Context: an optimization exercise on an open-source flow, tuned for small area, a short achievable clock period and few clock cycles per item. The choices shown serve that exercise and are no tape-out recipe. At most, simulation tests tie the RTL to the original design; equivalence was not proved. Some runs may be left out. An edit can pass the tests and still lose a function that they never use. The RTL of runs 2 and 8 was laid out without a check of its function.

Run 1, wires after detailed routing:
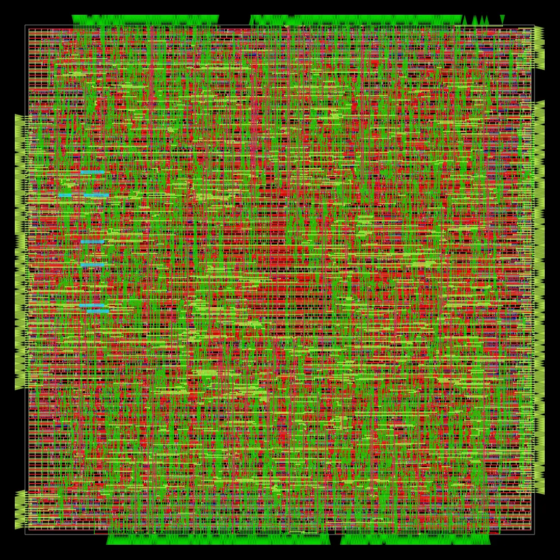
Run 1, I/O pins on the die edge:
(1.5 px per µm) Pins as bars across the die edge, other pins in grey.
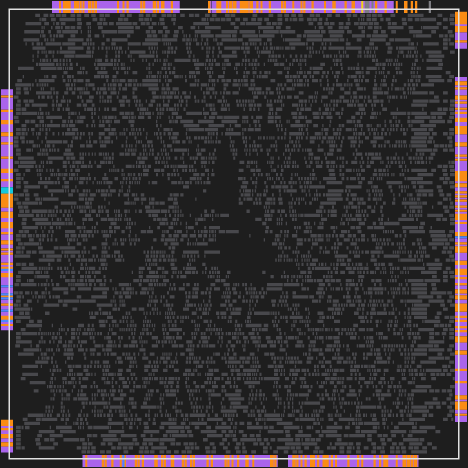
Run 1, register map, names as in the netlist:
(1.5 px per µm) Other sequential cells in the stronger grey, the rest of the logic in the fainter grey.
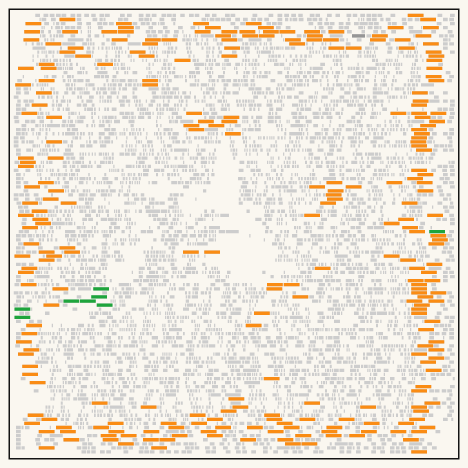
<file path="design/flow/config.mk">
export PLATFORM = sky130hd
export DESIGN_NAME = redmule_mx_encoder
export DESIGN_NICKNAME = redmule_mx_encoder
export VERILOG_FILES = /design/flow/design.v
export SDC_FILE = /design/flow/constraint.sdc
export NUM_CORES = 4
export LEC_CHECK = 0
export ABC_AREA = 1
export CAP_MARGIN = 20
export CORE_MARGIN = 2
export CORE_UTILIZATION = 40
export PLACE_DENSITY = 0.6
export SLEW_MARGIN = 20
</file>
<file path="design/flow/constraint.sdc">
create_clock -name core_clock -period 66.0 [get_ports {clk_i}]
set_input_delay 13.2000 -clock core_clock [delete_from_list [all_inputs] [get_ports {clk_i}]]
set_output_delay 13.2000 -clock core_clock [all_outputs]
set_load 0.01 [all_outputs]
</file>
<file path="design/flow/design.v">
package redmule_pkg;
  typedef enum logic [2:0] {
    MX_FMT_E4M3 = 3'b000,
    MX_FMT_E5M2 = 3'b001,
    MX_FMT_E3M2 = 3'b010,
    MX_FMT_E2M3 = 3'b011,
    MX_FMT_E2M1 = 3'b100
  } mx_format_e;
endpackage
import redmule_pkg::*;
module redmule_mx_encoder
#(
    parameter int unsigned DATA_W = 256,
    parameter int unsigned BITW = 16,
    parameter int unsigned NUM_LANES = 32
)(
    input logic                    clk_i,
    input logic                   rst_ni,
    input logic [2:0]              mx_format_i,
    input logic                  fp16_valid_i,
    output logic                 fp16_ready_o,
    input logic [NUM_LANES*BITW-1:0]       fp16_data_i,
    output logic                         mx_val_valid_o,
    input  logic                         mx_val_ready_i,
    output logic [DATA_W-1:0]            mx_val_data_o,
    output logic                         mx_exp_valid_o,
    input  logic                         mx_exp_ready_i,
    output logic [7:0]                   mx_exp_data_o
);
localparam int unsigned ELEM_WIDTH = 8;
logic f_e5m2, f_e3m2, f_e2m3, f_e2m1, f_e4m3;
assign f_e5m2 = (mx_format_i == MX_FMT_E5M2);
assign f_e3m2 = (mx_format_i == MX_FMT_E3M2);
assign f_e2m3 = (mx_format_i == MX_FMT_E2M3);
assign f_e2m1 = (mx_format_i == MX_FMT_E2M1);
assign f_e4m3 = !(f_e5m2 || f_e3m2 || f_e2m3 || f_e2m1);
logic mb3, mb2, mb1;
assign mb3 = f_e4m3 | f_e2m3;
assign mb2 = f_e5m2 | f_e3m2;
assign mb1 = f_e2m1;
logic sp7, sp5, sp3;
assign sp7 = f_e4m3 | f_e5m2;
assign sp5 = f_e3m2 | f_e2m3;
assign sp3 = f_e2m1;
logic [4:0] elim;
logic [6:0] mc, ic, ovf;
always_comb begin
  unique case (1'b1)
    f_e5m2: begin elim = 5'd30; mc = 7'h7B; ic = 7'h7C; ovf = 7'h7C; end
    f_e3m2: begin elim = 5'd6;  mc = 7'h1B; ic = 7'h1C; ovf = 7'h1C; end
    f_e2m3: begin elim = 5'd3;  mc = 7'h1F; ic = 7'h1F; ovf = 7'h20; end
    f_e2m1: begin elim = 5'd3;  mc = 7'h07; ic = 7'h07; ovf = 7'h08; end
    default: begin elim = 5'd14; mc = 7'h77; ic = 7'h78; ovf = 7'h78; end
  endcase
end
logic [4:0] emax;
logic [NUM_LANES-1:0] cand [6];
always_comb begin
  for (int l = 0; l < NUM_LANES; l++)
    cand[5][l] = ~&fp16_data_i[BITW*l+10 +: 5];
  for (int b = 4; b >= 0; b--) begin
    logic [NUM_LANES-1:0] hit;
    for (int l = 0; l < NUM_LANES; l++)
      hit[l] = cand[b+1][l] & fp16_data_i[BITW*l+10+b];
    emax[b] = |hit;
    cand[b] = emax[b] ? hit : cand[b+1];
  end
end
logic [7:0] scale;
always_comb begin
  logic [7:0] off;
  unique case (1'b1)
    f_e5m2:         off = 8'd97;    
    f_e3m2:         off = 8'd109;   
    f_e2m3, f_e2m1: off = 8'd110;   
    default:        off = 8'd105;   
  endcase
  scale = (emax == 5'd0) ? 8'd127 : ({3'b0, emax} + off);
end
logic [6:0] kd, ks;
logic [4:0] thr;
assign kd  = {2'b0, elim} - {2'b0, emax};
assign ks  = mb3 ? {kd[3:0], 3'b0} : mb2 ? {kd[4:0], 2'b0} : {kd[5:0], 1'b0};
assign thr = (emax > elim) ? (emax - elim) : 5'd0;
logic [DATA_W-1:0] val_d;
always_comb begin
  for (int l = 0; l < NUM_LANES; l++) begin
    logic       s;
    logic [4:0] e;
    logic [9:0] m;
    logic [6:0] z, w, c;
    logic       rbit, sticky, ru, zero, big, sat;
    s = fp16_data_i[BITW*l+15];
    e = fp16_data_i[BITW*l+10 +: 5];
    m = fp16_data_i[BITW*l +: 10];
    unique case (1'b1)
      mb3:     begin z = {e[3:0], m[9:7]}; rbit = m[6]; sticky = |m[5:0]; end
      mb2:     begin z = {e, m[9:8]};      rbit = m[7]; sticky = |m[6:0]; end
      default: begin z = {1'b0, e, m[9]};  rbit = m[8]; sticky = |m[7:0]; end
    endcase
    ru = rbit & (sticky | z[0]);
    w  = z + ks + {6'b0, ru};
    big  = &e;
    zero = (e <= thr);
    sat  = ((w & ovf) == ovf);
    if (big)       c = ic | {6'b0, |m};
    else if (sat)  c = mc;
    else           c = w;
    if (zero && !big) val_d[ELEM_WIDTH*l +: ELEM_WIDTH] = {s, 7'b0};
    else val_d[ELEM_WIDTH*l +: ELEM_WIDTH] =
        {s & sp7, c[6], c[5] | (s & sp5), c[4], c[3] | (s & sp3), c[2:0]};
  end
end
logic              v_q;
logic [DATA_W-1:0] val_q;
logic [7:0]        scale_q;
logic              load;
assign fp16_ready_o = !v_q || (mx_val_ready_i && mx_exp_ready_i);
assign load         = fp16_valid_i && fp16_ready_o;
always_ff @(posedge clk_i or negedge rst_ni) begin
  if (!rst_ni) v_q <= 1'b0;
  else if (fp16_ready_o) v_q <= fp16_valid_i;
end
always_ff @(posedge clk_i) begin
  if (load) begin
    val_q   <= val_d;
    scale_q <= scale;
  end
end
assign mx_val_valid_o = v_q;
assign mx_exp_valid_o = v_q;
assign mx_val_data_o  = val_q;
assign mx_exp_data_o  = scale_q;
endmodule
</file>
<file path="design/flow/run.sh">
#!/bin/bash
# synth_recipe.tcl (not shown) runs the flow's synth.tcl, then flattens the netlist and writes it again
# the make line also repeats each setting of config.mk as NAME=value (left out here)
make -C /OpenROAD-flow-scripts/flow DESIGN_CONFIG=/design/flow/config.mk WORK_HOME=/design/flow/orfs CLKGATE_MAP_FILE= SYNTH_SCRIPT=/design/flow/synth_recipe.tcl finish
</file>
==> results.yml, run 1 <==
logic_synthesis:
  ys_top_cells_by_count: "nand2_1, a21oi_1, inv_1"
  synth_top_cell_by_area: "edfxtp_1"
  synth_cell_types: 51
  synthCells: 5101
  synth.most_common_cell: "nand2_1"
  synth_top_area_share_pct: 22.82
  syn_nets: 5988
  avgSynthCellArea_um2: 6.812
  yosysWarnings: 2
  yosys-top-cells-area: "edfxtp_1, ha_1, a21oi_1"
  syn_area_um2: 34750
  ys_seq_area_share_pct: 22.89
  ys.flop_type: "edfxtp_1"
  synthArstFlopShare_pct: 0.3774
  synth_edf_count: 264
  ys_seq_elements: 265
floorplan:
  initial_core_util_pct: 40.18
  die-area_um2: 89240
  num_io_pins: 787
  num_rows: 108
  core_area_um2: 86480
worst_setup_path:
  r2r-end: "val_q[144]"
  timing.rr.start: "v_q"
  rrSetupSlack_ps: 63400
  worst_setup_path_start_kind: "primary input"
  reg2reg_depth: 3
  crit_type: "in2out"
  crit_fanout: 2
  crit_arrival_ps: 14390
  crit_required_ps: 52800
  crit_path_end_kind: "output port"
clocking:
  ctsHtreeMaxLevel: 2
  numCtsBuffers: 35
  holdBufCountCts: 0
  post_cts_resize_count: 0
  post_cts_buffers: 0
  worst_skew_pair.late_latency_ps: 570
  clk_pin_slew_ps: 50
  clockBufferDepth: 3
  cts_tree: "yes"
  cts-root-buf: "clkbuf_16"
  cts.sinks: 265
route:
  ant_nets: 0
  firstDrtPassIters: 7
  avgRoutedWirePerCell_um: 22.55
  drt_iter0_drc: 3725
  drc_errors: 0
  via_per_inst: 5.726
cells_and_area:
  areaGrowthSynthToFinish_pct: 29.06
  drive_gt1_share_pct: 3.790
  layout_common_cells: "nand2_1, clkdlybuf4s50_1, a21oi_1"
  multi_input_area_um2: 23730
  nFillCells: 8666
  final_net_count: 6645
  final_common_cell: "nand2_1"
timing:
  layout_setup_ws_ps: 38410
  timing.final.crit_share_pct: 41.80
  setup_tns_ps: 0
  fin_crit_ps: 27590
  setup_violations: 0
  fmax_mhz: 36.25
  fin_skew_ps: 13.45
  finalMaxSlewViolations: 0
  rsz0062_at_grt: "no"
  slew_headroom_pct: 22.57
  worst_pin_slew_ps: 1159
  finalHoldViolations: 0
placed_design:
  dp_hpwl_um: 113700
  place_congestion: 0.9256
  preCtsSetupSlack_ps: 38270
status:
  status: "complete, no violations"
grt:
  grt_pass1_vias: 36910
  grt_pass1_wl_um: 230000
  grt_max_degree: 134
  antenna_found_initial: 44
  gr-total-overflow: 0
hold_path:
  hp-class: "reg2reg"
  min-delay-start: "v_q"
  whs_endpoint: "v_q"
  holdPathStages: 2
run:
  drv.max_cap_violation_count: 0
Testbench counts for the RTL of run 1, summed over its fixed seeds: cycles 2,056, items 2,048.
Back to the opening pictures, 'wires after detailed routing':
met3 wire length: 13,150 µm
gr usage total: 33.62%
total number of vias: 39,920
routed wire length: 157,200 µm

Back to the opening pictures, 'I/O pins on the die edge':
colour	port	pins	direction	edge
blue	`mx_exp_data_o`	8	output	6 west, 1 east, 1 south
cyan	`mx_format_i`	3	input	west
purple	`fp16_data_i`	512	input	172 south, 158 north, 103 east, 79 west
yellow	`fp16_valid_i`	1	input	north
orange	`mx_val_data_o`	256	output	83 east, 65 north, 62 south, 46 west
die height: 298.7 µm
port buffer count: 786
Die W: 298.7 µm

Back to the opening pictures, 'register map, names as in the netlist':
colour	name in the netlist	sequential cells
orange	`val_q`	256
green	`scale_q`	8
not coloured	1
Seq area share: 17.73%
post-layout util: 51.85%
FF+latch area: 7953 µm²

run 1: layout make-up:
cell class	instances	share of cell area, %
antenna	39	0.2176
timing repair buffer	831	18.37
tap	1155	3.223
sequential	265	17.73
inverter	604	5.100
clock inverter	12	0.3069
multi-input combinational	4021	52.92
clock buffer	45	2.132
run 1: layer usage:
| layer | GRT usage (%) | up-vias | wire [µm] |
|---|---|---|---|
| met5 | 0 | - | 78 |
| met4 | 13.85 | 14 | 5833 |
| met3 | 5.453 | 265 | 13150 |
| met2 | 55.85 | 1892 | 73280 |
| met1 | 43.38 | 18550 | 64890 |
| li1 | - | 19200 | - |
run 1: through the flow:
stage | utilization [%] | hold slack, ps | cells | area [µm²]
floorplan | - | 630.1 | 5101 | 34750
global placement | 50.44 | 600.0 | 6875 | 43630
detailed placement | 50.48 | 620.1 | 6876 | 43650
CTS | 51.74 | 633.8 | 6933 | 44750
global route | 51.84 | 666.2 | 6968 | 44830
finish | 51.85 | 622.7 | 6972 | 44840
run 1: state kept, by name, indices dropped and copies added, names as in the netlist:
name and count:
scale_q 8, v_q 1, val_q 256
run 1: critical path, cell delays in order:
cell and delay [ps]:
clkdlybuf4s50_1 450, nand2_1 90, nand2_1 100, clkdlybuf4s50_1 550
run 1: worst max path at each step:
stage	cells after the start	to	start	slack, ps
CTS	4	fp16_ready_o	mx_val_ready_i	38400
global placement	4	fp16_ready_o	mx_val_ready_i	38430
floorplan	2	scale_q[0]	mx_val_ready_i	39110
detailed placement	52	val_q[244]	fp16_data_i[268]	38270
global route	52	val_q[244]	fp16_data_i[268]	38010
finish	4	fp16_ready_o	mx_val_ready_i	38410
run 1: cell families after synthesis:
logic type | Yosys count | synth area share, %
buf+inv | 815 | 9.330
flops | 265 | 22.89
xor+xnor | 168 | 4.235
compound gates | 1476 | 23.74
fa+ha+maj | 367 | 13.93
simple gates | 2010 | 25.88
Run 1, signal wires on met2:
(1.5 px per µm)
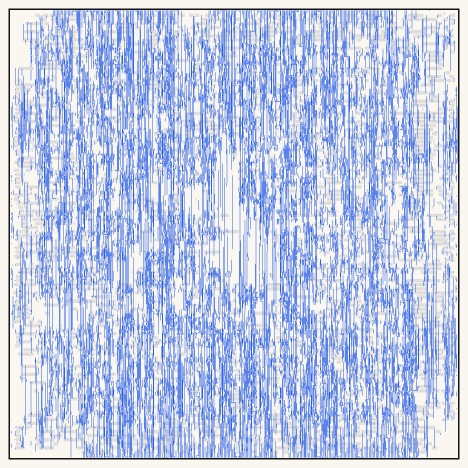

==> run 2, diff against run 1 <==
--- a/design/flow/design.v
+++ b/design/flow/design.v
@@ -82,6 +82,14 @@
 assign kd  = {2'b0, elim} - {2'b0, emax};
 assign ks  = mb3 ? {kd[3:0], 3'b0} : mb2 ? {kd[4:0], 2'b0} : {kd[5:0], 1'b0};
 assign thr = (emax > elim) ? (emax - elim) : 5'd0;
+function automatic logic [6:0] add7(input logic [6:0] a, input logic [6:0] b, input logic cin);
+  logic c;
+  c = cin;
+  for (int i = 0; i < 7; i++) begin
+    add7[i] = a[i] ^ b[i] ^ c;
+    c = (a[i] & b[i]) | (c & (a[i] ^ b[i]));
+  end
+endfunction
 logic [DATA_W-1:0] val_d;
 always_comb begin
   for (int l = 0; l < NUM_LANES; l++) begin
@@ -99,7 +107,7 @@
       default: begin z = {1'b0, e, m[9]};  rbit = m[8]; sticky = |m[7:0]; end
     endcase
     ru = rbit & (sticky | z[0]);
-    w  = z + ks + {6'b0, ru};
+    w  = add7(z, ks, ru);
     big  = &e;
     zero = (e <= thr);
     sat  = ((w & ovf) == ovf);
==> design/flow/flow/run.sh (new file) <==
#!/bin/bash
# Own layout flow: the standard synthesis, then the combinational logic is
# re-mapped for area (flip-flops untouched), then the standard layout from
# that netlist. Each tool's output goes to a log file in this folder.
set -euo pipefail
HERE=$(pwd)
FLOWDIR=$HERE/flow
R=$HERE/orfs/results/$FLOW_PLATFORM/redmule_mx_encoder/base
P=$FLOW_HOME/platforms/$FLOW_PLATFORM
LIB=$P/lib/sky130_fd_sc_hd__tt_025C_1v80.lib

bash standard.sh synth > $HERE/log_1_standard_synth.log 2>&1

cp $R/1_2_yosys.v $HERE/standard_netlist.v
DONTUSE=$(grep -A60 "^export DONT_USE_CELLS" $P/config.mk | sed -n '1,/^$/p' | grep -o "sky130_fd_sc_hd__[a-z0-9_]*" | sed 's/^/-dont_use /' | tr '\n' ' ')
printf 'set_driving_cell sky130_fd_sc_hd__buf_1\nset_load 5\n' > $HERE/reopt.constr
sed -e "s#{LIB}#$LIB#g" -e "s#{IN}#$HERE/standard_netlist.v#" -e "s#{TOP}#$FLOW_TOP#g" \
    -e "s#{ABCSCRIPT}#$FLOWDIR/reopt.abc#" -e "s#{CONSTR}#$HERE/reopt.constr#" \
    -e "s#{DONTUSE}#$DONTUSE#" -e "s#{STAT}#$HERE/reopt_stat.txt#" -e "s#{OUT}#$HERE/reopt_netlist.v#" \
    $FLOWDIR/reopt.ys > $HERE/reopt_run.ys
yosys -s $HERE/reopt_run.ys > $HERE/log_2_reopt_yosys.log 2>&1
cp $HERE/reopt_netlist.v $R/1_2_yosys.v

bash standard.sh do-1_synth > $HERE/log_3_synth_odb.log 2>&1
export BUFFER_PORTS_ARGS="-buffer_cell sky130_fd_sc_hd__buf_1"
bash standard.sh finish > $HERE/log_4_layout.log 2>&1
==> design/flow/flow/reopt.abc (new file) <==
strash
dch -f
amap
strash
dch -f
amap
topo
==> design/flow/flow/reopt.ys (new file) <==
# Re-map the combinational logic of the standard synthesis for area.
# Flip-flops (and tie cells) stay the instances standard synthesis made,
# with their names and cell types; all other cells are flattened to their
# library functions and mapped again by ABC with an area-only script.
read_liberty -ignore_miss_func {LIB}
read_verilog {IN}
hierarchy -top {TOP}
setattr -mod -set keep_hierarchy 1 sky130_fd_sc_hd__*df* sky130_fd_sc_hd__conb*
flatten
opt -purge
select {TOP}
abc -script {ABCSCRIPT} -liberty {LIB} -constr {CONSTR} {DONTUSE}
opt_clean -purge
tee -o {STAT} stat -liberty {LIB}
write_verilog -noattr -noexpr -nohex -nodec -selected {OUT}
==> design/flow/standard.sh (new file) <==
#!/bin/bash
# synth_recipe.tcl (not shown) runs the flow's synth.tcl, then flattens the netlist and writes it again
# the make line also repeats each setting of config.mk as NAME=value (left out here)
make -C /OpenROAD-flow-scripts/flow DESIGN_CONFIG=/design/flow/config.mk WORK_HOME=/design/flow/orfs CLKGATE_MAP_FILE= SYNTH_SCRIPT=/design/flow/synth_recipe.tcl "${@:-finish}"
removed: design/flow/run.sh
Run 2, signal wires on met2:
(2 px per µm)
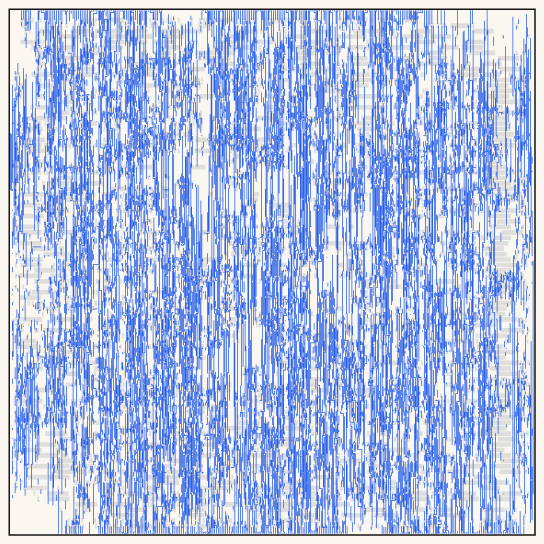
share of all routed wire	45%
nets with wire on the layer	4,301

Run 2, I/O pins on the die edge:
(2 px per µm) Pins as bars across the die edge, other pins in grey.
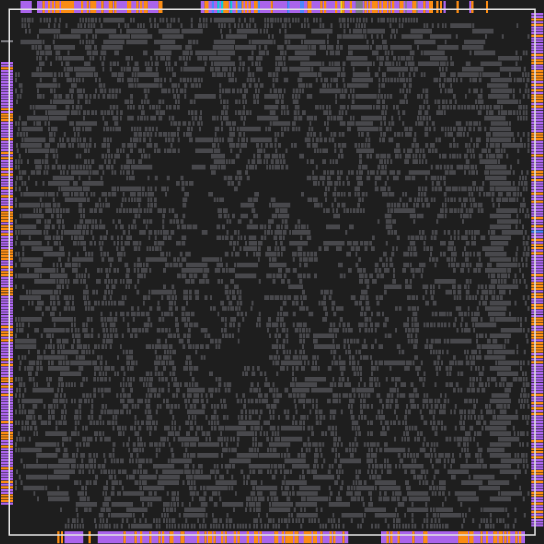
colour	port	pins	direction	edge
orange	`mx_val_data_o`	256	output	70 north, 68 south, 67 east, 51 west
blue	`mx_exp_data_o`	8	output	7 north, 1 east
purple	`fp16_data_i`	512	input	159 south, 121 east, 120 north, 112 west
cyan	`mx_format_i`	3	input	north
yellow	`fp16_valid_i`	1	input	north
all pins by edge	227 south, 207 north, 189 east, 164 west
die height: 262.1 µm
Die W: 262.1 µm

==> run 2 against run 1 <==
  * Still clean on timing, DRC and antenna
  * Flip-flop and latch count unchanged
  * Area after synthesis down 23%
  * Worst hold slack better by 27 ps
  * First-iteration DRC count up 44%
  * Die area down 23%
  * Cell area down 27%
  * Cell count down 19%
  * Critical path depth up 44
  * Count of clock-buffer cells in the layout down 4
==> results.yml, run 2 <==
status:
  status: "complete, no violations"
timing:
  finalHoldViolations: 0
  fin_skew_ps: 32.28
  setup_tns_ps: 0
  slew_headroom_pct: 20.95
  timing.final.crit_share_pct: 42.14
  finalMaxSlewViolations: 0
  rsz0062_at_grt: "no"
  setup_violations: 0
  fmax_mhz: 35.96
  worst_pin_slew_ps: 1184
  whs_ps: 650.2
  fin_crit_ps: 27810
cells_and_area:
  regArea_um2: 7953
  largestRegisters: "val_q x256, scale_q x8, v_q x1"
  final_net_count: 5210
  nFillCells: 6804
  multi_input_area_um2: 17710
  regMostFlops: "val_q"
  drive_gt1_share_pct: 2.821
  layout_common_cells: "nor2_1, buf_1, o21ai_0"
  final_common_cell: "nor2_1"
  areaGrowthSynthToFinish_pct: 22.05
  largest_reg_flops: 256
route:
  avgRoutedWirePerCell_um: 26.10
  firstDrtPassIters: 10
  num_vias: 36500
  drc_errors: 0
  wl_um: 146500
  ant_nets: 0
  via_per_inst: 6.502
  drt_iter0_drc: 5348
hold_path:
  min-delay-start: "v_q"
  whs_endpoint: "v_q"
  holdPathStages: 3
  hp-class: "reg2reg"
clocking:
  numCtsBuffers: 34
  worst_skew_pair.late_latency_ps: 580
  ctsHtreeMaxLevel: 2
  cts-root-buf: "clkbuf_16"
  cts_tree: "yes"
  clk_pin_slew_ps: 60
  post_cts_buffers: 0
  holdBufCountCts: 0
  clockBufferDepth: 3
  cts.sinks: 265
  post_cts_resize_count: 0
worst_setup_path:
  rrSetupSlack_ps: 62910
  timing.rr.start: "v_q"
  crit_fanout: 40
  worst_setup_path_start_kind: "primary input"
  crit_slowest_cell: "nor2_4"
  crit_required_ps: 66280
  critPathTopFamily: "simple AND/OR/NAND/NOR gates"
  cp_common_cell: "nor2_1"
  cpPeakStageDelay_ps: 820
  reg2reg_depth: 5
  crit_type: "in2reg"
  crit_arrival_ps: 28090
  crit_path_end_kind: "flip-flop"
  r2r-end: "val_q[192]"
  crit_buf_inv: 8
logic_synthesis:
  yosysWarnings: 2
  syn_nets: 4338
  synthCells: 3818
  syn_area_um2: 26650
  avgSynthCellArea_um2: 6.981
grt:
  grt_max_degree: 126
  antenna_found_initial: 43
  gr-total-overflow: 0
  grt_pass1_vias: 31820
  grt.total_usage_pct: 40.22
  grt_pass1_wl_um: 206200
floorplan:
  num_rows: 94
  core_area_um2: 65860
  die-area_um2: 68710
  num_io_pins: 787
  initial_core_util_pct: 40.47
placed_design:
  place_congestion: 1.010
  numPortBuffers: 786
  dp_hpwl_um: 104300
run:
  drv.max_cap_violation_count: 0
Run 2, wires after detailed routing:
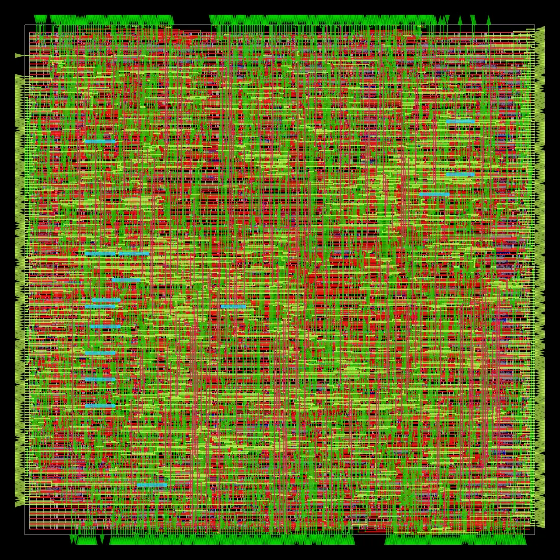
top routing layer in use: met5
met2 WL: 65,600 µm

Run 2, register map, names as in the netlist:
(2 px per µm) Other sequential cells in the stronger grey, the rest of the logic in the fainter grey.
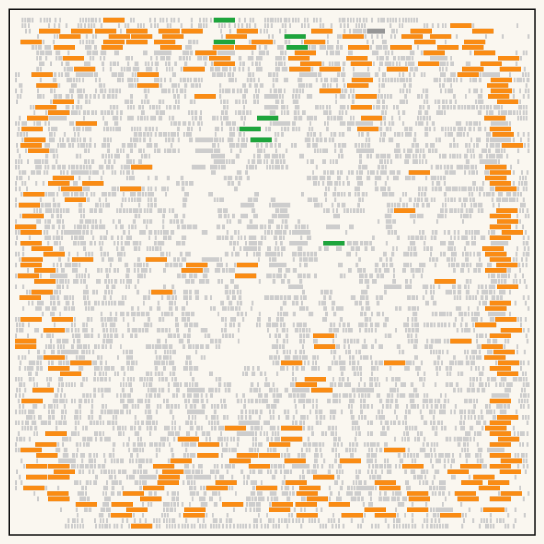
colour	name in the netlist	sequential cells	where
orange	`val_q`	256	spread over the die
green	`scale_q`	8	north

[run 2: worst max-delay path by stage]
stage	start	end	depth (start not counted)
6_report	fp16_data_i[314]	val_q[171]	48
5_1_grt	fp16_data_i[314]	val_q[171]	48
4_1_cts	fp16_data_i[12]	val_q[171]	48
3_5_place_dp	fp16_data_i[12]	val_q[171]	48
3_3_place_gp	fp16_data_i[314]	val_q[171]	48
2_1_floorplan	mx_format_i[1]	val_q[244]	25
[run 2: per-layer routing]
metal	part of all wire, %	global-route usage (%)	vias to the layer above
li1	-	-	16760
met3	12	9.336	459
met4	5.6	22.10	30
met1	38	50.86	16750
met2	45	63.38	2500
met5	0.14	0	-
[run 2: area by class of cell]
class	instances	area share, %
Timing Repair Buffer	837	10.44
Antenna cell	35	0.2692
Sequential cell	265	24.45
Tap cell	864	3.323
Inverter	318	3.727
Clock inverter	19	0.4615
Multi-Input combinational cell	3234	54.44
Clock buffer	41	2.892
[run 2: per-stage QoR]
stage | utilization, % | setup slack (ps) | area [µm²] | std cells
3_5_place_dp | 47.58 | 38110 | 31340 | 5518
5_1_grt | 49.34 | 37440 | 32500 | 5600
6_report | 49.39 | 38190 | 32530 | 5613
4_1_cts | 49.24 | 38680 | 32430 | 5578
3_3_place_gp | 47.58 | 38160 | 31340 | 5518
2_1_floorplan | - | 10130 | 26650 | 3818
[run 2: worst reg2reg max path, delay by kind of cell, from the launching register on]
kind / cells / cell delay [ps]
DFF: 1 / 390
buffers and inverters: 3 / 1590
and+or+nand+nor: 2 / 640
Run 2, wiring by layer:
(2 px per µm) Two of the layers only.
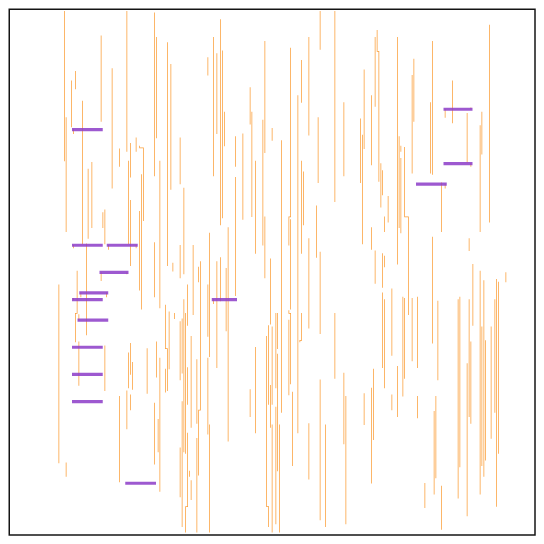

==> run 3, diff against run 2 <==
--- a/design/flow/design.v
+++ b/design/flow/design.v
@@ -77,46 +77,41 @@
   endcase
   scale = (emax == 5'd0) ? 8'd127 : ({3'b0, emax} + off);
 end
-logic [6:0] kd, ks;
-logic [4:0] thr;
-assign kd  = {2'b0, elim} - {2'b0, emax};
-assign ks  = mb3 ? {kd[3:0], 3'b0} : mb2 ? {kd[4:0], 2'b0} : {kd[5:0], 1'b0};
-assign thr = (emax > elim) ? (emax - elim) : 5'd0;
-function automatic logic [6:0] add7(input logic [6:0] a, input logic [6:0] b, input logic cin);
-  logic c;
-  c = cin;
-  for (int i = 0; i < 7; i++) begin
-    add7[i] = a[i] ^ b[i] ^ c;
-    c = (a[i] & b[i]) | (c & (a[i] ^ b[i]));
-  end
-endfunction
+logic [5:0] kd;
+assign kd = {1'b0, elim} - {1'b0, emax};
 logic [DATA_W-1:0] val_d;
 always_comb begin
   for (int l = 0; l < NUM_LANES; l++) begin
     logic       s;
     logic [4:0] e;
     logic [9:0] m;
-    logic [6:0] z, w, c;
-    logic       rbit, sticky, ru, zero, big, sat;
+    logic [2:0] mt, mo;
+    logic       rbit, sticky, ones, ru, cy, zero, big;
+    logic [5:0] ep;        
+    logic [6:0] c;         
     s = fp16_data_i[BITW*l+15];
     e = fp16_data_i[BITW*l+10 +: 5];
     m = fp16_data_i[BITW*l +: 10];
     unique case (1'b1)
-      mb3:     begin z = {e[3:0], m[9:7]}; rbit = m[6]; sticky = |m[5:0]; end
-      mb2:     begin z = {e, m[9:8]};      rbit = m[7]; sticky = |m[6:0]; end
-      default: begin z = {1'b0, e, m[9]};  rbit = m[8]; sticky = |m[7:0]; end
+      mb3:     begin mt = m[9:7];         rbit = m[6]; sticky = |m[5:0]; ones = &m[9:7]; end
+      mb2:     begin mt = {1'b0, m[9:8]}; rbit = m[7]; sticky = |m[6:0]; ones = &m[9:8]; end
+      default: begin mt = {2'b0, m[9]};   rbit = m[8]; sticky = |m[7:0]; ones = m[9];   end
     endcase
-    ru = rbit & (sticky | z[0]);
-    w  = add7(z, ks, ru);
+    ru = rbit & (sticky | mt[0]) & !(ones && cand[0][l]);
+    cy = ru & ones;
+    mo = mt + {2'b0, ru};
+    ep   = {1'b0, e} + kd + {5'b0, cy};
     big  = &e;
-    zero = (e <= thr);
-    sat  = ((w & ovf) == ovf);
-    if (big)       c = ic | {6'b0, |m};
-    else if (sat)  c = mc;
-    else           c = w;
+    zero = (e == 5'd0) || ep[5] || (ep[4:0] == 5'd0) || (cy && ep[4:0] == 5'd1);
+    unique case (1'b1)
+      mb3:     c = {ep[3:0], mo[2:0]};
+      mb2:     c = {ep[4:0], mo[1:0]};
+      default: c = {4'b0, ep[1:0], mo[0]};
+    endcase
+    if (big) c = ic | {6'b0, |m};
     if (zero && !big) val_d[ELEM_WIDTH*l +: ELEM_WIDTH] = {s, 7'b0};
     else val_d[ELEM_WIDTH*l +: ELEM_WIDTH] =
-        {s & sp7, c[6], c[5] | (s & sp5), c[4], c[3] | (s & sp3), c[2:0]};
+        {s & sp7, c[6] & sp7, c[5] | (s & sp5), c[4], c[3] | (s & sp3), c[2:0]};
   end
 end
 logic              v_q;
Run 3, wiring by layer:
(2 px per µm) Two of the layers only.
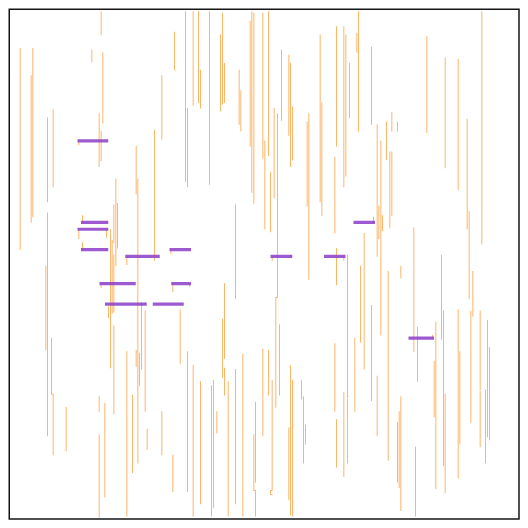
colour	layer	wire length
orange	metal 4	6,930 µm
purple	metal 5	173 µm

Run 3, I/O pins on the die edge:
(2 px per µm) Pins as bars across the die edge, other pins in grey.
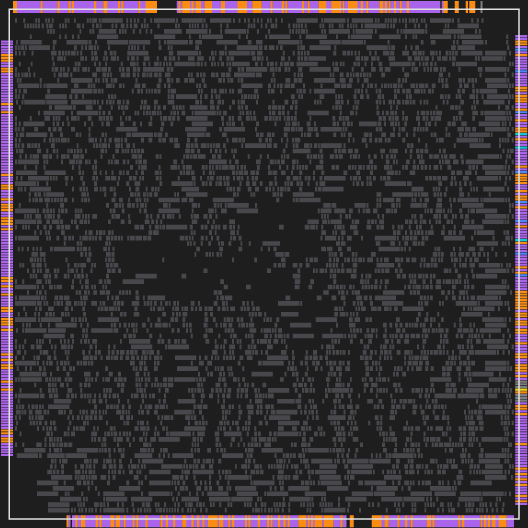
colour	port	pins	direction	edge
orange	`mx_val_data_o`	256	output	81 south, 80 north, 57 east, 38 west
blue	`mx_exp_data_o`	8	output	east
cyan	`mx_format_i`	3	input	east
yellow	`fp16_valid_i`	1	input	east
purple	`fp16_data_i`	512	input	150 north, 149 south, 115 west, 98 east
Die W: 254.1 µm
die height: 254.1 µm

==> run 3 against run 2 <==
  * Synthesized cell count is 5.2% lower
  * Non-clock buffer count shrank 6
  * Highest routed layer unchanged
  * Critical path depth shrank 6
  * Area after synthesis shrank 6.1%
  * Sequential share of layout area increased by 1.5 points
  * Critical path type unchanged
  * Clock skew is 18 ps lower
  * First-iteration DRC count decreased by 37%
==> results.yml, run 3 <==
status:
  status: "complete, no violations"
clocking:
  cts_tree: "yes"
  cts-root-buf: "clkbuf_16"
  worst_skew_pair.late_latency_ps: 560
  holdBufCountCts: 0
  post_cts_buffers: 0
  clk_pin_slew_ps: 60
  cts.sinks: 265
  post_cts_resize_count: 0
  clockBufferDepth: 3
  ctsHtreeMaxLevel: 2
  numCtsBuffers: 34
floorplan:
  num_io_pins: 787
  die-area_um2: 64570
  num_rows: 91
  initial_core_util_pct: 40.47
  core_area_um2: 61830
cells_and_area:
  final_cells: 5380
  largest_reg_flops: 256
  final_common_cell: "buf_1"
  drive_gt1_share_pct: 2.637
  final_net_count: 5007
  nFillCells: 6501
  largestRegisters: "val_q x256, scale_q x8, v_q x1"
  multi_input_area_um2: 15660
  regMostFlops: "val_q"
  areaGrowthSynthToFinish_pct: 22.56
  finalCoreUtilization_pct: 49.60
  layout_common_cells: "buf_1, nor2_1, clkinv_1"
  regArea_um2: 7953
grt:
  gr-total-overflow: 0
  grt_pass1_wl_um: 183700
  antenna_found_initial: 41
  grt_pass1_vias: 28830
  grt_max_degree: 76
  grt.total_usage_pct: 38.21
timing:
  setup_tns_ps: 0
  finalHoldViolations: 0
  fmax_mhz: 37.38
  finalMaxSlewViolations: 0
  slew_headroom_pct: 21.20
  fin_skew_ps: 14.64
  whs_ps: 649.8
  worst_pin_slew_ps: 1175
  timing.final.crit_share_pct: 40.54
  fin_crit_ps: 26750
  setup_violations: 0
  rsz0062_at_grt: "no"
worst_setup_path:
  crit_required_ps: 66390
  crit_slowest_cell: "a2111oi_0"
  cpPeakStageDelay_ps: 800
  crit_type: "in2reg"
  crit_buf_inv: 10
  critPathTopFamily: "compound AO/OA/AOI/OAI gates"
  crit_arrival_ps: 27140
  crit_path_end_kind: "flip-flop"
  crit_fanout: 36
  worst_setup_path_start_kind: "primary input"
placed_design:
  dp.cells: 5287
  numPortBuffers: 786
  place_congestion: 0.9550
  dp_hpwl_um: 94370
hold_path:
  hp-class: "reg2reg"
route:
  firstDrtPassIters: 6
  avgRoutedWirePerCell_um: 24.15
  via_per_inst: 6.165
  ant_nets: 0
  drt_iter0_drc: 3359
  drc_errors: 0
logic_synthesis:
  syn_area_um2: 25020
  yosysWarnings: 2
  avgSynthCellArea_um2: 6.910
  synthCells: 3621
  syn_nets: 4141
run:
  drv.max_cap_violation_count: 0
Testbench counts for the RTL of run 3, summed over its fixed seeds: cycles 2,056, items 2,048.
Run 3, signal wires on met2:
(2 px per µm)
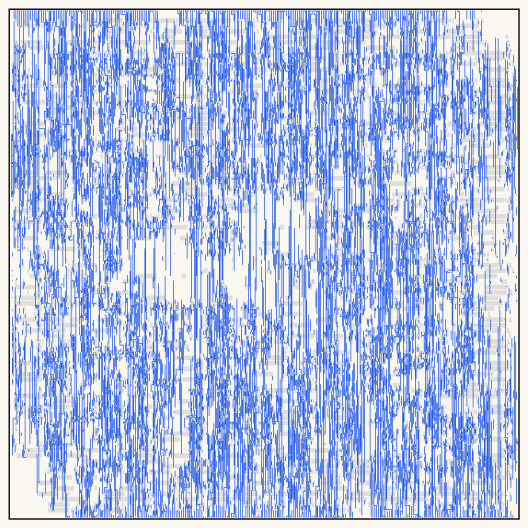
nets with wire on the layer	4,166
main direction	vertical
met2 Usage GRT: 60.75%
total number of vias: 33,170
routed wire length: 129,900 µm

Run 3, wires after detailed routing:
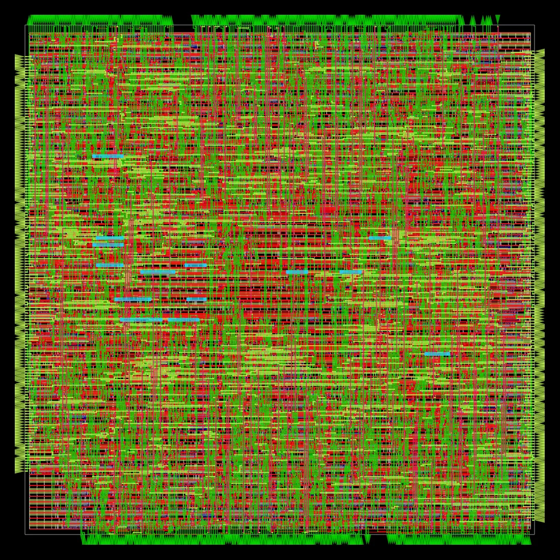
met2 WL: 58,450 µm
met1 wire length: 50,780 µm

[run 3: cell type report]
class / count / area share (%)
Inverter: 413 / 5.104
Timing Repair Buffer: 831 / 10.73
Sequential cell: 265 / 25.93
Clock buffer: 42 / 3.080
Antenna cell: 31 / 0.2530
Clock inverter: 19 / 0.4080
Multi-Input combinational cell: 2942 / 51.07
Tap cell: 837 / 3.415
[run 3: worst register-to-register path: stages, from the launching register on]
cell and delay [ps]:
dfrtp_1 380, nand2_1 80, clkinv_1 110, nor2b_4 110
buf_4 650, buf_4 850, buf_4 890
[run 3: path summary, 6_finish.rpt]
check | start | to | slack [ps] | depth (start not counted)
worst min-delay path | v_q | v_q | 650 | 3
min in group asynchronous | rst_ni | v_q | 12390 | 1
max in group asynchronous | rst_ni | v_q | 53520 | 1
worst min register to register | v_q | v_q | 650 | 3
worst max-delay path | fp16_data_i[317] | val_q[72] | 39250 | 42
worst max register to register | v_q | val_q[120] | 62440 | 6
[run 3: through the flow]
stage | instance area [µm²] | setup slack, ps
CTS | 30580 | 39250
detailed placement | 29510 | 38830
floorplan | 25020 | 33480
global placement | 29510 | 39130
global route | 30650 | 38850
finish | 30670 | 39250
[run 3: layer usage]
| layer | global-route usage, % | part of all wire, % | vias up |
|---|---|---|---|
| met4 | 20.00 | 5.3 | 28 |
| met5 | 0 | 0.13 | - |
| met2 | 60.75 | 45 | 1892 |
| met3 | 8.706 | 10 | 350 |
| li1 | - | - | 15700 |
| met1 | 48.41 | 39 | 15200 |
Run 3, register map, names as in the netlist:
(2 px per µm) Other sequential cells in the stronger grey, the rest of the logic in the fainter grey.
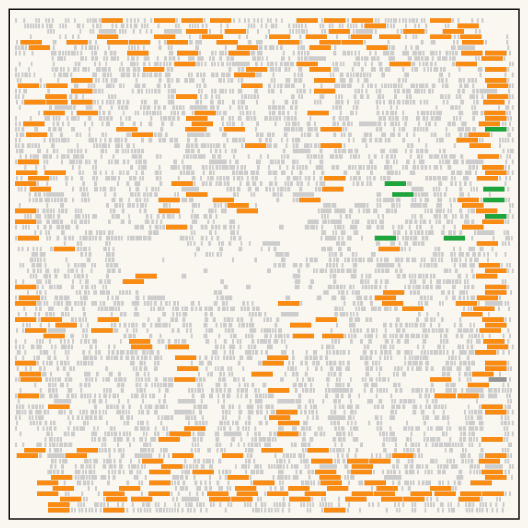

==> run 4, diff against run 3 <==
--- a/design/flow/config.mk
+++ b/design/flow/config.mk
@@ -9,5 +9,7 @@
 export CAP_MARGIN = 20
 export CORE_MARGIN = 2
 export CORE_UTILIZATION = 40
+export CTS_CLUSTER_DIAMETER = 100
+export CTS_CLUSTER_SIZE = 20
 export PLACE_DENSITY = 0.6
 export SLEW_MARGIN = 20
Run 4, register map, names as in the netlist:
(2 px per µm) Other sequential cells in the stronger grey, the rest of the logic in the fainter grey.
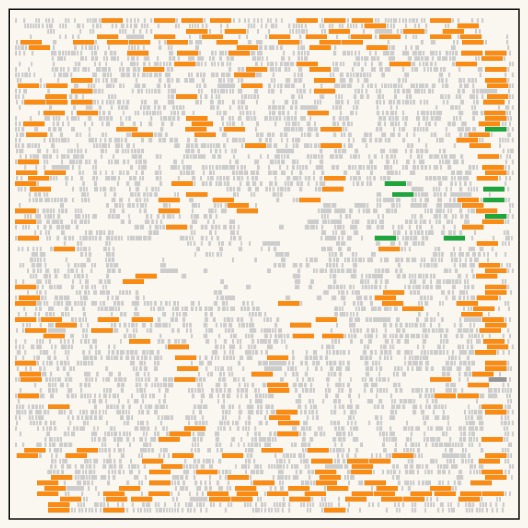
colour	name in the netlist	sequential cells
orange	`val_q`	256
green	`scale_q`	8

Run 4, signal wires on met2:
(2 px per µm)
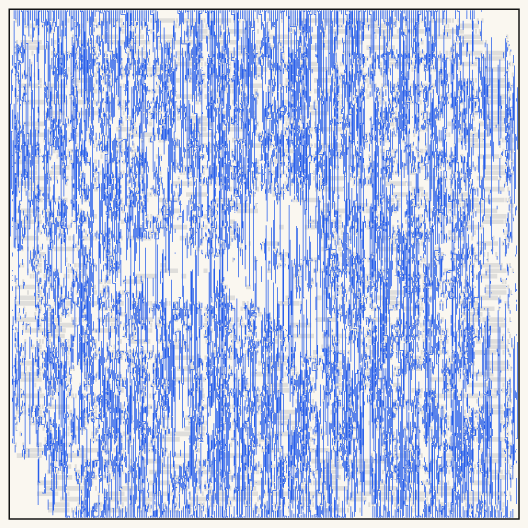
wire length on this layer	59.0 mm
share of all routed wire	45%
nets with wire on the layer	4,157
longest straight run	102 µm
main direction	vertical
routed wire length: 129,700 µm
met2 Usage GRT: 61.31%
total number of vias: 33,040

Run 4, wiring by layer:
(2 px per µm) Two of the layers only.
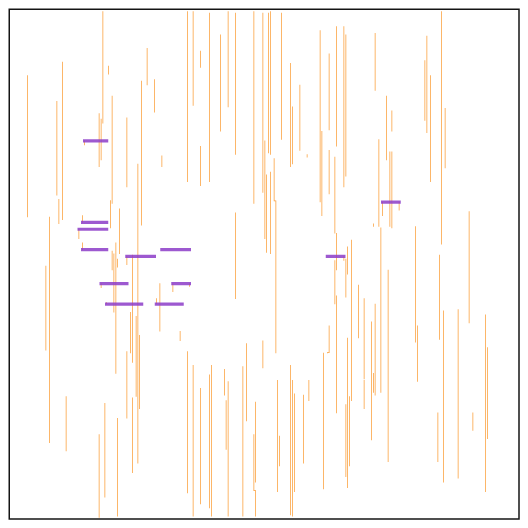
colour	layer	wire length
purple	metal 5	144 µm
orange	metal 4	5,810 µm
gr usage total: 37.96%
WL/cell: 24.26 µm

Run 4, wires after detailed routing:
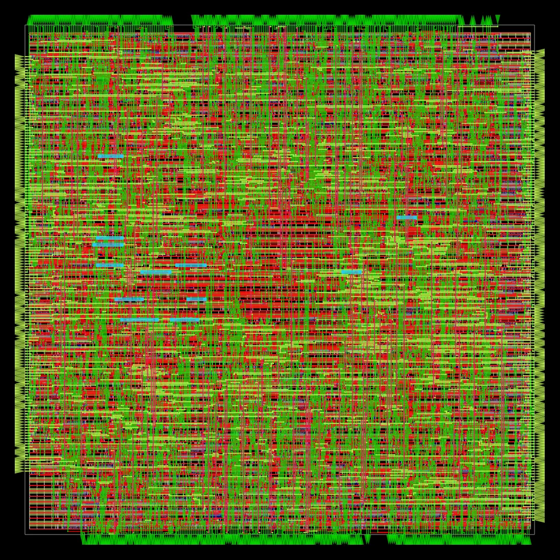
met1 wire length: 51,080 µm
met2 WL: 59,000 µm
met3 wire length: 13,700 µm

==> run 4 against run 3 <==
  * Critical path type is now in2out
  * Sequential share of layout area grew 0.42 points
  * Critical path depth shrank 38
  * Still clean on timing, DRC and antenna
  * Critical endpoint is now fp16_ready_o
==> results.yml, run 4 <==
grt:
  antenna_found_initial: 36
  grt_pass1_wl_um: 184000
  gr-total-overflow: 0
  grt_max_degree: 76
  grt_pass1_vias: 28750
placed_design:
  place_congestion: 0.9550
  numPortBuffers: 786
  dp_hpwl_um: 94370
timing:
  fmax_mhz: 37.39
  timing.final.crit_share_pct: 40.52
  rsz0062_at_grt: "no"
  fin_crit_ps: 26740
  slew_headroom_pct: 23.56
  setup_violations: 0
  whs_ps: 655.1
  fin_skew_ps: 14.15
  worst_pin_slew_ps: 1140
  finalMaxSlewViolations: 0
  setup_tns_ps: 0
  finalHoldViolations: 0
cells_and_area:
  final_net_count: 4992
  regArea_um2: 7953
  multi_input_area_um2: 15660
  drive_gt1_share_pct: 2.209
  largestRegisters: "val_q x256, scale_q x8, v_q x1"
  layout_common_cells: "buf_1, nor2_1, clkinv_1"
  areaGrowthSynthToFinish_pct: 20.62
  final_common_cell: "buf_1"
  largest_reg_flops: 256
  regMostFlops: "val_q"
  nFillCells: 6550
status:
  status: "complete, no violations"
clocking:
  clk_pin_slew_ps: 80
  post_cts_buffers: 0
  cts-root-buf: "clkbuf_16"
  numCtsBuffers: 19
  ctsHtreeMaxLevel: 1
  clockBufferDepth: 3
  holdBufCountCts: 0
  worst_skew_pair.late_latency_ps: 580
  post_cts_resize_count: 0
  cts_tree: "yes"
  cts.sinks: 265
worst_setup_path:
  crit_chain: "buf_1 -> nand2_1 -> nand2_1 -> buf_1"
  crit_path_end_kind: "output port"
  worst_setup_path_start_kind: "primary input"
  crit_slowest_cell: "buf_1"
  crit_arrival_ps: 13540
  crit_buf_inv: 2
  crit_type: "in2out"
  crit_fanout: 2
  crit_required_ps: 52800
  cpPeakStageDelay_ps: 150
  critPathTopFamily: "buffers and inverters"
route:
  ant_nets: 0
  firstDrtPassIters: 9
  drc_errors: 0
  via_per_inst: 6.180
  drt_iter0_drc: 3369
floorplan:
  num_io_pins: 787
  die_w_um: 254.1
  num_rows: 91
  die_y_um: 254.1
  die-area_um2: 64570
  core_area_um2: 61830
  initial_core_util_pct: 40.47
logic_synthesis:
  synthCells: 3621
  avgSynthCellArea_um2: 6.910
  yosysWarnings: 2
  syn_nets: 4141
  syn_area_um2: 25020
run:
  drv.max_cap_violation_count: 0
hold_path:
  hp-class: "reg2reg"
[run 4: worst register-to-register path, delay by kind of cell, from the launching register on]
family	cells	cell delay, ps
simple gates	2	190
buf+inv	4	2490
flops	1	390
[run 4: cell type report]
type	instances	area share, %
flip-flops and latches	265	26.35
clock inverters	9	0.3358
repair buffers	831	10.92
multi-input cells	2942	51.89
clock buffers	22	1.613
well taps	837	3.470
inverters	413	5.186
diodes	28	0.2322
[run 4: stage by stage]
step                      cells  setup WS (ps)  util (%)  instance area (µm²)
after detailed placement   5287          38830     47.73                29510
after floorplan            3621          33480         -                25020
after CTS                  5318          39250     48.68                30100
final                      5347          39260     48.82                30180
after global routing       5340          38880     48.79                30160
after global placement     5287          39130     47.73                29510
[run 4: metal layers]
layer,GRT usage (%),wire (µm),vias to the layer above,part of all wire [%]
met4,17.21,5811,24,4.5
met5,0,144,-,0.11
met1,49.24,51080,15260,39
met3,7.170,13700,298,11
li1,-,-,15630,-
met2,61.31,59000,1833,45
[run 4: final timing paths]
check,start,endpoint,slack (ps),depth (start not counted)
max in group asynchronous,rst_ni,v_q,53530,1
min,v_q,v_q,660,3
min reg2reg,v_q,v_q,660,3
min in group asynchronous,rst_ni,v_q,12380,1
max reg2reg,v_q,val_q[117],62470,6
max,mx_exp_ready_i,fp16_ready_o,39260,4
==> run 5, diff against run 4 <==
--- a/design/flow/config.mk
+++ b/design/flow/config.mk
@@ -8,8 +8,8 @@
 export ABC_AREA = 1
 export CAP_MARGIN = 20
 export CORE_MARGIN = 2
-export CORE_UTILIZATION = 40
+export CORE_UTILIZATION = 55
 export CTS_CLUSTER_DIAMETER = 100
 export CTS_CLUSTER_SIZE = 20
-export PLACE_DENSITY = 0.6
+export PLACE_DENSITY = 0.7
 export SLEW_MARGIN = 20
==> run 5 against run 4 <==
  * The flow now stops in I/O pin placement
  * Area after synthesis stayed put
  * Synthesized cell count is the same
==> results.yml, run 5 <==
status:
  status: "stopped before the end"
  lastStage: "I/O pin placement"
  error_line: "[ERROR PPL-0024] Number of IO pins (787) exceeds maximum number of available positions (780). Increase the die perimeter from 869.18um to 1070.32um."
logic_synthesis:
  synthCells: 3621
  syn_nets: 4141
  avgSynthCellArea_um2: 6.910
  syn_area_um2: 25020
  yosysWarnings: 2
floorplan:
  initial_core_util_pct: 55.38
  num_rows: 78
  die_y_um: 217.3
  die_w_um: 217.3
==> run 6, diff against run 5 <==
--- a/design/flow/config.mk
+++ b/design/flow/config.mk
@@ -6,10 +6,10 @@
 export NUM_CORES = 4
 export LEC_CHECK = 0
 export ABC_AREA = 1
-export CAP_MARGIN = 20
+export CAP_MARGIN = 10
 export CORE_MARGIN = 2
-export CORE_UTILIZATION = 55
+export CORE_UTILIZATION = 40
 export CTS_CLUSTER_DIAMETER = 100
 export CTS_CLUSTER_SIZE = 20
-export PLACE_DENSITY = 0.7
-export SLEW_MARGIN = 20
+export PLACE_DENSITY = 0.6
+export SLEW_MARGIN = 10
Run 6, register map, names as in the netlist:
(2 px per µm) Other sequential cells in the stronger grey, the rest of the logic in the fainter grey.
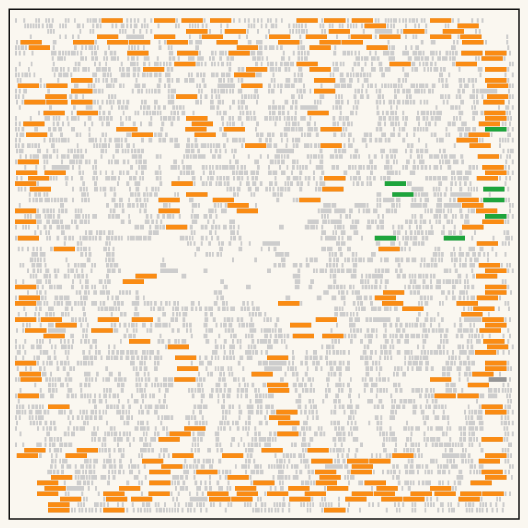
colour	name in the netlist	sequential cells
green	`scale_q`	8
orange	`val_q`	256
not coloured	1

Run 6, signal wires on met2:
(2 px per µm)
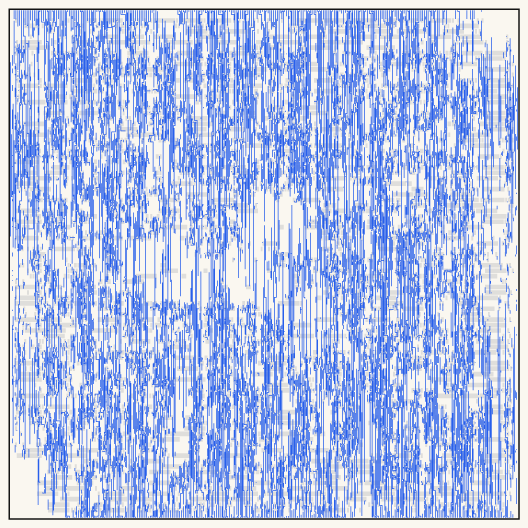
longest straight run	102 µm
wire length on this layer	58.9 mm
routed wire length: 129,500 µm
total number of vias: 33,000

Run 6, wires after detailed routing:
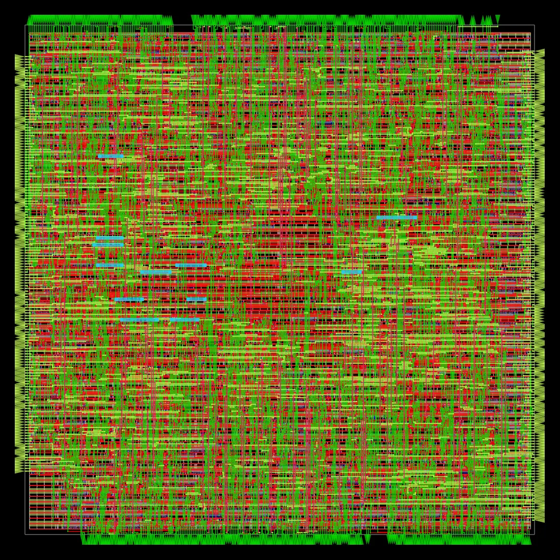
met2 WL: 58,920 µm
met1 wire length: 50,930 µm
met3 wire length: 13,660 µm

Run 6, I/O pins on the die edge:
(2 px per µm) Pins as bars across the die edge, other pins in grey.
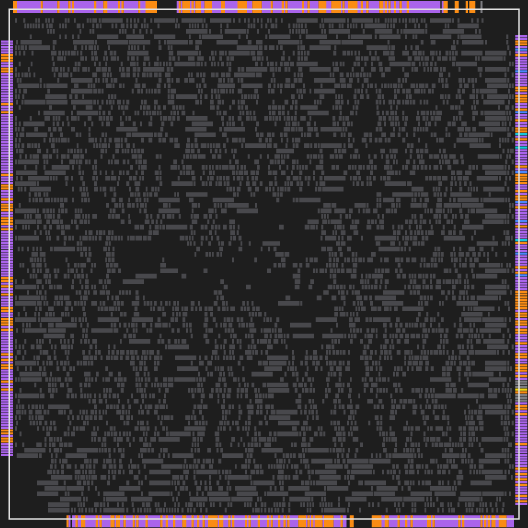
colour	port	pins	direction	edge
orange	`mx_val_data_o`	256	output	81 south, 80 north, 57 east, 38 west
cyan	`mx_format_i`	3	input	east
blue	`mx_exp_data_o`	8	output	east
purple	`fp16_data_i`	512	input	150 north, 149 south, 115 west, 98 east
yellow	`fp16_valid_i`	1	input	east

==> run 6 against run 5 <==
  * The run now finishes clean
  * Area after synthesis stayed put
  * Synthesized cell count stayed put
==> results.yml, run 6 <==
cells_and_area:
  layout_common_cells: "buf_1, nor2_1, clkinv_1"
  final_common_cell: "buf_1"
  largestRegisters: "val_q x256, scale_q x8, v_q x1"
  largest_reg_flops: 256
  regMostFlops: "val_q"
  drive_gt1_share_pct: 2.187
  nFillCells: 6551
  areaGrowthSynthToFinish_pct: 20.56
  final_net_count: 4991
  final_cells: 5346
grt:
  grt_pass1_wl_um: 184000
  grt.total_usage_pct: 37.96
  antenna_found_initial: 36
  grt_pass1_vias: 28750
  grt_max_degree: 76
  gr-total-overflow: 0
logic_synthesis:
  synthCells: 3621
  avgSynthCellArea_um2: 6.910
  syn_nets: 4141
  syn_area_um2: 25020
  yosysWarnings: 2
route:
  highest_layer: "met5"
  via_per_inst: 6.173
  drc_errors: 0
  firstDrtPassIters: 6
  ant_nets: 0
  drt_iter0_drc: 3223
  avgRoutedWirePerCell_um: 24.23
timing:
  fin_crit_ps: 27000
  finalMaxSlewViolations: 0
  finalHoldViolations: 0
  worst_pin_slew_ps: 1123
  setup_violations: 0
  fmax_mhz: 37.04
  rsz0062_at_grt: "no"
  timing.final.crit_share_pct: 40.90
  slew_headroom_pct: 24.66
  setup_tns_ps: 0
  fin_skew_ps: 18.34
placed_design:
  dp_hpwl_um: 94370
  numPortBuffers: 786
  dp.cells: 5287
  place_congestion: 0.9550
status:
  status: "complete, no violations"
clocking:
  clockBufferDepth: 3
  ctsHtreeMaxLevel: 1
  cts_tree: "yes"
  cts.sinks: 265
  post_cts_buffers: 0
  worst_skew_pair.late_latency_ps: 570
  cts-root-buf: "clkbuf_16"
  clk_pin_slew_ps: 80
  post_cts_resize_count: 0
  numCtsBuffers: 19
  holdBufCountCts: 0
floorplan:
  initial_core_util_pct: 40.47
  die-area_um2: 64570
  die_y_um: 254.1
  num_io_pins: 787
  die_w_um: 254.1
  num_rows: 91
  core_area_um2: 61830
worst_setup_path:
  reg2reg_depth: 6
  crit_type: "in2reg"
  timing.rr.start: "v_q"
  cpPeakStageDelay_ps: 820
  worst_setup_path_start_kind: "primary input"
  crit_buf_inv: 10
  critPathTopFamily: "compound AO/OA/AOI/OAI gates"
  crit_fanout: 36
  cp_num_cells: 42
  crit_required_ps: 66380
  crit_path_end_kind: "flip-flop"
  crit_slowest_cell: "a2111oi_0"
  crit_arrival_ps: 27370
  crit_start: "fp16_data_i[317]"
run:
  drv.max_cap_violation_count: 0
hold_path:
  hp-class: "reg2reg"
  min-delay-start: "v_q"
  holdPathStages: 3
==> run 6: layout make-up <==
class                           count  area (µm²)  share of cell area, %
Timing Repair Buffer              830        3281                  10.88
Clock buffer                       22       486.7                  1.613
Antenna cell                       28       70.07                 0.2323
Inverter                          413        1565                  5.189
Sequential cell                   265        7953                  26.36
Tap cell                          837        1047                  3.472
Multi-Input combinational cell   2942       15660                  51.92
Clock inverter                      9       101.3                 0.3360
==> run 6: final timing paths <==
kind	end	slack, ps
max	val_q[72]	39000
min	v_q	660
max reg2reg	val_q[117]	62430
min reg2reg	v_q	660
max in group asynchronous	v_q	53530
min in group asynchronous	v_q	12370
==> run 6: stage by stage <==
| step | instance area, µm² | hold WS (ps) | setup WS, ps | util [%] |
|---|---|---|---|---|
| 2_1_floorplan | 25020 | 764.3 | 33480 | - |
| 3_3_place_gp | 29510 | 644.3 | 39130 | 47.73 |
| 3_5_place_dp | 29510 | 640.7 | 38830 | 47.73 |
| 4_1_cts | 30100 | 663.8 | 39250 | 48.68 |
| 5_1_grt | 30150 | 736.0 | 38480 | 48.76 |
| 6_report | 30170 | 656.4 | 39000 | 48.79 |
==> run 6: worst register-to-register path, cell delays in order (launching register included) <==
cell and delay [ps]:
dfrtp_1 390, nand2_1 80, clkinv_1 110, nor2b_4 110, buf_4 670, buf_4 850
buf_4 880
==> run 6: layer usage <==
metal | GRT usage, % | up-vias
met2 | 61.31 | 1831
met1 | 49.24 | 15200
met4 | 17.21 | 24
met3 | 7.170 | 305
li1 | - | 15640
met5 | 0 | -
Run 6, wiring by layer:
(2 px per µm) Two of the layers only.
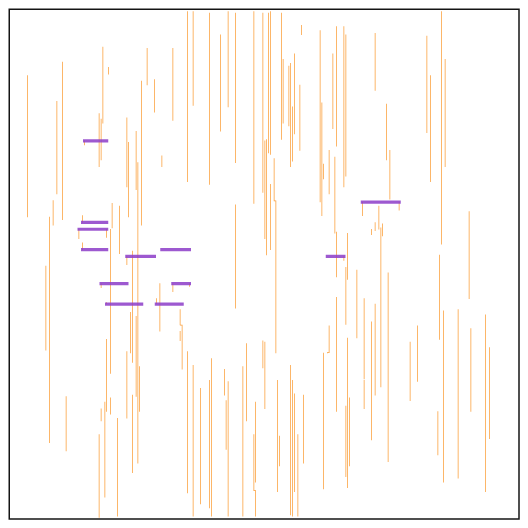

==> run 7, diff against run 6 <==
--- a/design/flow/design.v
+++ b/design/flow/design.v
@@ -54,18 +54,23 @@
   endcase
 end
 logic [4:0] emax;
-logic [NUM_LANES-1:0] cand [6];
+logic [NUM_LANES-1:0] cand0;
+logic [NUM_LANES-1:0] eb [5];
+logic [NUM_LANES-1:0] c0, c1, c2;
 always_comb begin
-  for (int l = 0; l < NUM_LANES; l++)
-    cand[5][l] = ~&fp16_data_i[BITW*l+10 +: 5];
-  for (int b = 4; b >= 0; b--) begin
-    logic [NUM_LANES-1:0] hit;
+  for (int b = 0; b < 5; b++)
     for (int l = 0; l < NUM_LANES; l++)
-      hit[l] = cand[b+1][l] & fp16_data_i[BITW*l+10+b];
-    emax[b] = |hit;
-    cand[b] = emax[b] ? hit : cand[b+1];
-  end
+      eb[b][l] = fp16_data_i[BITW*l+10+b];
 end
+assign c0 = ~(eb[4] & eb[3] & eb[2] & eb[1] & eb[0]);
+assign emax[4] = |(c0 & eb[4]);
+assign emax[3] = emax[4] ? |(c0 & eb[4] & eb[3]) : |(c0 & eb[3]);
+assign c1 = c0 & ~(eb[4] ^ {NUM_LANES{emax[4]}}) & ~(eb[3] ^ {NUM_LANES{emax[3]}});
+assign emax[2] = |(c1 & eb[2]);
+assign emax[1] = emax[2] ? |(c1 & eb[2] & eb[1]) : |(c1 & eb[1]);
+assign c2 = c1 & ~(eb[2] ^ {NUM_LANES{emax[2]}}) & ~(eb[1] ^ {NUM_LANES{emax[1]}});
+assign emax[0] = |(c2 & eb[0]);
+assign cand0   = emax[0] ? (c2 & eb[0]) : c2;
 logic [7:0] scale;
 always_comb begin
   logic [7:0] off;
@@ -97,7 +102,7 @@
       mb2:     begin mt = {1'b0, m[9:8]}; rbit = m[7]; sticky = |m[6:0]; ones = &m[9:8]; end
       default: begin mt = {2'b0, m[9]};   rbit = m[8]; sticky = |m[7:0]; ones = m[9];   end
     endcase
-    ru = rbit & (sticky | mt[0]) & !(ones && cand[0][l]);
+    ru = rbit & (sticky | mt[0]) & !(ones && cand0[l]);
     cy = ru & ones;
     mo = mt + {2'b0, ru};
     ep   = {1'b0, e} + kd + {5'b0, cy};
--- a/design/flow/flow/run.sh
+++ b/design/flow/flow/run.sh
@@ -1,6 +1,6 @@
 #!/bin/bash
 # Own layout flow: the standard synthesis, then the combinational logic is
-# re-mapped for area (flip-flops untouched), then the standard layout from
+# re-mapped for area by ABC (flow/reopt.abc; flip-flops untouched), then the standard layout from
 # that netlist. Each tool's output goes to a log file in this folder.
 set -euo pipefail
 HERE=$(pwd)
@@ -19,6 +19,10 @@
     -e "s#{DONTUSE}#$DONTUSE#" -e "s#{STAT}#$HERE/reopt_stat.txt#" -e "s#{OUT}#$HERE/reopt_netlist.v#" \
     $FLOWDIR/reopt.ys > $HERE/reopt_run.ys
 yosys -s $HERE/reopt_run.ys > $HERE/log_2_reopt_yosys.log 2>&1
+
+grep -oE "sky130_fd_sc_hd__[a-z0-9_]*df[a-z0-9_]* +[^ ]+" $HERE/standard_netlist.v | sort > $HERE/regs_standard.txt
+grep -oE "sky130_fd_sc_hd__[a-z0-9_]*df[a-z0-9_]* +[^ ]+" $HERE/reopt_netlist.v | sort > $HERE/regs_reopt.txt
+cmp $HERE/regs_standard.txt $HERE/regs_reopt.txt
 cp $HERE/reopt_netlist.v $R/1_2_yosys.v
 
 bash standard.sh do-1_synth > $HERE/log_3_synth_odb.log 2>&1
==> design/flow/flow/reopt.abc (replaced) <==
strash
&get -n
&deepsyn -T 240
&put
dch -f
amap
topo
--- a/design/flow/config.mk
+++ b/design/flow/config.mk
@@ -6,10 +6,10 @@
 export NUM_CORES = 4
 export LEC_CHECK = 0
 export ABC_AREA = 1
-export CAP_MARGIN = 10
+export CAP_MARGIN = 20
 export CORE_MARGIN = 2
 export CORE_UTILIZATION = 40
 export CTS_CLUSTER_DIAMETER = 100
 export CTS_CLUSTER_SIZE = 20
 export PLACE_DENSITY = 0.6
-export SLEW_MARGIN = 10
+export SLEW_MARGIN = 20
Run 7, wiring by layer:
(2 px per µm) Two of the layers only.
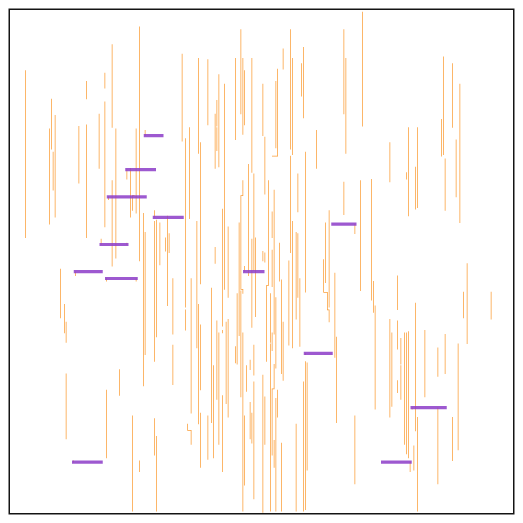
colour	layer	wire length
orange	metal 4	6,800 µm
purple	metal 5	172 µm

Run 7, signal wires on met2:
(2 px per µm)
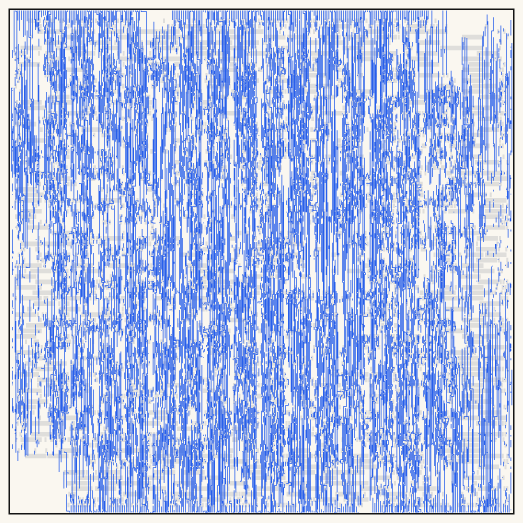
share of all routed wire	45%
main direction	vertical
nets with wire on the layer	4,087
wire length on this layer	62.3 mm
total number of vias: 32,860
met2 Usage GRT: 65.88%
routed wire length: 138,200 µm

==> run 7 against run 6 <==
  * Fmax shrank 3.2%
  * Register-to-register slack improved by 430 ps
  * Worst setup slack worse by 910 ps
  * Sequential share of layout area is 0.40 points higher
  * Core utilization up 0.36 points
  * Non-clock buffer count increased by 15
  * Critical path type unchanged
  * Critical endpoint is now val_q[233]
==> results.yml, run 7 <==
worst_setup_path:
  crit_buf_inv: 14
  crit_fanout: 33
  worst_setup_path_start_kind: "primary input"
  crit_type: "in2reg"
  crit_required_ps: 66410
  crit_path_end_kind: "flip-flop"
  crit_slowest_cell: "a221oi_1"
  critPathTopFamily: "simple AND/OR/NAND/NOR gates"
  crit_arrival_ps: 28320
  cpPeakStageDelay_ps: 930
  cp_common_cell: "nor2_1"
placed_design:
  numPortBuffers: 786
  place_congestion: 1.027
  dp_hpwl_um: 105700
cells_and_area:
  final_net_count: 4786
  drive_gt1_share_pct: 2.432
  largestRegisters: "val_q x256, scale_q x8, v_q x1"
  layout_common_cells: "buf_1, nor2_1, clkinv_1"
  multi_input_area_um2: 15100
  final_common_cell: "buf_1"
  largest_reg_flops: 256
  regArea_um2: 7953
  areaGrowthSynthToFinish_pct: 21.24
  regMostFlops: "val_q"
  nFillCells: 6393
floorplan:
  die-area_um2: 63280
  num_io_pins: 787
  die_y_um: 251.6
  die_w_um: 251.6
  core_area_um2: 60470
  num_rows: 90
  initial_core_util_pct: 40.54
grt:
  grt_max_degree: 91
  grt.total_usage_pct: 41.52
  gr-total-overflow: 0
  antenna_found_initial: 48
  grt_pass1_vias: 29900
  grt_pass1_wl_um: 196000
hold_path:
  hp-class: "reg2reg"
clocking:
  clockBufferDepth: 3
  cts.sinks: 265
  cts_tree: "yes"
  holdBufCountCts: 0
  post_cts_resize_count: 0
  worst_skew_pair.late_latency_ps: 580
  ctsHtreeMaxLevel: 1
  cts-root-buf: "clkbuf_16"
  clk_pin_slew_ps: 80
  numCtsBuffers: 18
  post_cts_buffers: 0
timing:
  fin_crit_ps: 27900
  fin_skew_ps: 30.60
  slew_headroom_pct: 25.30
  worst_pin_slew_ps: 1092
  finalHoldViolations: 0
  finalMaxSlewViolations: 0
  fmax_mhz: 35.84
  setup_violations: 0
  timing.final.crit_share_pct: 42.28
  rsz0062_at_grt: "no"
  setup_tns_ps: 0
  whs_ps: 686.4
logic_synthesis:
  yosysWarnings: 2
  synthCells: 3402
  avgSynthCellArea_um2: 7.206
  syn_nets: 3922
  syn_area_um2: 24510
route:
  firstDrtPassIters: 6
  drt_iter0_drc: 4070
  via_per_inst: 6.450
  ant_nets: 0
  avgRoutedWirePerCell_um: 27.13
  drc_errors: 0
run:
  drv.max_cap_violation_count: 0
status:
  status: "complete, no violations"
Testbench counts for the RTL of run 7, summed over its fixed seeds: cycles 2,056, items 2,048.
Run 7, register map, names as in the netlist:
(2 px per µm) Other sequential cells in the stronger grey, the rest of the logic in the fainter grey.
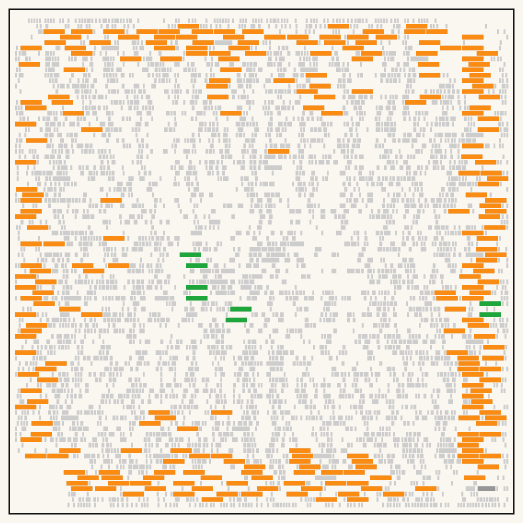
colour	name in the netlist	sequential cells
green	`scale_q`	8
orange	`val_q`	256
Seq area share: 26.76%
post-layout util: 49.15%

Run 7, wires after detailed routing:
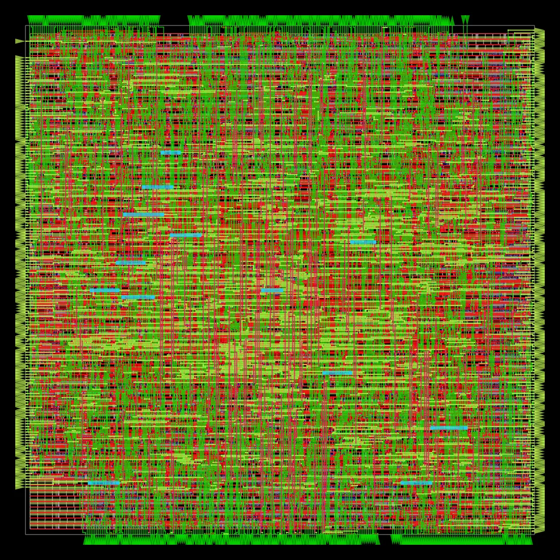
met2 WL: 62,310 µm
met1 wire length: 52,130 µm

==> run 7: worst register-to-register path, delay by kind of cell (launching register included) <==
family,cells,cell delay [ps]
DFF,1,400
buffers and inverters,3,1730
and+or+nand+nor,2,540
==> run 7: layout make-up <==
cell class | count | share of cell area, %
inverter | 427 | 5.410
clock inverter | 6 | 0.2652
antenna | 36 | 0.3031
clock buffer | 24 | 1.625
multi-input combinational | 2709 | 50.82
timing repair buffer | 845 | 11.53
tap | 782 | 3.292
sequential | 265 | 26.76
==> run 7: final timing paths <==
kind                                 start         end  slack (ps)  cells past startpoint
setup reg to reg                       v_q  val_q[230]       62860                      5
hold / removal                         v_q         v_q         690                      3
min in group asynchronous           rst_ni         v_q       12370                      1
setup / recovery           fp16_data_i[43]  val_q[233]       38100                     51
hold reg to reg                        v_q         v_q         690                      3
max in group asynchronous           rst_ni         v_q       53530                      1
==> run 7: metrics by stage <==
step           utilization (%)  cells  instance area, µm²  worst slack (ps)
3_5_place_dp             48.07   5028               29070             38890
6_report                 49.15   5094               29720             38100
3_3_place_gp             48.05   5027               29050             38790
2_1_floorplan                -   3402               24510             26250
5_1_grt                  49.12   5086               29700             38170
4_1_cts                  49.00   5058               29630             39230
==> run 7: layer usage <==
layer  vias to the layer above  share of wire, %  GRT usage [%]
li1                      14900                 -              -
met1                     15320                38          52.32
met2                      2206                45          65.88
met3                       406                12          11.08
met4                        26               4.9          20.17
met5                         -              0.12              0
Run 7, I/O pins on the die edge:
(2 px per µm) Pins as bars across the die edge, other pins in grey.
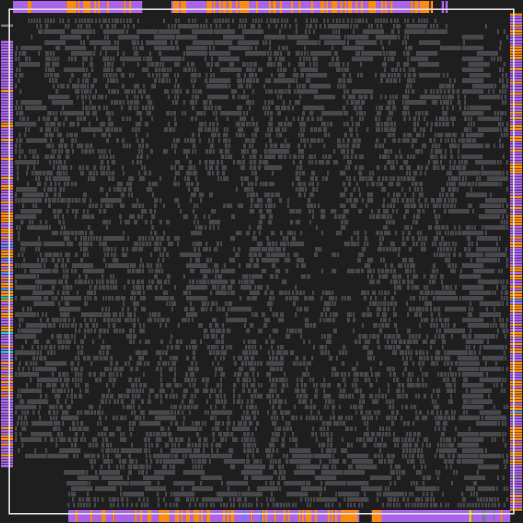

--- run 8 (changed files replaced; the others as in run 7) ---
removed: design/flow/flow/run.sh
removed: design/flow/flow/reopt.abc
removed: design/flow/flow/reopt.ys
removed: design/flow/standard.sh
==> design/flow/design.v <==
package redmule_pkg;
  typedef enum logic [2:0] {
    MX_FMT_E4M3 = 3'b000,
    MX_FMT_E5M2 = 3'b001,
    MX_FMT_E3M2 = 3'b010,
    MX_FMT_E2M3 = 3'b011,
    MX_FMT_E2M1 = 3'b100
  } mx_format_e;
endpackage
import redmule_pkg::*;
module redmule_mx_encoder
#(
    parameter int unsigned DATA_W = 256,
    parameter int unsigned BITW = 16,
    parameter int unsigned NUM_LANES = 32
)(
    input logic                    clk_i,
    input logic                   rst_ni,
    input logic [2:0]              mx_format_i,
    input logic                  fp16_valid_i,
    output logic                 fp16_ready_o,
    input logic [NUM_LANES*BITW-1:0]       fp16_data_i,
    output logic                         mx_val_valid_o,
    input  logic                         mx_val_ready_i,
    output logic [DATA_W-1:0]            mx_val_data_o,
    output logic                         mx_exp_valid_o,
    input  logic                         mx_exp_ready_i,
    output logic [7:0]                   mx_exp_data_o
);
localparam int unsigned ELEM_WIDTH = 8;
localparam int unsigned NUM_ELEMS = DATA_W / ELEM_WIDTH;
localparam int unsigned NUM_GROUPS = NUM_ELEMS / NUM_LANES;
localparam int BIAS_FP8_E4M3 = 7;
localparam int BIAS_FP8_E5M2 = 15;
localparam int BIAS_FP16     = 15;
logic [BITW-1:0]  fp16_lane [NUM_LANES];
logic [4:0]       e16_lane  [NUM_LANES];
genvar lane;
generate
  for (lane = 0; lane < NUM_LANES; lane++) begin : gen_lanes
    assign fp16_lane[lane] = fp16_data_i[BITW*lane +: BITW];
    assign e16_lane[lane]  = fp16_lane[lane][14:10];
  end
endgenerate
function automatic logic [7:0] compute_shared_exp(input logic [4:0] max_e16, input logic [2:0] fmt);
  int signed eM_unbiased;
  int signed scale_needed;
  int signed e8m0;
  int signed max_unbiased_e8;
  begin
    if (max_e16 == 5'd0) begin
      compute_shared_exp = 8'd127;
    end else begin
      case (fmt)
        MX_FMT_E5M2:  max_unbiased_e8 = 15;
        MX_FMT_E3M2:  max_unbiased_e8 = 3;
        MX_FMT_E2M3:  max_unbiased_e8 = 2;
        MX_FMT_E2M1:  max_unbiased_e8 = 2;
        default:       max_unbiased_e8 = 7;
      endcase
      eM_unbiased  = int'(max_e16) - BIAS_FP16;
      scale_needed = eM_unbiased - max_unbiased_e8;
      e8m0 = scale_needed + 127;
      if (e8m0 < 0)        compute_shared_exp = 8'd0;
      else if (e8m0 > 255) compute_shared_exp = 8'd255;
      else                 compute_shared_exp = e8m0[7:0];
    end
  end
endfunction
function automatic logic rne_round_up(
    input logic lsb, input logic round_bit, input logic sticky_bit
);
  logic [1:0] rs;
  begin
    rs = {round_bit, sticky_bit};
    unique case (rs)
      2'b00, 2'b01: rne_round_up = 1'b0;
      2'b10:        rne_round_up = lsb;
      2'b11:        rne_round_up = 1'b1;
      default:      rne_round_up = 1'b0;
    endcase
  end
endfunction
function automatic logic [ELEM_WIDTH-1:0] mx_max_finite(input logic s, input logic [2:0] fmt);
  case (fmt)
    MX_FMT_E5M2: mx_max_finite = {s, 5'b11110, 2'b11};
    MX_FMT_E3M2: mx_max_finite = {2'b0, s, 3'b110, 2'b11};
    MX_FMT_E2M3: mx_max_finite = {2'b0, s, 2'b11, 3'b111};
    MX_FMT_E2M1: mx_max_finite = {4'b0, s, 2'b11, 1'b1};
    default:      mx_max_finite = {s, 4'hE, 3'b111};
  endcase
endfunction
function automatic logic [ELEM_WIDTH-1:0] mx_inf(input logic s, input logic [2:0] fmt);
  case (fmt)
    MX_FMT_E5M2: mx_inf = {s, 5'b11111, 2'b00};
    MX_FMT_E3M2: mx_inf = {2'b0, s, 3'b111, 2'b00};
    MX_FMT_E2M3: mx_inf = {2'b0, s, 2'b11, 3'b111};
    MX_FMT_E2M1: mx_inf = {4'b0, s, 2'b11, 1'b1};
    default:      mx_inf = {s, 4'hF, 3'b000};
  endcase
endfunction
function automatic logic [ELEM_WIDTH-1:0] mx_nan(input logic s, input logic [2:0] fmt);
  case (fmt)
    MX_FMT_E5M2: mx_nan = {s, 5'b11111, 2'b01};
    MX_FMT_E3M2: mx_nan = {2'b0, s, 3'b111, 2'b01};
    MX_FMT_E2M3: mx_nan = {2'b0, s, 2'b11, 3'b111};
    MX_FMT_E2M1: mx_nan = {4'b0, s, 2'b11, 1'b1};
    default:      mx_nan = {s, 4'hF, 3'b001};
  endcase
endfunction
function automatic logic [ELEM_WIDTH-1:0] mx_normal_pack(
    input logic s,
    input logic signed [5:0] e8_biased,
    input logic [9:0] m16,
    input logic [2:0] fmt
);
  logic rbit, sbit, round_up;
  logic [4:0] e5_out; logic [1:0] m2_trunc, m2_round; logic c5;
  logic [2:0] e3_out; logic [1:0] m32_trunc, m32_round; logic c3;
  logic [1:0] e23_out; logic [2:0] m23_trunc, m23_round; logic c23;
  logic [1:0] e21_out; logic m21_trunc, m21_round; logic c21;
  logic [3:0] e4_out; logic [2:0] m43_trunc, m43_round; logic c4;
  begin
    mx_normal_pack = '0;
    rbit = 1'b0; sbit = 1'b0; round_up = 1'b0;
    case (fmt)
      MX_FMT_E5M2: begin
        e5_out = e8_biased[4:0]; m2_trunc = m16[9:8];
        rbit = m16[7]; sbit = |m16[6:0];
        round_up = rne_round_up(m2_trunc[0], rbit, sbit);
        {c5, m2_round} = {1'b0, m2_trunc} + round_up;
        if (c5) begin
          if (e5_out >= 5'b11110) begin e5_out = 5'b11110; m2_round = 2'b11; end
          else                    e5_out = e5_out + 5'd1;
        end
        mx_normal_pack = {s, e5_out, m2_round};
      end
      MX_FMT_E3M2: begin
        e3_out = e8_biased[2:0]; m32_trunc = m16[9:8];
        rbit = m16[7]; sbit = |m16[6:0];
        round_up = rne_round_up(m32_trunc[0], rbit, sbit);
        {c3, m32_round} = {1'b0, m32_trunc} + round_up;
        if (c3) begin
          if (e3_out >= 3'b110) begin e3_out = 3'b110; m32_round = 2'b11; end
          else                   e3_out = e3_out + 3'd1;
        end
        mx_normal_pack = {2'b0, s, e3_out, m32_round};
      end
      MX_FMT_E2M3: begin
        e23_out = e8_biased[1:0]; m23_trunc = m16[9:7];
        rbit = m16[6]; sbit = |m16[5:0];
        round_up = rne_round_up(m23_trunc[0], rbit, sbit);
        {c23, m23_round} = {1'b0, m23_trunc} + round_up;
        if (c23) begin
          if (e23_out >= 2'b11) begin e23_out = 2'b11; m23_round = 3'b111; end
          else                   e23_out = e23_out + 2'd1;
        end
        mx_normal_pack = {2'b0, s, e23_out, m23_round};
      end
      MX_FMT_E2M1: begin
        e21_out = e8_biased[1:0]; m21_trunc = m16[9];
        rbit = m16[8]; sbit = |m16[7:0];
        round_up = rne_round_up(m21_trunc, rbit, sbit);
        {c21, m21_round} = {1'b0, m21_trunc} + round_up;
        if (c21) begin
          if (e21_out >= 2'b11) begin e21_out = 2'b11; m21_round = 1'b1; end
          else                   e21_out = e21_out + 2'd1;
        end
        mx_normal_pack = {4'b0, s, e21_out, m21_round};
      end
      default: begin  
        e4_out = e8_biased[3:0]; m43_trunc = m16[9:7];
        rbit = m16[6]; sbit = |m16[5:0];
        round_up = rne_round_up(m43_trunc[0], rbit, sbit);
        {c4, m43_round} = {1'b0, m43_trunc} + round_up;
        if (c4) begin
          if (e4_out >= 4'hE) begin e4_out = 4'hE; m43_round = 3'b111; end
          else                 e4_out = e4_out + 4'd1;
        end
        mx_normal_pack = {s, e4_out, m43_round};
      end
    endcase
  end
endfunction
logic                   s1_v_q;
logic [BITW-1:0]        s1_buf_q   [NUM_LANES];
logic [4:0]             s1_e16_max_q;
logic                   s2_v_q;
logic [BITW-1:0]        s2_buf_q   [NUM_LANES];
logic [7:0]             s2_scale_q;
logic                   s3_v_q;
logic [7:0]             s3_scale_q;
logic                   s3_sign_q      [NUM_LANES];
logic [9:0]             s3_mant_q      [NUM_LANES];
logic [2:0]             s3_special_q   [NUM_LANES];
logic signed [5:0]      s3_e8_biased_q [NUM_LANES];
logic                   s4_v_q;
logic [DATA_W-1:0]      s4_val_q;
logic [7:0]             s4_scale_q;
logic [4:0] e16_max_in;
always_comb begin
  e16_max_in = 5'd0;
  for (int l = 0; l < NUM_LANES; l++) begin
    if (e16_lane[l] != 5'b0 && e16_lane[l] != 5'b11111)
      if (e16_lane[l] > e16_max_in)
        e16_max_in = e16_lane[l];
  end
end
logic [7:0] s2_scale_next;
assign s2_scale_next = compute_shared_exp(s1_e16_max_q, mx_format_i);
logic [2:0]             s3_special_next   [NUM_LANES];
logic signed [5:0]      s3_e8_biased_next [NUM_LANES];
logic                   s3_sign_next      [NUM_LANES];
logic [9:0]             s3_mant_next      [NUM_LANES];
always_comb begin
  for (int l = 0; l < NUM_LANES; l++) begin
    logic [BITW-1:0] fp16_val;
    logic        s_bit;
    logic [4:0]  e16;
    logic [9:0]  m16;
    int signed   delta, e8_unbiased, e8_biased_tmp;
    int signed   fp8_bias, max_unbiased;
    fp16_val = s2_buf_q[l];
    s_bit = fp16_val[15];
    e16   = fp16_val[14:10];
    m16   = fp16_val[9:0];
    case (mx_format_i)
      MX_FMT_E5M2: begin fp8_bias = BIAS_FP8_E5M2; max_unbiased = 15; end
      MX_FMT_E3M2: begin fp8_bias = 3;             max_unbiased = 3;  end
      MX_FMT_E2M3: begin fp8_bias = 1;             max_unbiased = 2;  end
      MX_FMT_E2M1: begin fp8_bias = 1;             max_unbiased = 2;  end
      default:      begin fp8_bias = BIAS_FP8_E4M3; max_unbiased = 7;  end
    endcase
    delta         = int'(s2_scale_q) - 127;
    e8_unbiased   = int'(e16) - BIAS_FP16 - delta;
    e8_biased_tmp = e8_unbiased + fp8_bias;
    s3_sign_next[l] = s_bit;
    s3_mant_next[l] = m16;
    if (e16 == 5'b0) begin
      s3_special_next[l]   = 3'd1;
      s3_e8_biased_next[l] = '0;
    end else if (e16 == 5'b11111) begin
      s3_special_next[l]   = (m16 == 0) ? 3'd2 : 3'd3;
      s3_e8_biased_next[l] = '0;
    end else if (e8_unbiased < -fp8_bias) begin
      s3_special_next[l]   = 3'd4;
      s3_e8_biased_next[l] = '0;
    end else if (e8_unbiased > max_unbiased) begin
      s3_special_next[l]   = 3'd5;
      s3_e8_biased_next[l] = '0;
    end else if (e8_biased_tmp <= 0) begin
      s3_special_next[l]   = 3'd4;
      s3_e8_biased_next[l] = '0;
    end else begin
      s3_special_next[l]   = 3'd0;
      s3_e8_biased_next[l] = 6'(e8_biased_tmp);
    end
  end
end
logic [DATA_W-1:0] s4_val_next;
always_comb begin
  s4_val_next = '0;
  for (int l = 0; l < NUM_LANES; l++) begin
    logic [ELEM_WIDTH-1:0] fp8_val;
    case (s3_special_q[l])
      3'd1:    fp8_val = {s3_sign_q[l], 7'b0};
      3'd2:    fp8_val = mx_inf(s3_sign_q[l], mx_format_i);
      3'd3:    fp8_val = mx_nan(s3_sign_q[l], mx_format_i);
      3'd4:    fp8_val = {s3_sign_q[l], 7'b0};
      3'd5:    fp8_val = mx_max_finite(s3_sign_q[l], mx_format_i);
      default: fp8_val = mx_normal_pack(s3_sign_q[l], s3_e8_biased_q[l], s3_mant_q[l], mx_format_i);
    endcase
    s4_val_next[ELEM_WIDTH*l +: ELEM_WIDTH] = fp8_val;
  end
end
logic out_handshake;
assign out_handshake = mx_val_valid_o && mx_val_ready_i && mx_exp_ready_i;
logic s4_ready, s3_ready, s2_ready, s1_ready;
assign s4_ready = !s4_v_q || out_handshake;
assign s3_ready = !s3_v_q || s4_ready;
assign s2_ready = !s2_v_q || s3_ready;
assign s1_ready = !s1_v_q || s2_ready;
assign fp16_ready_o = s1_ready;
logic s1_load, s2_advance, s3_advance, s4_advance;
assign s1_load    = fp16_valid_i && fp16_ready_o;
assign s2_advance = s1_v_q && s2_ready;
assign s3_advance = s2_v_q && s3_ready;
assign s4_advance = s3_v_q && s4_ready;
always_ff @(posedge clk_i or negedge rst_ni) begin
  if (!rst_ni) begin
    s1_v_q <= 1'b0;
    s2_v_q <= 1'b0;
    s3_v_q <= 1'b0;
    s4_v_q <= 1'b0;
    s1_e16_max_q <= 5'd0;
    s2_scale_q   <= 8'd0;
    s3_scale_q   <= 8'd0;
    s4_scale_q   <= 8'd0;
    s4_val_q     <= '0;
    for (int i = 0; i < NUM_LANES; i++) begin
      s1_buf_q[i]       <= '0;
      s2_buf_q[i]       <= '0;
      s3_sign_q[i]      <= 1'b0;
      s3_mant_q[i]      <= '0;
      s3_special_q[i]   <= '0;
      s3_e8_biased_q[i] <= '0;
    end
  end else begin
    if (s1_load) begin
      s1_v_q <= 1'b1;
      for (int l = 0; l < NUM_LANES; l++) s1_buf_q[l] <= fp16_lane[l];
      s1_e16_max_q <= e16_max_in;
    end else if (s2_advance) begin
      s1_v_q <= 1'b0;
    end
    if (s2_advance) begin
      s2_v_q <= 1'b1;
      for (int l = 0; l < NUM_LANES; l++) s2_buf_q[l] <= s1_buf_q[l];
      s2_scale_q <= s2_scale_next;
    end else if (s3_advance) begin
      s2_v_q <= 1'b0;
    end
    if (s3_advance) begin
      s3_v_q <= 1'b1;
      s3_scale_q <= s2_scale_q;
      for (int l = 0; l < NUM_LANES; l++) begin
        s3_sign_q[l]      <= s3_sign_next[l];
        s3_mant_q[l]      <= s3_mant_next[l];
        s3_special_q[l]   <= s3_special_next[l];
        s3_e8_biased_q[l] <= s3_e8_biased_next[l];
      end
    end else if (s4_advance) begin
      s3_v_q <= 1'b0;
    end
    if (s4_advance) begin
      s4_v_q <= 1'b1;
      s4_val_q   <= s4_val_next;
      s4_scale_q <= s3_scale_q;
    end else if (out_handshake) begin
      s4_v_q <= 1'b0;
    end
  end
end
assign mx_val_valid_o = s4_v_q;
assign mx_val_data_o  = s4_val_q;
assign mx_exp_valid_o = s4_v_q;
assign mx_exp_data_o  = s4_scale_q;
endmodule
==> design/flow/run.sh <==
#!/bin/bash
# synth_recipe.tcl (not shown) runs the flow's synth.tcl, then flattens the netlist and writes it again
# the make line also repeats each setting of config.mk as NAME=value (left out here)
make -C /OpenROAD-flow-scripts/flow DESIGN_CONFIG=/design/flow/config.mk WORK_HOME=/design/flow/orfs CLKGATE_MAP_FILE= SYNTH_SCRIPT=/design/flow/synth_recipe.tcl finish
==> design/flow/config.mk <==
export PLATFORM = sky130hd
export DESIGN_NAME = redmule_mx_encoder
export DESIGN_NICKNAME = redmule_mx_encoder
export VERILOG_FILES = /design/flow/design.v
export SDC_FILE = /design/flow/constraint.sdc
export NUM_CORES = 4
export LEC_CHECK = 0
export CAP_MARGIN = 20
export CORE_MARGIN = 2
export CORE_UTILIZATION = 40
export PLACE_DENSITY = 0.6
export SLEW_MARGIN = 20
Run 8, I/O pins on the die edge:
Pins as bars across the die edge, other pins in grey.
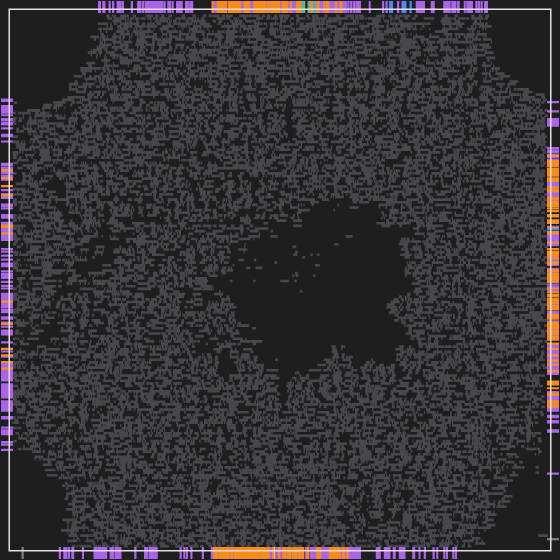
colour	port	pins	direction	edge
purple	`fp16_data_i`	512	input	153 north, 142 south, 128 west, 89 east
blue	`mx_exp_data_o`	8	output	7 north, 1 east
cyan	`mx_format_i`	3	input	north
orange	`mx_val_data_o`	256	output	90 east, 81 south, 72 north, 13 west
yellow	`fp16_valid_i`	1	input	south

Run 8, wiring by layer:
(1 px per µm) Two of the layers only.
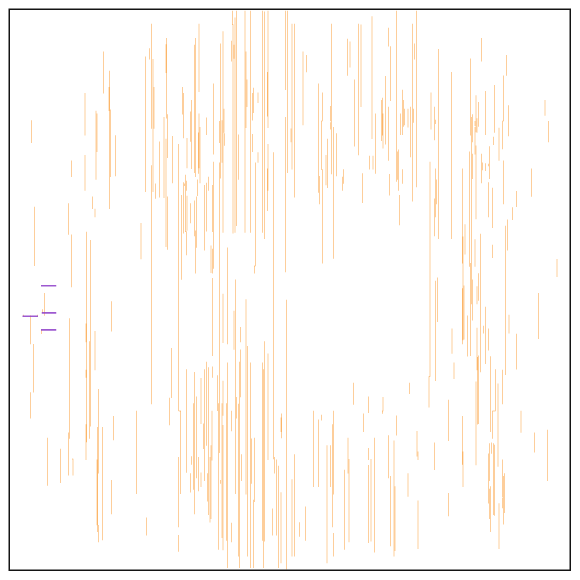
colour	layer	wire length
orange	metal 4	23.4 mm
purple	metal 5	54.3 µm
routed wire length: 456,200 µm
total number of vias: 111,900
gr usage total: 28.41%
WL/cell: 22.66 µm

==> run 8 against run 7 <==
  * Still clean on timing, DRC and antenna
  * Clock skew is 45 ps higher
  * Non-clock buffer count is 138 higher
  * Fmax decreased by 55%
  * Core utilization is 2.2 points lower
  * Synthesized cell count grew to 4.5 times the previous value
  * Via count grew to 3.4 times the previous value
  * Worst hold slack got worse by 240 ps
  * Die area grew to 4.9 times the previous value
  * Critical path type unchanged
  * Largest cell class unchanged
  * Highest routed layer unchanged
==> results.yml, run 8 <==
logic_synthesis:
  synth_top_family_by_area: "simple AND/OR/NAND/NOR gates"
  synth_xor_area_share_pct: 3.610
  ys_seq_area_share_pct: 38.93
  synth_cell_types: 104
  syn_area_um2: 123500
  ys_top_cells_by_count: "nand2_1, dfrtp_1, o21ai_0"
  synthCells: 15320
  yosys-top-cells-area: "dfrtp_1, nand2_1, ha_1"
  synth_top_area_share_pct: 38.93
  synth_top_cell_by_area: "dfrtp_1"
  ys.flop_type: "dfrtp_1"
  synthArstFlopShare_pct: 100.0
  synth-adder-area-share_pct: 10.83
  synth.most_common_cell: "nand2_1"
  avgSynthCellArea_um2: 8.062
  yosysWarnings: 13
cells_and_area:
  drive_gt1_share_pct: 4.987
  final_common_cell: "nand2_1"
  final_cells: 20130
  largestRegisters: "s1_buf_q x512, s2_buf_q x512, s3_mant_q x320"
  areaGrowthSynthToFinish_pct: 16.66
hold_path:
  min-delay-start: "s2_buf_q[23][2]"
  holdPathStages: 2
  hp-class: "reg2reg"
  whs_endpoint: "s3_mant_q[23][2]"
worst_setup_path:
  worst_setup_path_start_kind: "primary input"
  crit_path_end_kind: "flip-flop"
  cp_common_cell: "ha_1"
  crit_required_ps: 66760
  crit_arrival_ps: 63160
  cpPeakStageDelay_ps: 490
  crit_fanout: 14
  reg2reg_depth: 17
  timing.rr.start: "s2_scale_q[1]"
floorplan:
  core_area_um2: 306600
  num_io_pins: 787
  die_y_um: 559.6
  initial_core_util_pct: 40.28
  die-area_um2: 313100
  num_rows: 203
timing:
  fin_crit_ps: 62400
  fin_skew_ps: 75.83
  worst_pin_slew_ps: 1380
  whs_ps: 444.9
  setup_tns_ps: 0
  slew_headroom_pct: 7.982
  fmax_mhz: 16.03
  setup_violations: 0
  finalMaxSlewViolations: 0
grt:
  grt_max_degree: 192
  grt_pass1_wl_um: 687800
  antenna_found_initial: 52
route:
  ant_nets: 0
  via_per_inst: 5.558
  drc_errors: 0
  firstDrtPassIters: 7
clocking:
  worst_skew_pair.late_latency_ps: 930
  cts_tree: "yes"
  numCtsBuffers: 226
  clk_pin_slew_ps: 60
status:
  status: "complete, no violations"
placed_design:
  numPortBuffers: 786
  dp_hpwl_um: 330900
  dp.cells: 19660
  place_congestion: 0.9473
Run 8, wires after detailed routing:
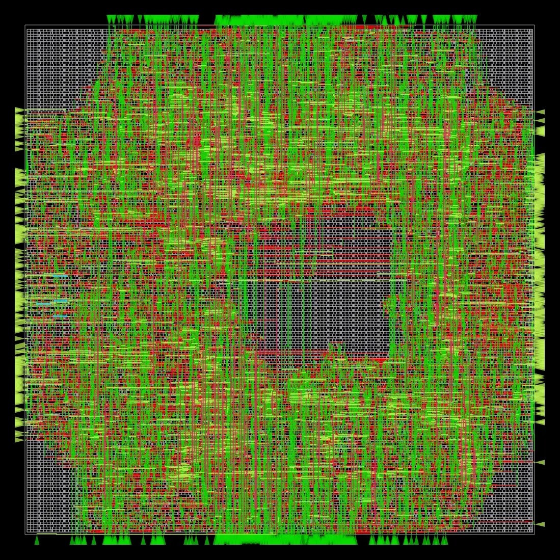
met3 wire length: 27,350 µm
met1 wire length: 201,700 µm
met2 WL: 203,700 µm

Run 8, signal wires on met2:
(1 px per µm)
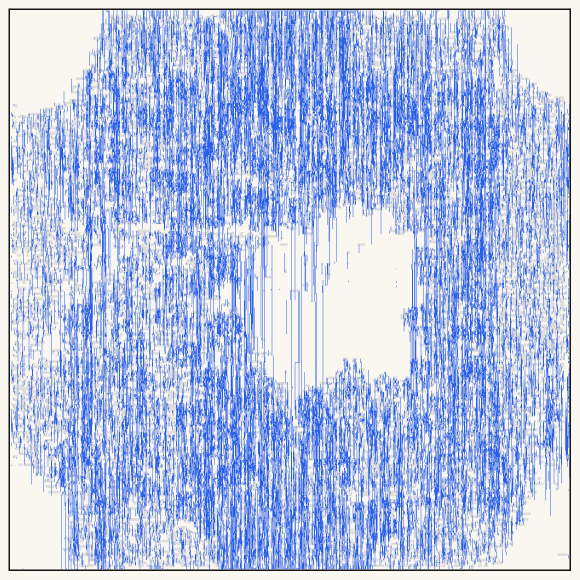
nets with wire on the layer	13,224
main direction	vertical
share of all routed wire	45%
longest straight run	256 µm
wire length on this layer	204 mm

## run 8: how the worst max path moves through the flow
stage	endpoint	cells past startpoint	start	slack, ps
2_1_floorplan	s1_e16_max_q[3]	261	fp16_data_i[14]	5820
3_3_place_gp	s1_e16_max_q[3]	251	fp16_data_i[11]	-2670
3_5_place_dp	s1_e16_max_q[3]	252	fp16_data_i[11]	-2840
4_1_cts	s1_e16_max_q[3]	254	fp16_data_i[11]	110
5_1_grt	s1_e16_max_q[3]	253	fp16_data_i[11]	-60
6_report	s1_e16_max_q[3]	252	fp16_data_i[11]	3600
## run 8: critical path, delay by kind of cell
| family | cells | cell delay (ps) |
|---|---|---|
| compound gates | 131 | 25010 |
| fa+ha+maj | 31 | 8920 |
| buf+inv | 17 | 3000 |
| mux | 6 | 1550 |
| simple gates | 67 | 11380 |
## run 8: logic make-up (layout without fill, tap and decap cells)
family / count (synthesis) / after routing
other: 0 / 24
adder cells (fa/ha/maj): 1030 / 1030
multiplexers: 148 / 148
XOR/XNOR: 509 / 509
AO/OA/AOI/OAI: 3375 / 3376
buffers and inverters: 1408 / 2094
AND/OR/NAND/NOR: 6925 / 6925
flip-flops: 1921 / 1921
## run 8: what timing repair did
action | 4_1_cts | 5_1_grt
cloned | 0 | 1
pin swaps | 4 | 12
resized for setup | 10 | 65
setup buffers | 7 | 15
endpoints found under the setup margin | 5 | 5
## run 8: layout make-up
cell class | count | area (µm²)
fillers | 30360 | 162500
repair buffers | 983 | 9514
inverters | 695 | 2618
multi-input cells | 11990 | 70700
flip-flops and latches | 1921 | 48070
well taps | 4100 | 5130
diodes | 24 | 60.06
clock buffers | 294 | 6292
clock inverters | 122 | 1657
## run 8: routing by layer
layer	GRT usage (%)	wire length (µm)
met1	38.64	201700
met2	44.77	203700
met3	3.683	27350
met4	13.40	23370
met5	0	54
## run 8: stage by stage
| step | instance area (µm²) | utilization [%] | setup WS [ps] |
|---|---|---|---|
| 2_1_floorplan | 123500 | - | 5821 |
| 3_3_place_gp | 135500 | 44.21 | -2666 |
| 3_5_place_dp | 135500 | 44.21 | -2843 |
| 4_1_cts | 143600 | 46.83 | 106.1 |
| 5_1_grt | 144000 | 46.98 | -63.43 |
| 6_report | 144000 | 46.99 | 3598 |

==> separate check: timing with driven ports <==
The results above use ideal ports. As a check the final layouts listed here were re-extracted and re-timed, cells and wires unchanged. Step 1, drivers: a clkbuf_16 drives clk_i and a buf_2 each remaining input, both assumed. Step 2 moves the port delays by t, midway between the first and last clock arrival at a register: inputs arrive t later, outputs are due t later. That takes back most of the time a late clock gives input paths. a / b / c = ideal / step 1 / step 2; a / b = the first two.
| run | t, ns | setup WS [ns] | hold WS [ns] | worst setup path at the end | worst slew at a driven data input, ns |
|---|---|---|---|---|---|
| run 1 | 0.634 | 38.411 / 38.386 / 38.057 | 0.623 / 0.623 / 0.623 | input to register | 0.15 |
| run 2 | 0.630 | 38.189 / 38.203 / 37.573 | 0.650 / 0.650 / 0.650 | input to register | 0.18 |
| run 3 | 0.626 | 39.246 / 39.232 / 38.644 | 0.650 / 0.650 / 0.650 | input to register | 0.15 |
| run 4 | 0.633 | 39.255 / 39.233 / 38.668 | 0.655 / 0.655 / 0.655 | input to register | 0.15 |
| run 6 | 0.633 | 39.004 / 39.033 / 38.400 | 0.656 / 0.656 / 0.656 | input to register | 0.15 |
| run 7 | 0.636 | 38.098 / 38.083 / 37.448 | 0.686 / 0.686 / 0.686 | input to register | 0.16 |
| run 8 | 0.996 | 3.598 / 3.674 / 2.678 | 0.445 / 0.445 / 0.445 | input to register | 0.32 |
After both steps setup and hold are still met in every run listed. The setup slack of run 8, which loses most, moves by +0.076 ns with the drivers and by -0.920 ns with both steps.
